What follows belongs to an exercise in optimizing a design on an open flow for small area and a short achievable clock period; a production flow would make more cautious choices.
The RTL was checked by simulation tests, not by an equivalence proof against the original design.
The series may have gaps, and a smaller design here may also do less where the tests do not look.
Power figures rest on the tool's default switching activity, not on a simulated workload.

Figure 1. Path with the least slack (run 1).
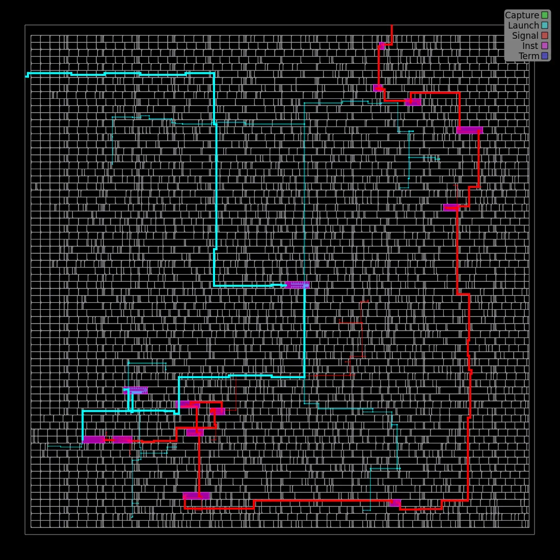
Figure 2. Signal routing as the flow saved it (run 1).
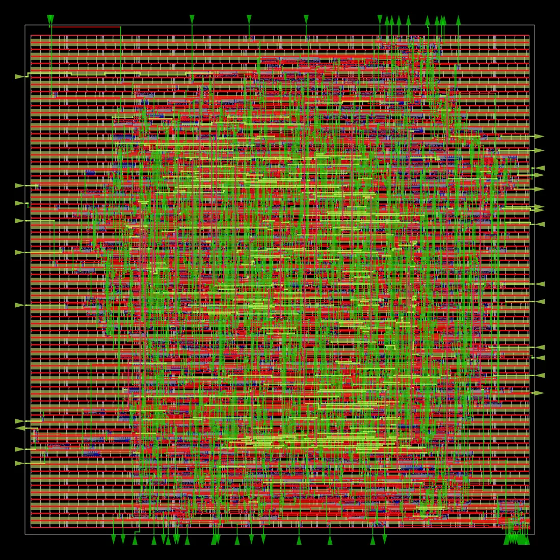
Figure 3. Sequential cells grouped by signal name (run 1).
Bar = 50 µm.
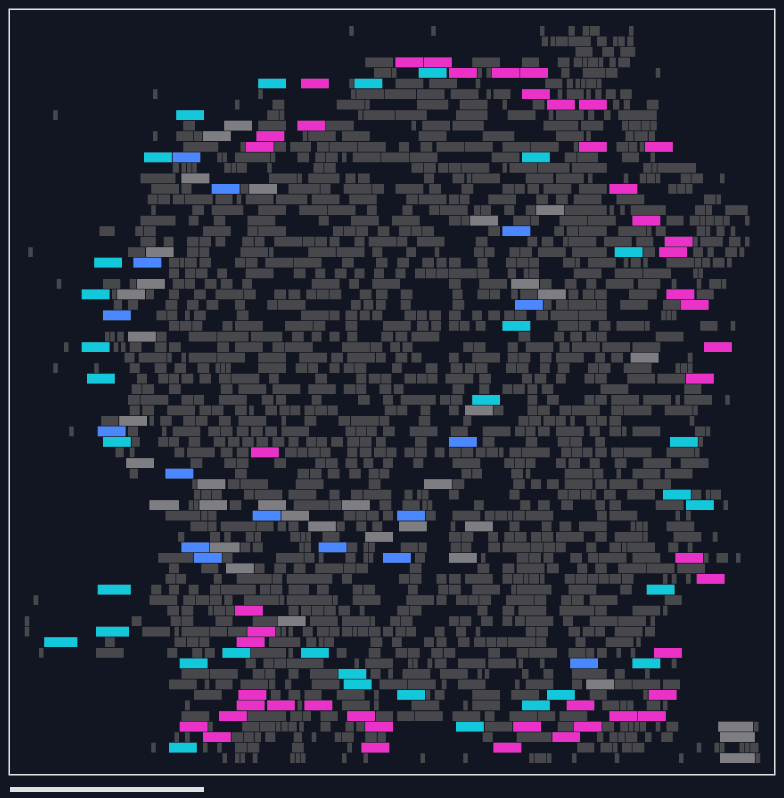
==> flow/design.v, too long to show whole: its modules and the start of the top module <==
// module ex2_1: 39 lines
// module ex2_1_add: 8 lines
// module ex2_1_tree: 1395 lines
module ex2_1 (
  input               clk, rst, validi,
  input        [31:0] data_in,
  output logic        valido,
  output logic [31:0] data_out
);
  // ...
==> flow/flow/run.sh <==
#!/bin/bash
# The standard layout (standard.sh), with two changes:
#  - after the standard synthesis, fapol.py removes inverters between full-adder
#    cells by choosing the polarity each full adder computes in (a full adder is
#    self-dual); registers and everything else are left as synthesis made them;
#  - port buffers start as the smallest buffer (repair sizes them up as needed);
#  - repair_timing is asked for a larger setup margin.
set -e
NET=$PWD/orfs/results/sky130hd/ex2_1/base/1_2_yosys.v
bash standard.sh $NET > synth.log 2>&1
cp $NET 1_2_yosys.orig.v
python3 flow/fapol.py 1_2_yosys.orig.v $NET > fapol.log 2>&1
export SETUP_SLACK_MARGIN=5.8
export BUFFER_PORTS_ARGS="-buffer_cell sky130_fd_sc_hd__buf_1"
bash standard.sh > standard.log 2>&1
==> flow/flow/fapol.py <==
#!/usr/bin/env python3
"""Remove inverters around full-adder cells in a mapped netlist.

A full adder is self-dual: FA(~a, ~b, ~c) = (~cout, ~sum). Synthesis leaves
inverters between full adders; this picks, for each full adder, whether it
computes on true or complemented signals so that as few inverters as
possible are needed, and rewrites the netlist accordingly.

usage: fapol.py in.v out.v
"""
import re
import sys
from collections import defaultdict

FA = 'sky130_fd_sc_hd__fa_1'
INV = ('sky130_fd_sc_hd__inv_1',)
OUTPINS = {'X', 'Y', 'Q', 'Q_N', 'SUM', 'COUT', 'HI', 'LO'}

src = open(sys.argv[1]).read()
cell_re = re.compile(r'^(\s*)(sky130_fd_sc_hd__\w+)\s+(\S+)\s*\((.*?)\);\n', re.M | re.S)
pin_re = re.compile(r'\.(\w+)\(((?:[^()]|\([^()]*\))*)\)')

cells = []   # [type, name, [(pin, net)], span]
for m in cell_re.finditer(src):
    pins = [(p, n.strip()) for p, n in pin_re.findall(m.group(4))]
    cells.append([m.group(2), m.group(3), pins, m.span()])

rest = cell_re.sub('', src)
rest = '\n'.join(l for l in rest.split('\n')
                 if not re.match(r'\s*(wire|input|output|inout|reg)\b', l))
outside = set()
for tok in re.findall(r'\\\S+ |[A-Za-z_][\w$]*(?:\[\d+\])?', rest):
    outside.add(tok.strip())

ports = set(re.findall(r'^\s*(?:input|output|inout)\s+(?:\[[^]]*\]\s*)?(\S+?)\s*;', src, re.M))


def is_port(n):
    return re.sub(r'\[\d+\]$', '', n) in ports


driver = {}
for ci, (typ, name, pins, _) in enumerate(cells):
    for p, n in pins:
        if p in OUTPINS:
            driver[n] = (ci, p)

# inverters that can be dissolved: output used only by cell pins
inv_of = {}   # out net -> in net
dissolve = set()
for ci, (typ, name, pins, _) in enumerate(cells):
    if typ in INV:
        d = dict(pins)
        if d['Y'] not in outside and not is_port(d['Y']) and d['Y']:
            inv_of[d['Y']] = d['A']
            dissolve.add(ci)


def resolve(n):
    par = 0
    seen = 0
    while n in inv_of and seen < 100:
        n = inv_of[n]
        par ^= 1
        seen += 1
    return n, par

fas = [ci for ci, c in enumerate(cells) if c[0] == FA]
fa_index = {ci: k for k, ci in enumerate(fas)}
flag = [0] * len(fas)
fixed = set()
for ci in fas:
    for p, n in cells[ci][2]:
        if p in OUTPINS and (n in outside or is_port(n)):
            fixed.add(fa_index[ci])

# consumers of each root: list of (fa k or None, parity)
cons = defaultdict(list)
for ci, (typ, name, pins, _) in enumerate(cells):
    if ci in dissolve:
        continue
    for p, n in pins:
        if p in OUTPINS:
            continue
        if not n or n.startswith("1'"):
            continue
        r, par = resolve(n)
        cons[r].append((fa_index.get(ci), par))
# nets used outside cells (ports, assigns) consume with parity 0 on their resolved root
for n in outside:
    r, par = resolve(n)
    cons[r].append((None, par))

root_drv = {}
for r in cons:
    d = driver.get(r)
    if d and d[0] in fa_index:
        root_drv[r] = fa_index[d[0]]

fa_roots = defaultdict(set)
for r, lst in cons.items():
    if r in root_drv:
        fa_roots[root_drv[r]].add(r)
    for k, _ in lst:
        if k is not None:
            fa_roots[k].add(r)


def root_cost(r):
    pd = flag[root_drv[r]] if r in root_drv else 0
    need = set()
    for k, par in cons[r]:
        pk = flag[k] if k is not None else 0
        need.add(par ^ pk ^ pd)
    return 1 if 1 in need else 0


def total():
    return sum(root_cost(r) for r in cons)

before = total()
import random
rng = random.Random(1)


def descend(order):
    improved = True
    it = 0
    while improved and it < 50:
        improved = False
        it += 1
        for k in order:
            rs = fa_roots[k]
            c0 = sum(root_cost(r) for r in rs)
            flag[k] ^= 1
            c1 = sum(root_cost(r) for r in rs)
            if c1 < c0 or (c1 == c0 and rng.random() < 0.3):
                improved = improved or c1 < c0
            else:
                flag[k] ^= 1

free = [k for k in range(len(fas)) if k not in fixed]
best = (before, list(flag))
for trial in range(60):
    if trial:
        flag[:] = best[1]
        for k in rng.sample(free, max(1, len(free) // 10)):
            flag[k] ^= 1
    order = list(free)
    rng.shuffle(order)
    descend(order)
    c = total()
    if c < best[0]:
        best = (c, list(flag))
flag[:] = best[1]
after = total()
sys.stderr.write(f'fapol: {len(fas)} full adders, {len(dissolve)} inverters dissolved, '
                 f'inverters needed {before} -> {after}, {sum(flag)} flipped\n')

# rewrite
newinv = {}
newwires = []
invcells = []


def inv_net(r):
    if r not in newinv:
        w = f'_fapol_{len(newinv)}_'
        newinv[r] = w
        newwires.append(w)
        invcells.append(f'  {INV[0]} _fapol_inv_{len(invcells)}_ (\n    .A({r if not r.startswith(chr(92)) else r + " "}),\n    .Y({w})\n  );\n')
    return newinv[r]


def fmt(n):
    return n + ' ' if n.startswith('\\') else n

out = []
pos = 0
for ci, (typ, name, pins, span) in enumerate(cells):
    out.append(src[pos:span[0]])
    pos = span[1]
    if ci in dissolve:
        continue
    k = fa_index.get(ci)
    pk = flag[k] if k is not None else 0
    newpins = []
    for p, n in pins:
        if p in OUTPINS or not n or n.startswith("1'"):
            newpins.append((p, n))
            continue
        r, par = resolve(n)
        pd = flag[root_drv[r]] if r in root_drv else 0
        if par ^ pk ^ pd:
            newpins.append((p, inv_net(r)))
        else:
            newpins.append((p, r))
    body = ',\n'.join(f'    .{p}({fmt(n)})' for p, n in newpins)
    out.append(f'  {typ} {name} (\n{body}\n  );\n')
out.append(src[pos:])
res = ''.join(out)
# nets used outside cells whose inverter was dissolved: drive them from the rewritten root
extra = []
for n in sorted(outside):
    if n in inv_of:
        r, par = resolve(n)
        pd = flag[root_drv[r]] if r in root_drv else 0
        extra.append(f'  assign {fmt(n)} = {fmt(inv_net(r)) if par ^ pd else fmt(r)};\n')
decl = ''.join(f'  wire {w};\n' for w in newwires)
i = res.rindex('endmodule')
res = res[:i] + ''.join(invcells) + ''.join(extra) + res[i:]
h = res.index(');', res.index('module ')) + 3
res = res[:h] + decl + res[h:]
open(sys.argv[2], 'w').write(res)
==> flow/standard.sh <==
#!/bin/bash
# synth_recipe.tcl (not shown) runs the flow's synth.tcl, then flattens the netlist and writes it again
# the make line also repeats each setting of config.mk as NAME=value (left out here)
make -C /OpenROAD-flow-scripts/flow DESIGN_CONFIG=/design/flow/config.mk WORK_HOME=/design/flow/orfs CLKGATE_MAP_FILE= SYNTH_SCRIPT=/design/flow/synth_recipe.tcl "${@:-finish}"
==> flow/config.mk <==
export PLATFORM = sky130hd
export DESIGN_NAME = ex2_1
export DESIGN_NICKNAME = ex2_1
export VERILOG_FILES = /design/flow/design.v
export SDC_FILE = /design/flow/constraint.sdc
export NUM_CORES = 4
export LEC_CHECK = 0
export CAP_MARGIN = 20
export CORE_MARGIN = 2
export CORE_UTILIZATION = 40
export SLEW_MARGIN = 20
export TNS_END_PERCENT = 5
==> flow/constraint.sdc <==
create_clock -name core_clock -period 10.0 [get_ports {clk}]
set_input_delay 2.0000 -clock core_clock [delete_from_list [all_inputs] [get_ports {clk}]]
set_output_delay 2.0000 -clock core_clock [all_outputs]
set_load 0.01 [all_outputs]
==> run_results.csv, run 1 <==
group,metric,value,unit
finish,num_antenna_cells,0,
synth,synth_warnings,1,
place,io_buffers,67,
critical_path,reg2regPathDepth,11,
sta,rsz0062_at_grt,"true",
routing,wl_met1,18.6,mm
clock_tree,clk_pin_slew_worst_paths,0.06,ns
sta,final.setup_skew,0.00824,ns
synth,syn_nets,1777,
synth,synthesis.area,0.0149,mm²
finish,fillers,3456,
floorplanning,dieWidth,197,µm
worst_hold_path,worst_hold_path.num_cells,0,
routing,first_pass_iters,6,
finish,synthToLayoutAreaGrowth,11.0,%
sta,maxSlewHeadroom,42.8,%
clock_tree,htreeDepth,4,
floorplanning,core_region_area,0.0367,mm²
sta,tightest_slew,0.857,ns
worst_hold_path,worstHoldPathType,"reg2reg",
global_routing,grt_pass1_vias,11900,
clock_tree,clockRootBuffer,"clkbuf_16",
sta,drv_slew,0,
clock_tree,clock-sinks,130,
critical_path,critPathRequiredTime,8.00,ns
routing,drc,0,
flow_run,drv_cap,0,
clock_tree,cts_buffer_depth,2,
clock_tree,insertion_delay,0.45,ns
power_and_ir_drop,p_per_area,408,mW/mm²
routing,wl_per_cell,23.1,µm
floorplanning,start_util,40.7,%
place,hpwl,30.9,mm
critical_path,cp-end-kind,"output pin",
critical_path,r2r_slack,5.08,ns
synth,synth_cells,1456,
power_and_ir_drop,ir_drop,0.000246,V
routing,drtIter0Drc,1021,
critical_path,crit_type,"reg2out",
sta,hold_viol_final,0,
outcome,status,"timing/DRC/antenna clean",
critical_path,cp_max_fo,7,
routing,routed_wl,44.7,mm
finish,nets,1777,
critical_path,arrival,3.12,ns
place,dpl_worst_slack,4.77,ns
power_and_ir_drop,leakage,0.00663,µW
routing,ant_nets,0,
floorplanning,dieArea,0.0389,mm²
clock_tree,cts_inserted_buffers,17,
sta,fmax,195,MHz
routing,viasPerCell,5.69,
clock_tree,tritoncts,"built",
power_and_ir_drop,power,6750,µW
global_routing,grt_max_degree,36,
floorplanning,ios,68,
finish,drive_gt1_share,9.94,%
critical_path,crit_path_start_kind,"flop",
synth,syn-mean-instance-area,10.2,µm²
clock_tree,hold_buffers,0,
floorplanning,rows,70,
global_routing,antenna_found_initial,0,
place,gp_congestion,0.846,
global_routing,grt_overflow,0,
finish,largest_reg_flops,47,
global_routing,grt_pass1_wl,70.5,mm
sta,setup-violations-final,0,
sta,min_period_over_period,51.2,%
floorplanning,fp.dieH,197,µm
finish,multi_input_area,0.0115,mm²
## Picture notes: Figure 1
Non-Filler Instances: 1937
Min Clock Period, post-route: 5.12 ns
Fin Setup TNS: 0 ns
setup slack after layout: 4.88 ns
fin util: 45.1%

## Picture notes: Figure 2
met3 routed wirelength: 3.11 mm
met2 wire length: 21.6 mm
via count of the routed design: 11000
Max Used Layer: met4
Tot GR Track Use: 24.0%

## Picture notes: Figure 3
`q_r`: shown in magenta, sequential cells 47. `one`: shown in blue, sequential cells 16. `xa`: shown in cyan, sequential cells 32, where all over the die.
Another 35 sequential cells are not colored.
register area: 0.00263 mm²
fraction of area in registers: 15.9%
Seq. pwr: 933 µW

==> run 1: through the flow <==
stage	util, %	std cells	area, µm²	hold slack, ns
after floorplan	-	1456	15100	0.346
after global placement	42.4	1886	15500	0.358
after detailed placement	42.4	1886	15500	0.368
after CTS	44.6	1928	16400	0.380
after global routing	45.1	1937	16600	0.394
final	45.1	1937	16600	0.375
==> run 1: routing by layer <==
layer	track usage, %	up-vias
met5	0	-
li1	-	4836
met4	9.89	0
met2	39.1	479
met3	5.02	89
met1	31.3	5617
==> run 1: cell type report <==
cell class              count  share of cell area (%)
multi-input cells        1073                    69.6
repair buffers            127                    5.05
flip-flops and latches    130                    15.9
well taps                 468                    3.54
clock buffers              18                    2.65
inverters                 107                    2.47
clock inverters            14                   0.786
==> run 1: worst max-delay path, cell delays in order, from the launching register on <==
cell and delay (ns):
dfxtp_4 0.35, buf_12 0.12, buf_8 0.13, ha_4 0.27, nand3_4 0.08, a2111oi_4 0.46, buf_6 0.21, o21ai_4 0.09
a2111oi_4 0.43, o311ai_2 0.16, xnor2_1 0.19, buf_2 0.15
==> run 1: layout by cell type (no fill, tap or decap), types with 4 or more instances in the layout <==
cell type / count
nand2_1: 50
a22oi_1: 256
buf_1: 62
fa_1: 225
o21ai_0: 26
buf_2: 4
xor2_1: 235
clkbuf_16: 18
inv_6: 4
nand3b_1: 6
ha_1: 41
buf_4: 50
clkinvlp_4: 4
nand2b_1: 10
dfxtp_1: 122
xnor2_1: 96
nand4_1: 5
a31oi_1: 7
a21oi_1: 10
nor2b_1: 18
fa_2: 15
nor2_1: 22
inv_1: 105
==> run 1: power breakdown <==
| group | internal (µW) | total (µW) | switching [µW] | leakage (µW) |
|---|---|---|---|---|
| logic | 2370 | 5200 | 2830 | 0.00525 |
| registers | 793 | 933 | 140 | 0.00111 |
| clock network | 351 | 618 | 267 | 0.000271 |
| total | 3510 | 6750 | 3240 | 0.00663 |
==> run 1: what timing repair did <==
action,4_1_cts,5_1_grt
gates resized for setup,25,21
buffers inserted,8,7
pin swaps,7,14
setup endpoints to repair,59,57
gates cloned,2,1
==> run 2, diff against run 1 <==
--- a/flow/flow/run.sh
+++ b/flow/flow/run.sh
@@ -12,3 +12,3 @@
 python3 flow/fapol.py 1_2_yosys.orig.v $NET > fapol.log 2>&1
-export SETUP_SLACK_MARGIN=5.8
+export SETUP_SLACK_MARGIN=5.5
 export BUFFER_PORTS_ARGS="-buffer_cell sky130_fd_sc_hd__buf_1"
--- a/flow/config.mk
+++ b/flow/config.mk
@@ -8,2 +8,4 @@
 export CAP_MARGIN = 20
+export CELL_PAD_IN_SITES_DETAIL_PLACEMENT = 0
+export CELL_PAD_IN_SITES_GLOBAL_PLACEMENT = 0
 export CORE_MARGIN = 2
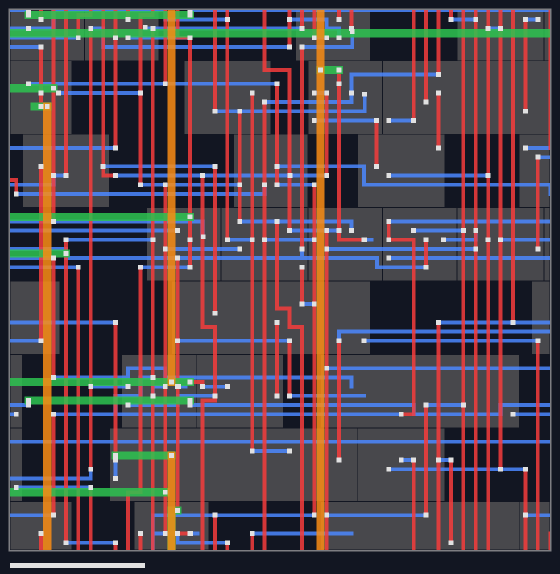
Figure 4: run 2, a small window of the routed layout.
Bar = 5 µm. Window x 138 to 158, y 39 to 59 µm. Cells in gray, sequential cells in the stronger gray; small squares are vias.
metal 1: shown in blue. metal 2: shown in red. metal 3: shown in green. metal 4: shown in orange.
Sequential cells in the window: 0. Most frequent: a22oi_1 (10), xor2_1 (8), fa_1 (4). 24 logic cells have their middle in the window.

==> run 2 against run 1 <==
  * Still clean
  * Register-to-register slack about the same
  * Total power unchanged
  * First-iteration DRC count is the same
  * Core utilization unchanged
  * Worst hold slack unchanged
  * Count of clock-buffer cells in the layout unchanged
  * Clock skew unchanged
  * Critical endpoint unchanged
==> run_results.csv, run 2 <==
group,metric,value,unit
global_routing,grt_max_degree,36,
flow_run,drv_cap,0,
critical_path,critPathRequiredTime,8.00,ns
critical_path,reg2regPathDepth,11,
clock_tree,insertion_delay,0.45,ns
critical_path,crit_path_start_kind,"flop",
finish,num_antenna_cells,0,
routing,viasPerCell,5.69,
routing,met2_length,21.6,mm
sta,setup-tns-final,0,ns
finish,fillers,3456,
clock_tree,clockRootBuffer,"clkbuf_16",
critical_path,arrival,3.12,ns
power_and_ir_drop,power.share.combinational,77.0,%
finish,design_area,0.0166,mm²
clock_tree,clk_pin_slew_worst_paths,0.06,ns
floorplanning,start_util,40.7,%
clock_tree,htreeDepth,4,
routing,highest_layer,"met4",
power_and_ir_drop,switchingPower,3240,µW
floorplanning,fp.dieH,197,µm
outcome,status,"timing/DRC/antenna clean",
routing,wl_met1,18.6,mm
finish,drive_gt1_share,9.94,%
sta,final.setup_skew,0.00824,ns
finish,nets,1777,
finish,synthToLayoutAreaGrowth,11.0,%
sta,setup-violations-final,0,
clock_tree,clock-sinks,130,
global_routing,grt_pass1_wl,70.5,mm
place,gp_congestion,0.846,
power_and_ir_drop,leakage,0.00663,µW
routing,drtIter0Drc,1021,
critical_path,max_stage_delay,0.46,ns
sta,hold_viol_final,0,
clock_tree,tritoncts,"built",
power_and_ir_drop,p_per_area,408,mW/mm²
critical_path,crit_family,"compound AO/OA/AOI/OAI gates",
sta,rsz0062_at_grt,"true",
floorplanning,dieWidth,197,µm
clock_tree,cts_inserted_buffers,17,
place,dpl_worst_slack,4.77,ns
sta,min_period_over_period,51.2,%
power_and_ir_drop,power,6750,µW
finish,largest_reg_flops,47,
synth,synth_cells,1456,
critical_path,cp-end-kind,"output pin",
finish,regArea,0.00263,mm²
critical_path,path_cells,"buf_12, buf_8, ha_4, nand3_4, a2111oi_4, buf_6, o21ai_4, a2111oi_4, o311ai_2, xnor2_1, buf_2",
global_routing,grt_overflow,0,
power_and_ir_drop,switching_share,47.9,%
finish,mostFrequentLayoutCells,"a22oi_1, xor2_1, fa_1",
routing,wl_met3,3.11,mm
synth,synthesis.area,0.0149,mm²
power_and_ir_drop,p_int,3510,µW
power_and_ir_drop,pwr-share-seq,13.8,%
routing,first_pass_iters,6,
routing,ant_nets,0,
critical_path,crit_top_cell,"a2111oi_4",
power_and_ir_drop,ir_drop,0.000246,V
finish,layout_commonest_cell,"a22oi_1",
clock_tree,cts_buffer_depth,2,
sta,tightest_slew,0.857,ns
global_routing,grt_pass1_vias,11900,
sta,setup_ws,4.88,ns
critical_path,cpMaxStageDelayCell,"a2111oi_4",
synth,syn_nets,1777,
sta,fmax,195,MHz
global_routing,grt_use_total,24.0,%
critical_path,cp_max_fo,7,
routing,drc,0,
floorplanning,rows,70,
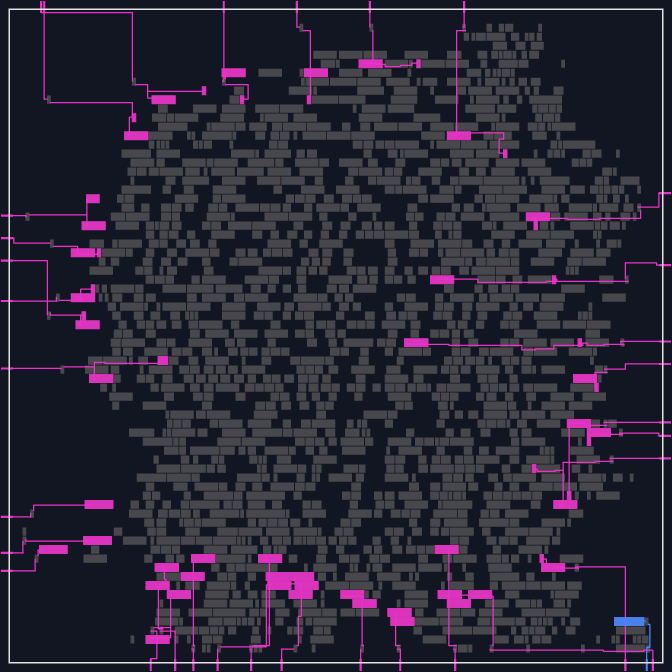
Figure 5: run 2, wires at chosen ports, followed through buffers.
`valido`: shown in blue, direction output, end cells 1, buffers 1, wire 13.2 µm. `data_in`: shown in magenta, direction input, end cells 61, buffers 32, wire 1350 µm.
Port Buffers: 67
I/O pin count: 68

[run 2: layer usage]
metal / vias to the layer above / track usage, %
met5: - / 0
met4: 0 / 9.89
met3: 89 / 5.02
met2: 479 / 39.1
met1: 5617 / 31.3
li1: 4836 / -
[run 2: stage by stage]
stage                     utilization [%]  instances  hold slack, ns
after floorplan                         -       1456           0.346
after global placement               42.4       1886           0.358
after detailed placement             42.4       1886           0.368
after CTS                            44.6       1928           0.380
after global routing                 45.1       1937           0.394
final                                45.1       1937           0.375
[run 2: layout make-up]
cell class | instances | share of cell area, %
Multi-Input combinational cell | 1073 | 69.6
Sequential cell | 130 | 15.9
Timing Repair Buffer | 127 | 5.05
Tap cell | 468 | 3.54
Clock buffer | 18 | 2.65
Inverter | 107 | 2.47
Clock inverter | 14 | 0.786
[run 2: power by group through the flow]
stage               logic (µW)  clock network [µW]  registers (µW)
floorplan                 3880                   0             866
global placement          5090                   0             940
detailed placement        5200                   0             942
CTS                       5280                 634             933
global route              6060                 660             950
finish                    5200                 618             933
[run 2: timing repair]
item	in CTS	in global routing
resized for setup	25	21
endpoints found under the setup margin	46	46
hold endpoints to repair	0	0
hold buffers	0	0
gates cloned	2	1
buffers inserted	8	7
pin swaps	7	14
Figure 6. Clock network drawn from the DEF (run 2).
Bar = 50 µm.
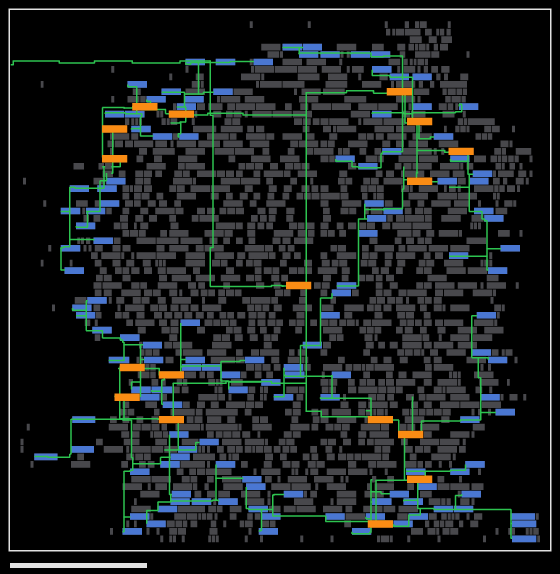

==> run 3, diff against run 2 <==
--- a/flow/config.mk
+++ b/flow/config.mk
@@ -8,4 +8,2 @@
 export CAP_MARGIN = 20
-export CELL_PAD_IN_SITES_DETAIL_PLACEMENT = 0
-export CELL_PAD_IN_SITES_GLOBAL_PLACEMENT = 0
 export CORE_MARGIN = 2
@@ -13,2 +11,2 @@
 export SLEW_MARGIN = 20
-export TNS_END_PERCENT = 5
+export TNS_END_PERCENT = 20
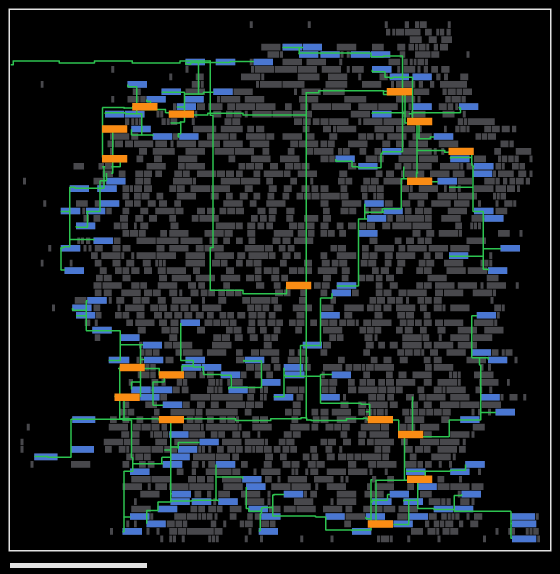
Figure 7: run 3, clock network drawn from the DEF.
Bar = 50 µm.
clock drivers: shown in orange, count 17. clock wires: shown in green, length 2210 µm. flip-flops: shown in blue, count 130.
Position of the flops: all over the die.
clock network fraction of total power: 9.1%
clk_skew: 0.00822 ns
P_clk: 618 µW
clock latency on the worst-skew pair: 0.45 ns

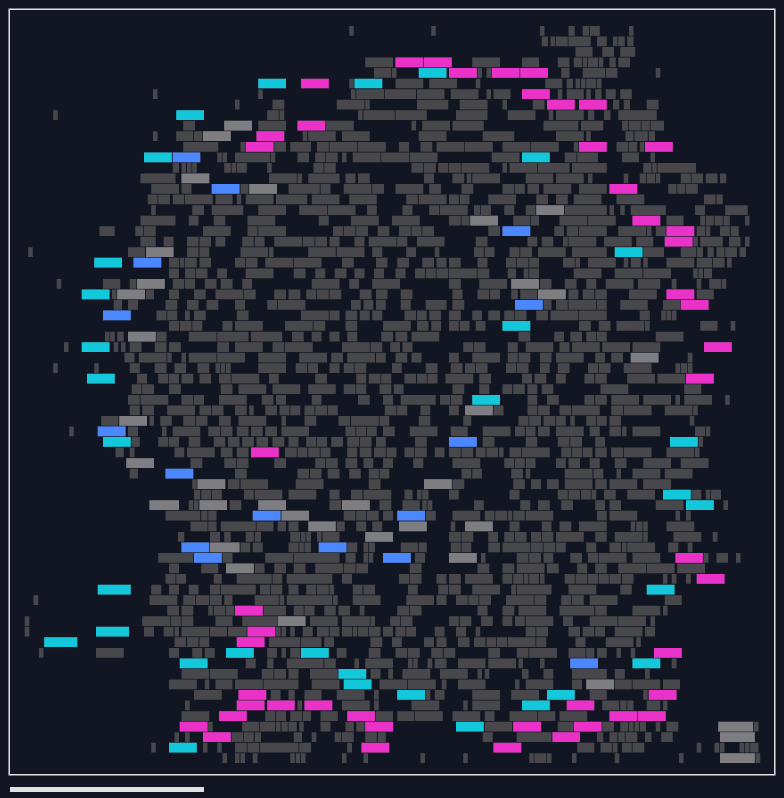
Figure 8: run 3, sequential cells grouped by signal name.
Bar = 50 µm.
`q_r`: shown in magenta, sequential cells 47. `one`: shown in blue, sequential cells 16. `xa`: shown in cyan, sequential cells 32, where all over the die.
Another 35 sequential cells are not colored.
Seq. pwr: 935 µW
fraction of area in registers: 15.8%
fin util: 45.3%

==> run 3 against run 2 <==
  * Still clean on timing, DRC and antenna
  * Core utilization increased by 0.22 points
  * Worst setup slack improved by 0.033 ns
  * Synthesized cell count unchanged
  * Sequential share of layout area shrank 0.077 points
  * Maximum frequency grew 0.65%
  * Critical endpoint is now data_out[28]
==> run_results.csv, run 3 <==
group,metric,value,unit
outcome,status,"timing/DRC/antenna clean",
critical_path,crit_family,"compound AO/OA/AOI/OAI gates",
routing,wl_per_cell,23.2,µm
floorplanning,dieWidth,197,µm
global_routing,antenna_found_initial,0,
power_and_ir_drop,leakage,0.00668,µW
critical_path,cp_num_cells,11,
global_routing,grt_pass1_vias,12000,
global_routing,grt_max_degree,36,
sta,min_period_over_period,50.9,%
routing,ant_nets,0,
worst_hold_path,worst_hold_path.num_cells,0,
critical_path,path_cells,"buf_12, ha_4, inv_2, fa_2, and2b_2, o2111ai_4, a2111o_2, a41oi_4, a21o_1, xor2_2, buf_2",
finish,largest_reg_flops,47,
synth,syn-mean-instance-area,10.2,µm²
routing,viasPerCell,5.75,
sta,fmax,197,MHz
floorplanning,core_region_area,0.0367,mm²
sta,hold_viol_final,0,
routing,first_pass_iters,7,
floorplanning,fp.dieH,197,µm
place,place_area,0.0155,mm²
sta,drv_slew,0,
clock_tree,clk_pin_slew_worst_paths,0.06,ns
critical_path,cp_max_fo,4,
sta,maxSlewHeadroom,41.6,%
place,gp_congestion,0.846,
critical_path,cpMaxStageDelayCell,"a2111o_2",
routing,routed_wl,45.0,mm
global_routing,grt_pass1_wl,71.3,mm
clock_tree,htreeDepth,4,
flow_run,drv_cap,0,
critical_path,reg2regPathDepth,11,
finish,synthToLayoutAreaGrowth,11.5,%
sta,rsz0062_at_grt,"true",
finish,design_area,0.0166,mm²
sta,setup-violations-final,0,
synth,synth_warnings,1,
finish,drive_gt1_share,10.7,%
floorplanning,ios,68,
==> run 3: metrics by stage <==
stage / worst slack [ns] / instances / utilization [%]
2_1_floorplan: 5.47 / 1456 / -
3_3_place_gp: 4.83 / 1886 / 42.4
3_5_place_dp: 4.77 / 1886 / 42.4
4_1_cts: 4.70 / 1936 / 45.0
5_1_grt: 4.79 / 1941 / 45.3
6_report: 4.91 / 1942 / 45.3
==> run 3: power breakdown <==
group | internal (µW) | switching, µW | total (µW)
registers | 793 | 141 | 935
logic | 2380 | 2840 | 5220
clock network | 351 | 267 | 618
==> run 3: layout make-up <==
class	count	area [µm²]	share of cell area [%]
clock inverters	14	130	0.782
diodes	1	2.50	0.0150
clock buffers	18	439	2.64
flip-flops and latches	130	2630	15.8
well taps	468	586	3.52
inverters	107	409	2.46
multi-input cells	1073	11600	69.4
repair buffers	131	885	5.32
==> run 3: metal layers <==
| metal | share of wire (%) | track usage [%] | vias to the layer above |
|---|---|---|---|
| li1 | - | - | 4845 |
| met1 | 42 | 32.0 | 5754 |
| met2 | 48 | 39.5 | 481 |
| met3 | 6.9 | 4.99 | 85 |
| met4 | 3.1 | 9.91 | 0 |
| met5 | 0 | 0 | - |
==> run 3: timing repair <==
item,in CTS,in global routing
pin swaps,15,17
buffers inserted,15,4
resized for setup,41,19
endpoints found under the setup margin,46,45
cloned,3,0
Figure 9. Path with the least slack (run 3).
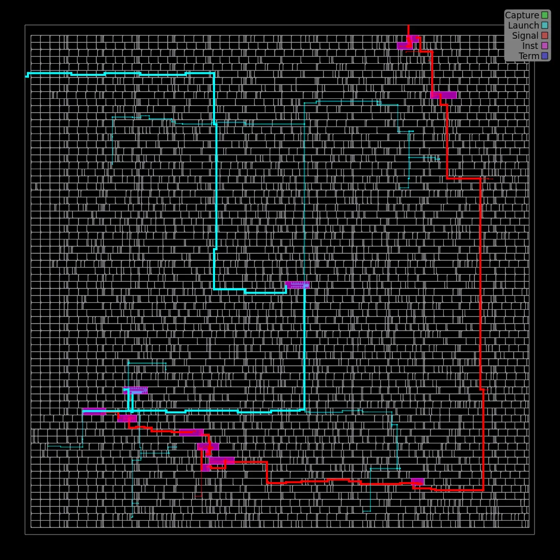

==> run 4, diff against run 3 <==
--- a/flow/flow/run.sh
+++ b/flow/flow/run.sh
@@ -12,3 +12,3 @@
 python3 flow/fapol.py 1_2_yosys.orig.v $NET > fapol.log 2>&1
-export SETUP_SLACK_MARGIN=5.5
+export SETUP_SLACK_MARGIN=5.2
 export BUFFER_PORTS_ARGS="-buffer_cell sky130_fd_sc_hd__buf_1"
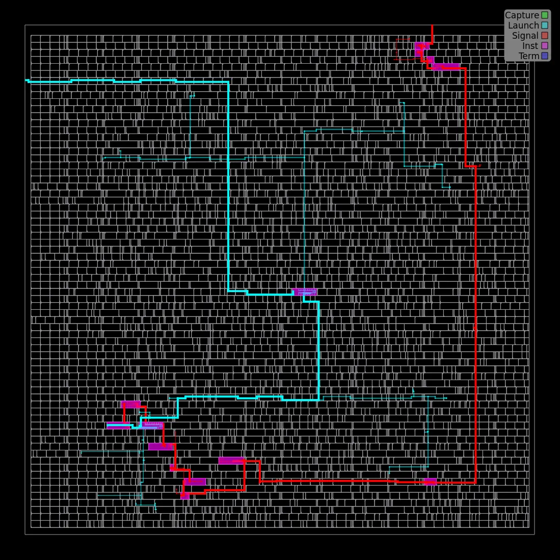
Figure 10: run 4, path with the least slack.
Min Clock Period, post-route: 5.16 ns
setup slack after layout: 4.84 ns

==> run 4 against run 3 <==
  * Still clean
  * Clock skew rose by 0.0079 ns
  * Clock power up 6.6%
  * Via count about the same
  * Critical path type unchanged
  * Largest cell class unchanged
==> run_results.csv, run 4 <==
group,metric,value,unit
routing,drtIter0Drc,1175,
floorplanning,core_region_area,0.0367,mm²
finish,num_antenna_cells,0,
sta,maxSlewHeadroom,45.9,%
floorplanning,dieWidth,197,µm
sta,fin_hold_ws,0.370,ns
clock_tree,tritoncts,"built",
sta,drv_slew,0,
global_routing,grt_use_total,24.3,%
flow_run,drv_cap,0,
place,place_area,0.0155,mm²
floorplanning,dieArea,0.0389,mm²
floorplanning,start_util,40.7,%
synth,synthesis.area,0.0149,mm²
sta,setup-tns-final,0,ns
routing,drc,0,
critical_path,cp_max_fo,4,
floorplanning,ios,68,
finish,drive_gt1_share,12.3,%
routing,routed_wl,45.4,mm
routing,first_pass_iters,6,
floorplanning,rows,70,
critical_path,crit_type,"reg2out",
outcome,status,"timing/DRC/antenna clean",
global_routing,antenna_found_initial,0,
finish,mostFrequentLayoutCells,"a22oi_1, xor2_1, fa_1",
routing,wl_per_cell,23.5,µm
floorplanning,fp.dieH,197,µm
power_and_ir_drop,ir_drop,0.000297,V
sta,fmax,194,MHz
sta,setup-violations-final,0,
routing,vias,11200,
sta,tightest_slew,0.809,ns
place,hpwl,30.8,mm
critical_path,r2r_slack,5.17,ns
critical_path,cp-end-kind,"output pin",
critical_path,critPathRequiredTime,8.00,ns
worst_hold_path,worst_hold_path.num_cells,0,
sta,min_period_over_period,51.6,%
routing,viasPerCell,5.78,
global_routing,grt_overflow,0,
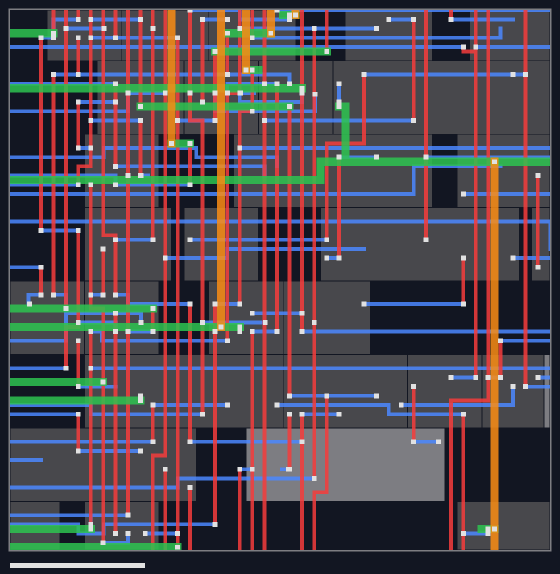
Figure 11: run 4, a small window of the routed layout.
Bar = 5 µm. Window x 138 to 158, y 39 to 59 µm. Cells in gray, sequential cells in the stronger gray; small squares are vias.
metal 3: shown in green. metal 4: shown in orange. metal 2: shown in red. metal 1: shown in blue.
24 logic cells have their middle in the window. Sequential cells in the window: 1. Most frequent: a22oi_1 (7), xor2_1 (7), fa_1 (4).

==> run 4: area by class of cell <==
| cell class | count | area (µm²) |
|---|---|---|
| Sequential cell | 130 | 2690 |
| Multi-Input combinational cell | 1073 | 11600 |
| Inverter | 107 | 402 |
| Clock inverter | 12 | 159 |
| Tap cell | 468 | 586 |
| Clock buffer | 18 | 439 |
| Timing Repair Buffer | 126 | 940 |
| Fill cell | 3376 | 19900 |
==> run 4: worst max-delay path, stage by stage (launching register included) <==
cell,delay (ns)
dfxtp_4,0.36
buf_12,0.10
ha_4,0.12
inv_2,0.04
fa_2,0.35
and2b_2,0.27
o2111ai_4,0.18
a2111o_2,0.59
a41oi_4,0.23
buf_4,0.16
a21oi_2,0.04
xnor2_1,0.12
buf_2,0.14
==> run 4: layer usage <==
| metal | global-route usage [%] | vias up | part of all wire [%] | wire length (µm) |
|---|---|---|---|---|
| li1 | - | 4834 | - | - |
| met1 | 32.4 | 5681 | 41 | 18700 |
| met2 | 38.9 | 546 | 47 | 21200 |
| met3 | 4.87 | 112 | 7.7 | 3480 |
| met4 | 9.91 | 0 | 4.4 | 1980 |
| met5 | 0 | - | 0 | 0 |
==> run 4: timing repair <==
action                                  CTS  global route
pin swaps                                10            18
endpoints found under the setup margin   39            39
buffers inserted                          6             9
resized for setup                        38           110
cloned                                    2             1
==> run 4: power breakdown <==
| group | leakage [µW] | switching, µW | internal [µW] |
|---|---|---|---|
| Clock | 0.000289 | 263 | 397 |
| Combinational | 0.00531 | 2790 | 2330 |
| Sequential | 0.00111 | 145 | 794 |
| Total | 0.00672 | 3200 | 3520 |
==> run 4: through the flow <==
step                      total power (µW)  setup slack, ns
after CTS                             6790             4.79
after global routing                  7740             4.70
final                                 6720             4.84
after detailed placement              6030             4.63
after floorplan                       4690             5.16
after global placement                5920             4.70
Figure 12. Sequential cells grouped by signal name (run 4).
Bar = 50 µm.
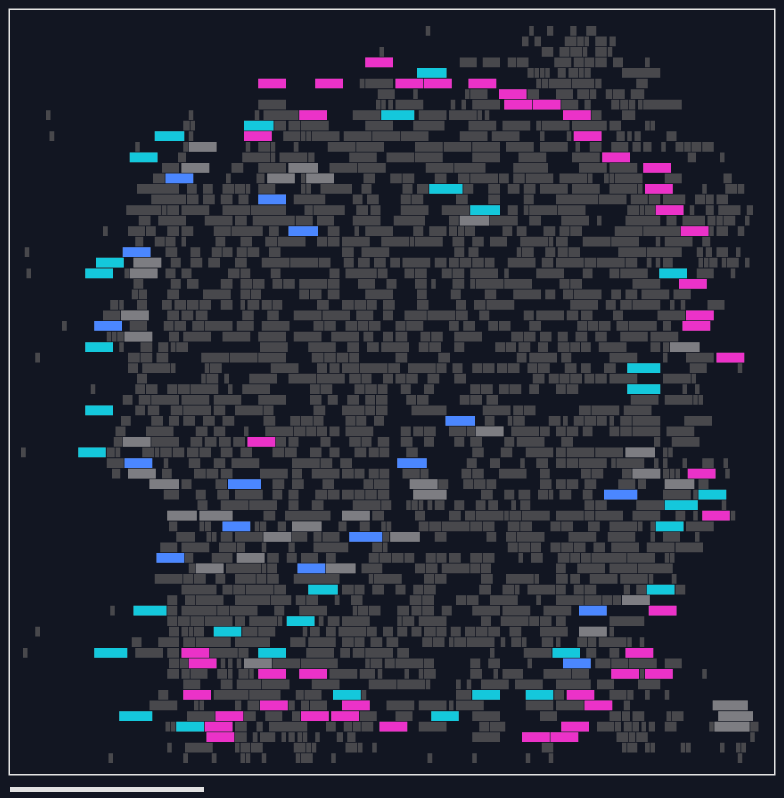

==> run 5, diff against run 4 <==
--- a/flow/design.v
+++ b/flow/design.v
@@ -34,3 +34,3 @@
   wire [31:0] hi0 = {q_r[31], q_r[30], q_r[29], q_r[28], q_r[27], q_r[26], q_r[25], q_r[24], q_r[23], q_r[22], q_r[21], q_r[20], q_r[19], q_r[18], q_r[17], q_r[16], q_r[15], q_r[14], q_r[13], q_r[12], q_r[11], q_r[10], q_r[9], q_r[8], q_r[7], q_r[6], q_r[5], q_r[4], q_r[3], q_r[2], q_r[1], q_r[0]};
-  wire [31:0] hi1 = {q_r[45], 1'b0, q_r[44], 1'b0, q_r[43], 1'b0, q_r[42], 1'b0, q_r[41], 1'b0, q_r[40], 1'b0, q_r[39], 1'b0, q_r[38], 1'b0, q_r[37], 1'b0, q_r[36], 1'b0, q_r[35], 1'b0, q_r[34], 1'b0, q_r[33], 1'b0, q_r[32], 1'b0, 1'b0, xa[2], xa[1], xa[0]};
+  wire [31:0] hi1 = {q_r[45], q_r[44], 1'b0, q_r[43], 1'b0, q_r[42], 1'b0, q_r[41], 1'b0, q_r[40], 1'b0, q_r[39], 1'b0, q_r[38], 1'b0, q_r[37], 1'b0, q_r[36], 1'b0, q_r[35], 1'b0, q_r[34], 1'b0, 1'b0, q_r[33], 1'b0, q_r[32], 1'b0, 1'b0, xa[2], xa[1], xa[0]};
   wire [32:0] hi_sum;
@@ -616,3 +616,3 @@
   wire c284;
-  assign {c284, s283} = {1'b0, c280} + {1'b0, data_in[3]} + {1'b0, s281};
+  assign {c284, s283} = {1'b0, c280} + {1'b0, s281} + {1'b0, data_in[3]};
   wire s285;
@@ -622,6 +622,6 @@
   wire c288;
-  assign {c288, s287} = {1'b0, pp63} + {1'b0, s285} + {1'b0, data_in[4]};
+  assign {c288, s287} = {1'b0, pp63} + {1'b0, s285} + {1'b0, c282};
   wire s289;
   wire c290;
-  assign {c290, s289} = {1'b0, c282} + {1'b0, s287} + {1'b0, c284};
+  assign {c290, s289} = {1'b0, data_in[4]} + {1'b0, s287} + {1'b0, c284};
   wire s291;
@@ -644,3 +644,3 @@
   wire c302;
-  assign {c302, s301} = {1'b0, s297} + {1'b0, data_in[6]} + {1'b0, s299};
+  assign {c302, s301} = {1'b0, s297} + {1'b0, s299} + {1'b0, data_in[6]};
   wire s303;
@@ -656,3 +656,3 @@
   wire c310;
-  assign {c310, s309} = {1'b0, data_in[7]} + {1'b0, c300} + {1'b0, s307};
+  assign {c310, s309} = {1'b0, c300} + {1'b0, s307} + {1'b0, data_in[7]};
   wire s311;
@@ -672,3 +672,3 @@
   wire c320;
-  assign {c320, s319} = {1'b0, data_in[8]} + {1'b0, c308} + {1'b0, s317};
+  assign {c320, s319} = {1'b0, c308} + {1'b0, s317} + {1'b0, data_in[8]};
   wire s321;
@@ -684,10 +684,9 @@
   wire c328;
-  assign {c328, s327} = {1'b0, c316} + {1'b0, s323} + {1'b0, data_in[9]};
+  assign {c328, s327} = {1'b0, c316} + {1'b0, s323} + {1'b0, c318};
   wire s329;
   wire c330;
-  assign {c330, s329} = {1'b0, c318} + {1'b0, s325} + {1'b0, s327};
+  assign {c330, s329} = {1'b0, s325} + {1'b0, data_in[9]} + {1'b0, s327};
   wire s331;
   wire c332;
-  assign s331 = c320 ^ s329;
-  assign c332 = c320 & s329;
+  assign {c332, s331} = {1'b0, c320} + {1'b0, s329} + {1'b0, c322};
   wire s333;
@@ -703,9 +702,10 @@
   wire c340;
-  assign {c340, s339} = {1'b0, s335} + {1'b0, data_in[10]} + {1'b0, c326};
+  assign {c340, s339} = {1'b0, s335} + {1'b0, c326} + {1'b0, s337};
   wire s341;
   wire c342;
-  assign {c342, s341} = {1'b0, s337} + {1'b0, c328} + {1'b0, s339};
+  assign {c342, s341} = {1'b0, data_in[10]} + {1'b0, c328} + {1'b0, s339};
   wire s343;
   wire c344;
-  assign {c344, s343} = {1'b0, c330} + {1'b0, s341} + {1'b0, c332};
+  assign s343 = c330 ^ s341;
+  assign c344 = c330 & s341;
   wire s345;
@@ -721,10 +721,9 @@
   wire c352;
-  assign {c352, s351} = {1'b0, s347} + {1'b0, data_in[11]} + {1'b0, c338};
+  assign {c352, s351} = {1'b0, s347} + {1'b0, c338} + {1'b0, s349};
   wire s353;
   wire c354;
-  assign {c354, s353} = {1'b0, s349} + {1'b0, c340} + {1'b0, s351};
+  assign {c354, s353} = {1'b0, data_in[11]} + {1'b0, c340} + {1'b0, s351};
   wire s355;
   wire c356;
-  assign s355 = c342 ^ s353;
-  assign c356 = c342 & s353;
+  assign {c356, s355} = {1'b0, c342} + {1'b0, s353} + {1'b0, c344};
   wire s357;
@@ -743,9 +742,10 @@
   wire c366;
-  assign {c366, s365} = {1'b0, data_in[12]} + {1'b0, c350} + {1'b0, s361};
+  assign {c366, s365} = {1'b0, c350} + {1'b0, s361} + {1'b0, s363};
   wire s367;
   wire c368;
-  assign {c368, s367} = {1'b0, s363} + {1'b0, c352} + {1'b0, s365};
+  assign {c368, s367} = {1'b0, data_in[12]} + {1'b0, c352} + {1'b0, s365};
   wire s369;
   wire c370;
-  assign {c370, s369} = {1'b0, c354} + {1'b0, s367} + {1'b0, c356};
+  assign s369 = c354 ^ s367;
+  assign c370 = c354 & s367;
   wire s371;
@@ -761,6 +761,6 @@
   wire c378;
-  assign {c378, s377} = {1'b0, s371} + {1'b0, s373} + {1'b0, data_in[13]};
+  assign {c378, s377} = {1'b0, s371} + {1'b0, s373} + {1'b0, c362};
   wire s379;
   wire c380;
-  assign {c380, s379} = {1'b0, c362} + {1'b0, c364} + {1'b0, s375};
+  assign {c380, s379} = {1'b0, c364} + {1'b0, s375} + {1'b0, data_in[13]};
   wire s381;
@@ -770,4 +770,3 @@
   wire c384;
-  assign s383 = c368 ^ s381;
-  assign c384 = c368 & s381;
+  assign {c384, s383} = {1'b0, c368} + {1'b0, s381} + {1'b0, c370};
   wire s385;
@@ -786,6 +785,6 @@
   wire c394;
-  assign {c394, s393} = {1'b0, s387} + {1'b0, s389} + {1'b0, data_in[14]};
+  assign {c394, s393} = {1'b0, s387} + {1'b0, s389} + {1'b0, c376};
   wire s395;
   wire c396;
-  assign {c396, s395} = {1'b0, c376} + {1'b0, s391} + {1'b0, c378};
+  assign {c396, s395} = {1'b0, s391} + {1'b0, data_in[14]} + {1'b0, c378};
   wire s397;
@@ -795,3 +794,4 @@
   wire c400;
-  assign {c400, s399} = {1'b0, c382} + {1'b0, c384} + {1'b0, s397};
+  assign s399 = c382 ^ s397;
+  assign c400 = c382 & s397;
   wire s401;
@@ -810,6 +810,6 @@
   wire c410;
-  assign {c410, s409} = {1'b0, s403} + {1'b0, data_in[15]} + {1'b0, c392};
+  assign {c410, s409} = {1'b0, s403} + {1'b0, c392} + {1'b0, s405};
   wire s411;
   wire c412;
-  assign {c412, s411} = {1'b0, s405} + {1'b0, s407} + {1'b0, c394};
+  assign {c412, s411} = {1'b0, s407} + {1'b0, data_in[15]} + {1'b0, c394};
   wire s413;
@@ -819,4 +819,3 @@
   wire c416;
-  assign s415 = c398 ^ s413;
-  assign c416 = c398 & s413;
+  assign {c416, s415} = {1'b0, c398} + {1'b0, s413} + {1'b0, c400};
   wire s417;
@@ -838,6 +837,6 @@
   wire c428;
-  assign {c428, s427} = {1'b0, data_in[16]} + {1'b0, c406} + {1'b0, c408};
+  assign {c428, s427} = {1'b0, c406} + {1'b0, c408} + {1'b0, s423};
   wire s429;
   wire c430;
-  assign {c430, s429} = {1'b0, s423} + {1'b0, s425} + {1'b0, c410};
+  assign {c430, s429} = {1'b0, s425} + {1'b0, data_in[16]} + {1'b0, c410};
   wire s431;
@@ -847,3 +846,4 @@
   wire c434;
-  assign {c434, s433} = {1'b0, c414} + {1'b0, s431} + {1'b0, c416};
+  assign s433 = c414 ^ s431;
+  assign c434 = c414 & s431;
   wire s435;
@@ -865,6 +865,6 @@
   wire c446;
-  assign {c446, s445} = {1'b0, data_in[17]} + {1'b0, c424} + {1'b0, c426};
+  assign {c446, s445} = {1'b0, c424} + {1'b0, c426} + {1'b0, s441};
   wire s447;
   wire c448;
-  assign {c448, s447} = {1'b0, s441} + {1'b0, s443} + {1'b0, c428};
+  assign {c448, s447} = {1'b0, s443} + {1'b0, data_in[17]} + {1'b0, c428};
   wire s449;
@@ -874,4 +874,3 @@
   wire c452;
-  assign s451 = c432 ^ s449;
-  assign c452 = c432 & s449;
+  assign {c452, s451} = {1'b0, c432} + {1'b0, s449} + {1'b0, c434};
   wire s453;
@@ -893,9 +892,9 @@
   wire c464;
-  assign {c464, s463} = {1'b0, s455} + {1'b0, s457} + {1'b0, data_in[18]};
+  assign {c464, s463} = {1'b0, s455} + {1'b0, s457} + {1'b0, c442};
   wire s465;
   wire c466;
-  assign {c466, s465} = {1'b0, c442} + {1'b0, c444} + {1'b0, s459};
+  assign {c466, s465} = {1'b0, c444} + {1'b0, s459} + {1'b0, s461};
   wire s467;
   wire c468;
-  assign {c468, s467} = {1'b0, s461} + {1'b0, s463} + {1'b0, c446};
+  assign {c468, s467} = {1'b0, data_in[18]} + {1'b0, c446} + {1'b0, s463};
   wire s469;
@@ -905,3 +904,4 @@
   wire c472;
-  assign {c472, s471} = {1'b0, c450} + {1'b0, s469} + {1'b0, c452};
+  assign s471 = c450 ^ s469;
+  assign c472 = c450 & s469;
   wire s473;
@@ -923,6 +923,6 @@
   wire c484;
-  assign {c484, s483} = {1'b0, s477} + {1'b0, data_in[19]} + {1'b0, c460};
+  assign {c484, s483} = {1'b0, s477} + {1'b0, c460} + {1'b0, c462};
   wire s485;
   wire c486;
-  assign {c486, s485} = {1'b0, c462} + {1'b0, s479} + {1'b0, s481};
+  assign {c486, s485} = {1'b0, s479} + {1'b0, s481} + {1'b0, data_in[19]};
   wire s487;
@@ -935,4 +935,3 @@
   wire c492;
-  assign s491 = c470 ^ s489;
-  assign c492 = c470 & s489;
+  assign {c492, s491} = {1'b0, c470} + {1'b0, s489} + {1'b0, c472};
   wire s493;
@@ -957,6 +956,6 @@
   wire c506;
-  assign {c506, s505} = {1'b0, s499} + {1'b0, data_in[20]} + {1'b0, c480};
+  assign {c506, s505} = {1'b0, s499} + {1'b0, c480} + {1'b0, c482};
   wire s507;
   wire c508;
-  assign {c508, s507} = {1'b0, c482} + {1'b0, s501} + {1'b0, s503};
+  assign {c508, s507} = {1'b0, s501} + {1'b0, s503} + {1'b0, data_in[20]};
   wire s509;
@@ -969,3 +968,4 @@
   wire c514;
-  assign {c514, s513} = {1'b0, c490} + {1'b0, s511} + {1'b0, c492};
+  assign s513 = c490 ^ s511;
+  assign c514 = c490 & s511;
   wire s515;
@@ -990,9 +990,9 @@
   wire c528;
-  assign {c528, s527} = {1'b0, data_in[21]} + {1'b0, c502} + {1'b0, c504};
+  assign {c528, s527} = {1'b0, c502} + {1'b0, c504} + {1'b0, s521};
   wire s529;
   wire c530;
-  assign {c530, s529} = {1'b0, s521} + {1'b0, s523} + {1'b0, s525};
+  assign {c530, s529} = {1'b0, s523} + {1'b0, s525} + {1'b0, data_in[21]};
   wire s531;
   wire c532;
-  assign {c532, s531} = {1'b0, c506} + {1'b0, c508} + {1'b0, s527};
+  assign {c532, s531} = {1'b0, c506} + {1'b0, s527} + {1'b0, c508};
   wire s533;
@@ -1002,4 +1002,3 @@
   wire c536;
-  assign s535 = c512 ^ s533;
-  assign c536 = c512 & s533;
+  assign {c536, s535} = {1'b0, c512} + {1'b0, s533} + {1'b0, c514};
   wire s537;
@@ -1024,12 +1023,12 @@
   wire c550;
-  assign {c550, s549} = {1'b0, s541} + {1'b0, s543} + {1'b0, data_in[22]};
+  assign {c550, s549} = {1'b0, s541} + {1'b0, s543} + {1'b0, c522};
   wire s551;
   wire c552;
-  assign {c552, s551} = {1'b0, c522} + {1'b0, c524} + {1'b0, c526};
+  assign {c552, s551} = {1'b0, c524} + {1'b0, c526} + {1'b0, s545};
   wire s553;
   wire c554;
-  assign {c554, s553} = {1'b0, s545} + {1'b0, s547} + {1'b0, s549};
+  assign {c554, s553} = {1'b0, s547} + {1'b0, data_in[22]} + {1'b0, c528};
   wire s555;
   wire c556;
-  assign {c556, s555} = {1'b0, c528} + {1'b0, c530} + {1'b0, s551};
+  assign {c556, s555} = {1'b0, s549} + {1'b0, s551} + {1'b0, c530};
   wire s557;
@@ -1039,3 +1038,4 @@
   wire c560;
-  assign {c560, s559} = {1'b0, c534} + {1'b0, s557} + {1'b0, c536};
+  assign s559 = c534 ^ s557;
+  assign c560 = c534 & s557;
   wire s561;
@@ -1060,12 +1060,12 @@
   wire c574;
-  assign {c574, s573} = {1'b0, s565} + {1'b0, s567} + {1'b0, data_in[23]};
+  assign {c574, s573} = {1'b0, s565} + {1'b0, s567} + {1'b0, c546};
   wire s575;
   wire c576;
-  assign {c576, s575} = {1'b0, c546} + {1'b0, c548} + {1'b0, s569};
+  assign {c576, s575} = {1'b0, c548} + {1'b0, s569} + {1'b0, s571};
   wire s577;
   wire c578;
-  assign {c578, s577} = {1'b0, s571} + {1'b0, c550} + {1'b0, s573};
+  assign {c578, s577} = {1'b0, data_in[23]} + {1'b0, c550} + {1'b0, c552};
   wire s579;
   wire c580;
-  assign {c580, s579} = {1'b0, c552} + {1'b0, s575} + {1'b0, c554};
+  assign {c580, s579} = {1'b0, s573} + {1'b0, s575} + {1'b0, c554};
   wire s581;
@@ -1075,4 +1075,3 @@
   wire c584;
-  assign s583 = c558 ^ s581;
-  assign c584 = c558 & s581;
+  assign {c584, s583} = {1'b0, c558} + {1'b0, c560} + {1'b0, s581};
   wire s585;
@@ -1100,9 +1099,9 @@
   wire c600;
-  assign {c600, s599} = {1'b0, s591} + {1'b0, data_in[24]} + {1'b0, c570};
+  assign {c600, s599} = {1'b0, s591} + {1'b0, c570} + {1'b0, c572};
   wire s601;
   wire c602;
-  assign {c602, s601} = {1'b0, c572} + {1'b0, s593} + {1'b0, s595};
+  assign {c602, s601} = {1'b0, s593} + {1'b0, s595} + {1'b0, s597};
   wire s603;
   wire c604;
-  assign {c604, s603} = {1'b0, s597} + {1'b0, c574} + {1'b0, c576};
+  assign {c604, s603} = {1'b0, data_in[24]} + {1'b0, c574} + {1'b0, c576};
   wire s605;
@@ -1115,3 +1114,4 @@
   wire c610;
-  assign {c610, s609} = {1'b0, c582} + {1'b0, s607} + {1'b0, c584};
+  assign s609 = c582 ^ s607;
+  assign c610 = c582 & s607;
   wire s611;
@@ -1139,9 +1139,9 @@
   wire c626;
-  assign {c626, s625} = {1'b0, data_in[25]} + {1'b0, c594} + {1'b0, c596};
+  assign {c626, s625} = {1'b0, c594} + {1'b0, c596} + {1'b0, c598};
   wire s627;
   wire c628;
-  assign {c628, s627} = {1'b0, c598} + {1'b0, s619} + {1'b0, s621};
+  assign {c628, s627} = {1'b0, s619} + {1'b0, s621} + {1'b0, s623};
   wire s629;
   wire c630;
-  assign {c630, s629} = {1'b0, s623} + {1'b0, c600} + {1'b0, c602};
+  assign {c630, s629} = {1'b0, data_in[25]} + {1'b0, c600} + {1'b0, c602};
   wire s631;
@@ -1154,4 +1154,3 @@
   wire c636;
-  assign s635 = c608 ^ s633;
-  assign c636 = c608 & s633;
+  assign {c636, s635} = {1'b0, c608} + {1'b0, s633} + {1'b0, c610};
   wire s637;
@@ -1182,9 +1181,9 @@
   wire c654;
-  assign {c654, s653} = {1'b0, data_in[26]} + {1'b0, c620} + {1'b0, c622};
+  assign {c654, s653} = {1'b0, c620} + {1'b0, c622} + {1'b0, c624};
   wire s655;
   wire c656;
-  assign {c656, s655} = {1'b0, c624} + {1'b0, s647} + {1'b0, s649};
+  assign {c656, s655} = {1'b0, s647} + {1'b0, s649} + {1'b0, s651};
   wire s657;
   wire c658;
-  assign {c658, s657} = {1'b0, s651} + {1'b0, c626} + {1'b0, c628};
+  assign {c658, s657} = {1'b0, data_in[26]} + {1'b0, c626} + {1'b0, c628};
   wire s659;
@@ -1197,3 +1196,4 @@
   wire c664;
-  assign {c664, s663} = {1'b0, c634} + {1'b0, s661} + {1'b0, c636};
+  assign s663 = c634 ^ s661;
+  assign c664 = c634 & s661;
   wire s665;
@@ -1221,12 +1221,12 @@
   wire c680;
-  assign {c680, s679} = {1'b0, s669} + {1'b0, s671} + {1'b0, data_in[27]};
+  assign {c680, s679} = {1'b0, s669} + {1'b0, s671} + {1'b0, c648};
   wire s681;
   wire c682;
-  assign {c682, s681} = {1'b0, c648} + {1'b0, c650} + {1'b0, c652};
+  assign {c682, s681} = {1'b0, c650} + {1'b0, c652} + {1'b0, s673};
   wire s683;
   wire c684;
-  assign {c684, s683} = {1'b0, s673} + {1'b0, s675} + {1'b0, s677};
+  assign {c684, s683} = {1'b0, s675} + {1'b0, s677} + {1'b0, data_in[27]};
   wire s685;
   wire c686;
-  assign {c686, s685} = {1'b0, s679} + {1'b0, c654} + {1'b0, c656};
+  assign {c686, s685} = {1'b0, c654} + {1'b0, s679} + {1'b0, c656};
   wire s687;
@@ -1239,4 +1239,3 @@
   wire c692;
-  assign s691 = c662 ^ s689;
-  assign c692 = c662 & s689;
+  assign {c692, s691} = {1'b0, c662} + {1'b0, s689} + {1'b0, c664};
   wire s693;
@@ -1267,9 +1266,9 @@
   wire c710;
-  assign {c710, s709} = {1'b0, s701} + {1'b0, data_in[28]} + {1'b0, c674};
+  assign {c710, s709} = {1'b0, s701} + {1'b0, c674} + {1'b0, c676};
   wire s711;
   wire c712;
-  assign {c712, s711} = {1'b0, c676} + {1'b0, c678} + {1'b0, s703};
+  assign {c712, s711} = {1'b0, c678} + {1'b0, s703} + {1'b0, s705};
   wire s713;
   wire c714;
-  assign {c714, s713} = {1'b0, s705} + {1'b0, s707} + {1'b0, c680};
+  assign {c714, s713} = {1'b0, s707} + {1'b0, data_in[28]} + {1'b0, c680};
   wire s715;
@@ -1285,3 +1284,4 @@
   wire c722;
-  assign {c722, s721} = {1'b0, c690} + {1'b0, s719} + {1'b0, c692};
+  assign s721 = c690 ^ s719;
+  assign c722 = c690 & s719;
   wire s723;
@@ -1312,9 +1312,9 @@
   wire c740;
-  assign {c740, s739} = {1'b0, s731} + {1'b0, data_in[29]} + {1'b0, c704};
+  assign {c740, s739} = {1'b0, s731} + {1'b0, c704} + {1'b0, c706};
   wire s741;
   wire c742;
-  assign {c742, s741} = {1'b0, c706} + {1'b0, c708} + {1'b0, s733};
+  assign {c742, s741} = {1'b0, c708} + {1'b0, s733} + {1'b0, s735};
   wire s743;
   wire c744;
-  assign {c744, s743} = {1'b0, s735} + {1'b0, s737} + {1'b0, c710};
+  assign {c744, s743} = {1'b0, s737} + {1'b0, data_in[29]} + {1'b0, c710};
   wire s745;
@@ -1330,4 +1330,3 @@
   wire c752;
-  assign s751 = c720 ^ s749;
-  assign c752 = c720 & s749;
+  assign {c752, s751} = {1'b0, c720} + {1'b0, s749} + {1'b0, c722};
   wire s753;
@@ -1361,9 +1360,9 @@
   wire c772;
-  assign {c772, s771} = {1'b0, data_in[30]} + {1'b0, c734} + {1'b0, c736};
+  assign {c772, s771} = {1'b0, c734} + {1'b0, c736} + {1'b0, c738};
   wire s773;
   wire c774;
-  assign {c774, s773} = {1'b0, c738} + {1'b0, s763} + {1'b0, s765};
+  assign {c774, s773} = {1'b0, s763} + {1'b0, s765} + {1'b0, s767};
   wire s775;
   wire c776;
-  assign {c776, s775} = {1'b0, s767} + {1'b0, s769} + {1'b0, c740};
+  assign {c776, s775} = {1'b0, s769} + {1'b0, data_in[30]} + {1'b0, c740};
   wire s777;
@@ -1379,3 +1378,4 @@
   wire c784;
-  assign {c784, s783} = {1'b0, c750} + {1'b0, s781} + {1'b0, c752};
+  assign s783 = c750 ^ s781;
+  assign c784 = c750 & s781;
   wire x785;
@@ -1419,9 +1419,9 @@
   wire x804;
-  assign x804 = x802 ^ data_in[31];
+  assign x804 = x802 ^ c764;
   wire x805;
-  assign x805 = c764 ^ c766;
+  assign x805 = c766 ^ c768;
   wire x806;
-  assign x806 = c768 ^ c770;
+  assign x806 = c770 ^ x803;
   wire x807;
-  assign x807 = x803 ^ x804;
+  assign x807 = data_in[31] ^ x804;
   wire x808;
@@ -1440,3 +1440,3 @@
   assign x814 = x813 ^ c780;
-  assign q = {c784, c782, c722, c664, c610, c560, c514, c472, c434, c400, c370, c344, c322, c304, c290, x814, s783, s751, s721, s691, s663, s635, s609, s583, s559, s535, s513, s491, s471, s451, s433, s415, s399, s383, s369, s355, s343, s331, s321, s311, s303, s295, s289, s283, s279, s275, s273};
+  assign q = {c784, c782, c752, c692, c636, c584, c536, c492, c452, c416, c384, c356, c332, c304, c290, x814, s783, s751, s721, s691, s663, s635, s609, s583, s559, s535, s513, s491, s471, s451, s433, s415, s399, s383, s369, s355, s343, s331, s321, s311, s303, s295, s289, s283, s279, s275, s273};
 endmodule
--- a/flow/flow/run.sh
+++ b/flow/flow/run.sh
@@ -12,3 +12,3 @@
 python3 flow/fapol.py 1_2_yosys.orig.v $NET > fapol.log 2>&1
-export SETUP_SLACK_MARGIN=5.2
+export SETUP_SLACK_MARGIN=5.5
 export BUFFER_PORTS_ARGS="-buffer_cell sky130_fd_sc_hd__buf_1"
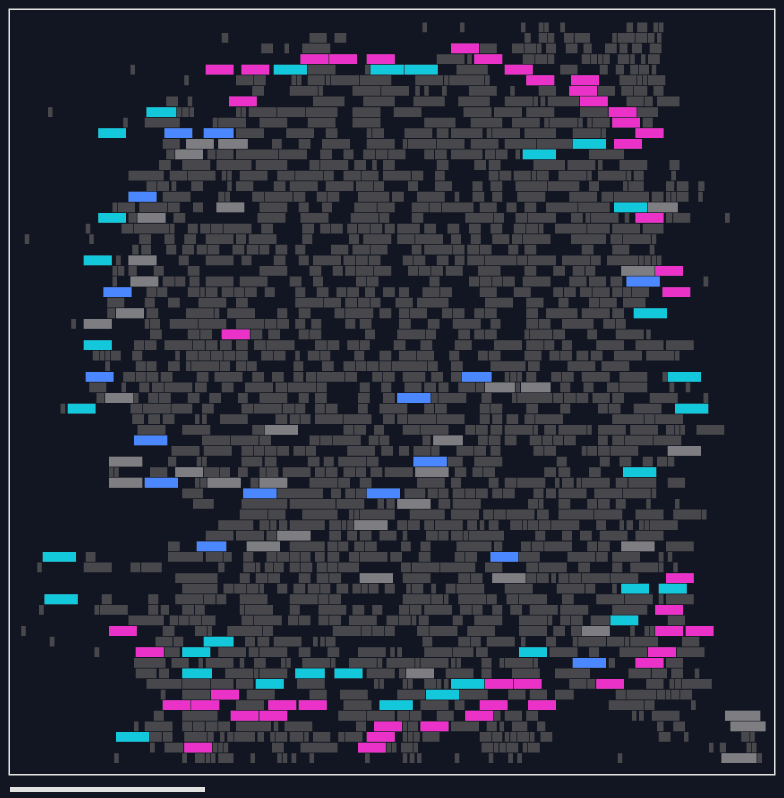
Figure 13: run 5, sequential cells grouped by signal name.
Bar = 50 µm.
`xa`: shown in cyan, sequential cells 32, where all over the die. `q_r`: shown in magenta, sequential cells 47. `one`: shown in blue, sequential cells 16.
Another 35 sequential cells are not colored.
Seq. pwr: 946 µW
fin util: 49.1%
register area: 0.00278 mm²
fraction of area in registers: 15.5%

==> run 5 against run 4 <==
  * Still clean on timing, DRC and antenna
  * Combinational power increased by 8.2%
  * Synthesized cell count fell by 1.6%
  * Maximum frequency increased by 5.7%
  * Count of clock-buffer cells in the layout did not move
  * Worst hold slack improved by 0.0098 ns
  * Critical path depth is 1 lower
  * Critical endpoint is now data_out[25]
  * Largest cell class unchanged
==> run_results.csv, run 5 <==
group,metric,value,unit
outcome,status,"timing/DRC/antenna clean",
global_routing,grt_use_total,24.7,%
routing,vias,11400,
routing,routed_wl,48.0,mm
critical_path,cpMaxStageDelayCell,"dfxtp_4",
floorplanning,dieArea,0.0385,mm²
routing,drc,0,
critical_path,crit_top_cell,"buf_12",
floorplanning,rows,70,
sta,period_needed,4.88,ns
floorplanning,dieWidth,196,µm
finish,mostFrequentLayoutCells,"xor2_1, a22oi_1, fa_1",
synth,syn-mean-instance-area,10.3,µm²
global_routing,grt_pass1_wl,71.3,mm
global_routing,grt_max_degree,36,
sta,setup-tns-final,0,ns
critical_path,crit_type,"reg2out",
synth,synth_cells,1433,
place,io_buffers,67,
sta,drv_slew,0,
sta,tightest_slew,0.678,ns
finish,layout_commonest_cell,"xor2_1",
sta,hold_viol_final,0,
routing,first_pass_iters,7,
sta,final.setup_skew,0.0134,ns
global_routing,grt_overflow,0,
floorplanning,fp.dieH,196,µm
clock_tree,tritoncts,"built",
clock_tree,cts_buffer_depth,2,
finish,fillers,3208,
power_and_ir_drop,p_per_area,398,mW/mm²
clock_tree,insertion_delay,0.46,ns
power_and_ir_drop,ir_drop,0.000391,V
finish,synthToLayoutAreaGrowth,21.4,%
floorplanning,core_region_area,0.0365,mm²
routing,drtIter0Drc,1092,
routing,viasPerCell,5.79,
worst_hold_path,worst_hold_path.num_cells,0,
global_routing,grt_use_met3,4.33,%
global_routing,grtUsageMet2,40.5,%
critical_path,max_stage_delay,0.35,ns
flow_run,drv_cap,0,
finish,num_antenna_cells,0,
clock_tree,clk_pin_slew_worst_paths,0.06,ns
power_and_ir_drop,leakage,0.00712,µW
worst_hold_path,worstHoldPathType,"reg2reg",
clock_tree,clock-sinks,130,
synth,syn_nets,1754,
global_routing,grt_use_met1,32.7,%
critical_path,cp_num_cells,11,
sta,setup_ws,5.12,ns
floorplanning,ios,68,
finish,largest_reg_flops,47,
place,dpl_worst_slack,4.36,ns
critical_path,crit_path_start_kind,"flop",
finish,drive_gt1_share,21.3,%
sta,fin_hold_ws,0.380,ns
critical_path,critPathRequiredTime,8.00,ns
critical_path,path_cells,"buf_12, ha_4, a21o_4, a21oi_4, o221ai_4, a31oi_4, buf_12, o21ba_4, mux2_4, a211oi_2, buf_2",
critical_path,critPathBufInv,3,
synth,synthesis.area,0.0148,mm²
routing,wl_per_cell,24.4,µm
power_and_ir_drop,power,7130,µW
global_routing,grt_pass1_vias,11700,
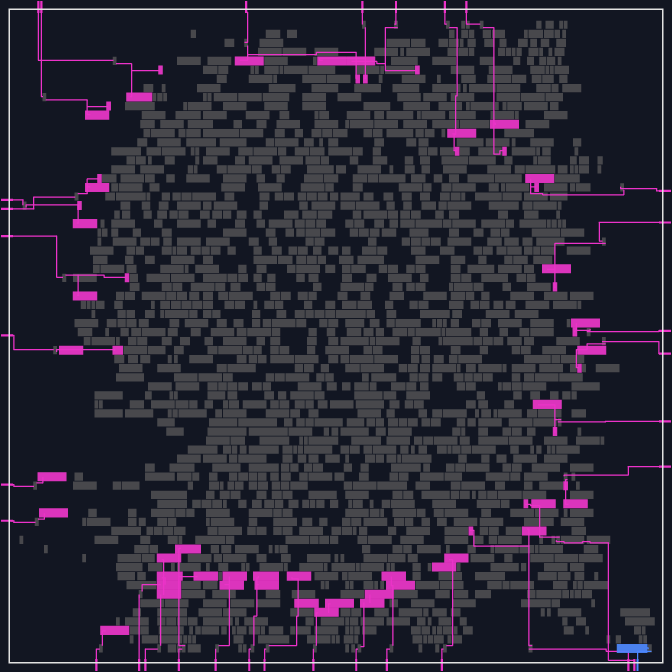
Figure 14: run 5, wires at chosen ports, followed through buffers.
`valido`: shown in blue, direction output, end cells 1, buffers 1, wire 7.80 µm. `data_in`: shown in magenta, direction input, end cells 61, buffers 32, wire 1250 µm.

[run 5: timing repair]
action	CTS	global route
cloned	3	10
setup buffers	13	47
pin swaps	14	70
endpoints found under the setup margin	49	50
resized for setup	66	243
[run 5: layer usage]
metal / share of wire (%) / vias to the layer above
li1: - / 4844
met1: 40 / 5776
met2: 48 / 650
met3: 8.1 / 123
met4: 3.9 / 0
met5: 0 / -
[run 5: stage by stage]
step           area [µm²]  std cells
6_report            17900       1968
5_1_grt             17900       1968
4_1_cts             16500       1911
3_5_place_dp        15400       1863
3_3_place_gp        15400       1863
2_1_floorplan       15200       1433
[run 5: power breakdown]
group | internal [µW] | switching (µW) | leakage, µW
sequential | 800 | 146 | 0.00112
clock | 377 | 272 | 0.000288
combinational | 2570 | 2970 | 0.00571
total | 3740 | 3390 | 0.00712
[run 5: worst register-to-register path: stages (launching register included)]
cell	delay, ns
dfxtp_4	0.36
buf_12	0.10
buf_4	0.10
buf_8	0.19
nand2_1	0.09
xor2_1	0.17
fa_1	0.57
fa_1	0.46
fa_2	0.37
fa_2	0.39
fa_1	0.47
fa_1	0.54
inv_1	0.04
ha_1	0.19
fa_1	0.48
[run 5: cell type report]
| cell class | instances | area, µm² | share of cell area, % |
|---|---|---|---|
| flip-flops and latches | 130 | 2780 | 15.5 |
| clock buffers | 18 | 439 | 2.45 |
| multi-input cells | 1052 | 11700 | 65.4 |
| inverters | 106 | 398 | 2.22 |
| well taps | 468 | 586 | 3.27 |
| clock inverters | 14 | 155 | 0.865 |
| repair buffers | 180 | 1860 | 10.4 |
Figure 15. A small window of the routed layout (run 5).
Bar = 5 µm. Window x 137 to 157, y 39 to 59 µm. Cells in gray, sequential cells in the stronger gray; small squares are vias.
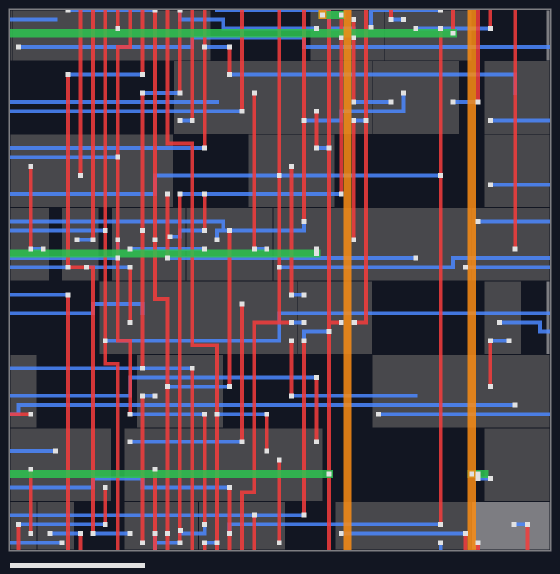

==> run 6, diff against run 5 <==
--- a/flow/config.mk
+++ b/flow/config.mk
@@ -11,2 +11,2 @@
 export SLEW_MARGIN = 20
-export TNS_END_PERCENT = 20
+export TNS_END_PERCENT = 5
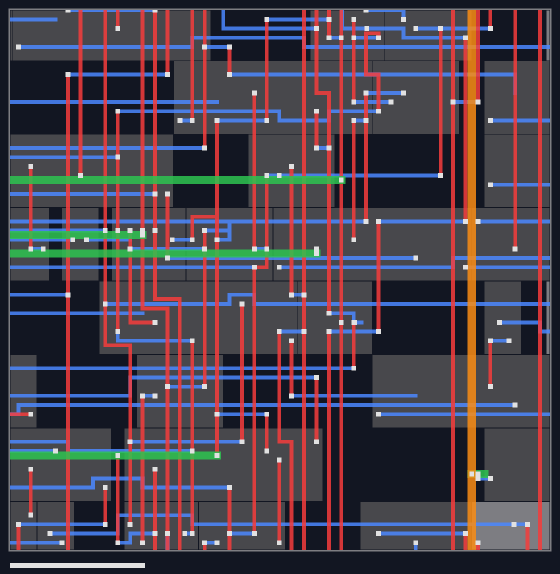
Figure 16: run 6, a small window of the routed layout.
Bar = 5 µm. Window x 137 to 157, y 39 to 59 µm. Cells in gray, sequential cells in the stronger gray; small squares are vias.
metal 3: shown in green. metal 2: shown in red. metal 1: shown in blue. metal 4: shown in orange.
Most frequent: fa_1 (8), xor2_1 (6), a22oi_1 (4). Sequential cells in the window: 0. 23 logic cells have their middle in the window.

==> run 6 against run 5 <==
  * Clock power about the same
  * First-iteration DRC count decreased by 6.5%
  * Combinational power decreased by 4.9%
  * Critical path depth unchanged
  * Synthesized cell count unchanged
  * Register-to-register slack got worse by 0.16 ns
  * Still clean
  * Count of clock-buffer cells in the layout unchanged
  * Clock skew about the same
  * Sequential share of layout area increased by 0.84 points
==> run_results.csv, run 6 <==
group,metric,value,unit
floorplanning,dieWidth,196,µm
finish,multi_input_area,0.0114,mm²
finish,drive_gt1_share,13.2,%
sta,rsz0062_at_grt,"true",
synth,synth_cells,1433,
sta,setup-violations-final,0,
floorplanning,rows,70,
synth,syn-mean-instance-area,10.3,µm²
critical_path,cp_max_fo,4,
floorplanning,start_util,40.5,%
clock_tree,cts_buffer_depth,2,
clock_tree,insertion_delay,0.46,ns
finish,mostFrequentLayoutCells,"a22oi_1, xor2_1, fa_1",
critical_path,critPathRequiredTime,8.00,ns
power_and_ir_drop,p_per_area,410,mW/mm²
sta,tightest_slew,0.678,ns
global_routing,grt_pass1_vias,11600,
sta,setup-tns-final,0,ns
sta,final.setup_skew,0.0135,ns
synth,synthesis.area,0.0148,mm²
flow_run,drv_cap,0,
finish,nets,1754,
global_routing,grt_use_total,24.6,%
finish,regArea,0.00273,mm²
clock_tree,hold_buffers,0,
place,io_buffers,67,
sta,hold_viol_final,0,
place,gp_congestion,0.889,
global_routing,grt_pass1_wl,70.9,mm
routing,vias,11100,
clock_tree,clk_pin_slew_worst_paths,0.06,ns
floorplanning,fp.dieH,196,µm
place,hpwl,30.5,mm
clock_tree,clock-sinks,130,
floorplanning,ios,68,
clock_tree,clockRootBuffer,"clkbuf_16",
sta,min_period_over_period,49.4,%
critical_path,reg2regPathDepth,12,
worst_hold_path,worstHoldPathType,"reg2reg",
routing,drtIter0Drc,1021,
critical_path,arrival,2.94,ns
synth,syn_nets,1754,
routing,viasPerCell,5.78,
outcome,status,"timing/DRC/antenna clean",
clock_tree,htreeDepth,4,
synth,synth_warnings,1,
global_routing,grt_overflow,0,
clock_tree,cts_inserted_buffers,17,
routing,wl_per_cell,23.6,µm
global_routing,grt_max_degree,36,
routing,first_pass_iters,7,
routing,ant_nets,0,
finish,layout_commonest_cell,"a22oi_1",
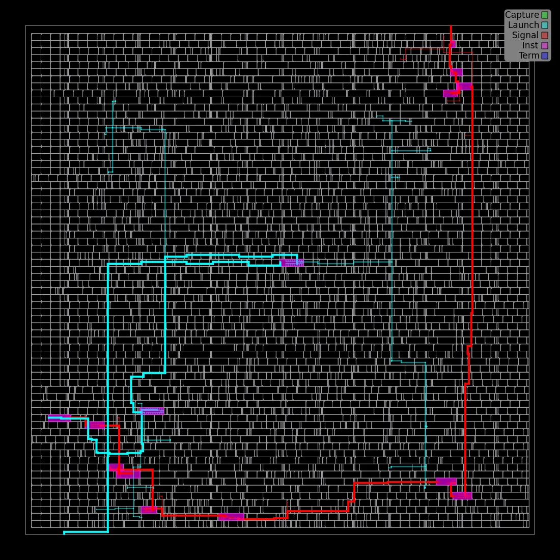
Figure 17: run 6, path with the least slack.
Non-Filler Instances: 1914
Min Clock Period, post-route: 4.94 ns
fin util: 45.7%
setup slack after layout: 5.06 ns

[run 6: worst max-delay path: stages (launching register included)]
cell and delay (ns):
dfxtp_4 0.35, buf_12 0.12, ha_4 0.20, a21o_4 0.22, a21oi_4 0.20, o221ai_4 0.19
a31oi_4 0.24, buf_12 0.15, o21ba_4 0.15, mux2_4 0.30, a211oi_2 0.19, buf_2 0.16
[run 6: layer usage]
layer / global-route usage [%] / up-vias / part of all wire (%)
met1: 32.5 / 5646 / 41
li1: - / 4742 / -
met3: 4.52 / 99 / 7.4
met5: 0 / - / 0
met4: 9.85 / 0 / 3.4
met2: 40.2 / 568 / 48
[run 6: power breakdown]
part           internal [µW]  total [µW]  switching, µW
clock                    376         647            270
combinational           2410        5270           2860
sequential               800         943            143
total                   3580        6860           3270
[run 6: per-stage QoR]
stage                     total power [µW]  hold WS, ns  setup slack (ns)  utilization [%]  area (µm²)
final                                 6860        0.381              5.06             45.7       16700
after floorplan                       4830        0.346              5.49                -       15200
after CTS                             6990        0.382              5.02             44.8       16300
after global routing                  7870        0.400              4.96             45.7       16700
after detailed placement              6250        0.361              4.36             42.3       15400
after global placement                6150        0.358              4.35             42.3       15400
[run 6: repair_timing]
action / 4_1_cts / 5_1_grt
endpoints found under the setup margin: 49 / 52
resized for setup: 48 / 105
pin swaps: 10 / 12
cloned: 3 / 0
setup buffers: 10 / 6
[run 6: layout make-up]
type                       count  share of cell area [%]
clock buffer                  18                    2.63
multi-input combinational   1052                    68.4
inverter                     106                    2.38
sequential                   130                    16.3
timing repair buffer         126                    5.79
clock inverter                14                   0.929
tap                          468                    3.51

[static timing again, ports no longer ideal]
The flow's constraints put no driver on any port. The routed layouts listed below were extracted and timed again, unchanged, in two steps.
Step 1, drivers: a clkbuf_16 drives clk and a buf_2 each remaining input, both assumed.
Step 2 adds t to the input delays and takes it off the output delays; t is the mean of the earliest and latest rising clock arrival at the registers after step 1. Input paths then give back, and output paths get back, about the clock's delay inside the block.
Slacks: no drivers / after step 1 / after step 2; pairs: no drivers / after step 1.
| run | shift t [ns] | setup slack, ns | clock arrival spread, ns | cell pins on the clock port's net |
|---|---|---|---|---|
| run 1 | 0.502 | 4.882 / 4.828 / 5.075 | 0.011 / 0.010 | 1 |
| run 2 | 0.502 | 4.882 / 4.828 / 5.075 | 0.011 / 0.010 | 1 |
| run 3 | 0.503 | 4.915 / 4.860 / 5.080 | 0.009 / 0.010 | 1 |
| run 4 | 0.503 | 4.842 / 4.790 / 4.840 | 0.016 / 0.016 | 1 |
| run 5 | 0.505 | 5.122 / 5.065 / 5.242 | 0.014 / 0.014 | 1 |
| run 6 | 0.504 | 5.057 / 5.002 / 5.198 | 0.013 / 0.013 | 1 |
After both steps every run listed still meets setup and hold. For run 4, which loses most, drivers alone change the setup slack by -0.052 ns; drivers and shift together by -0.002 ns.
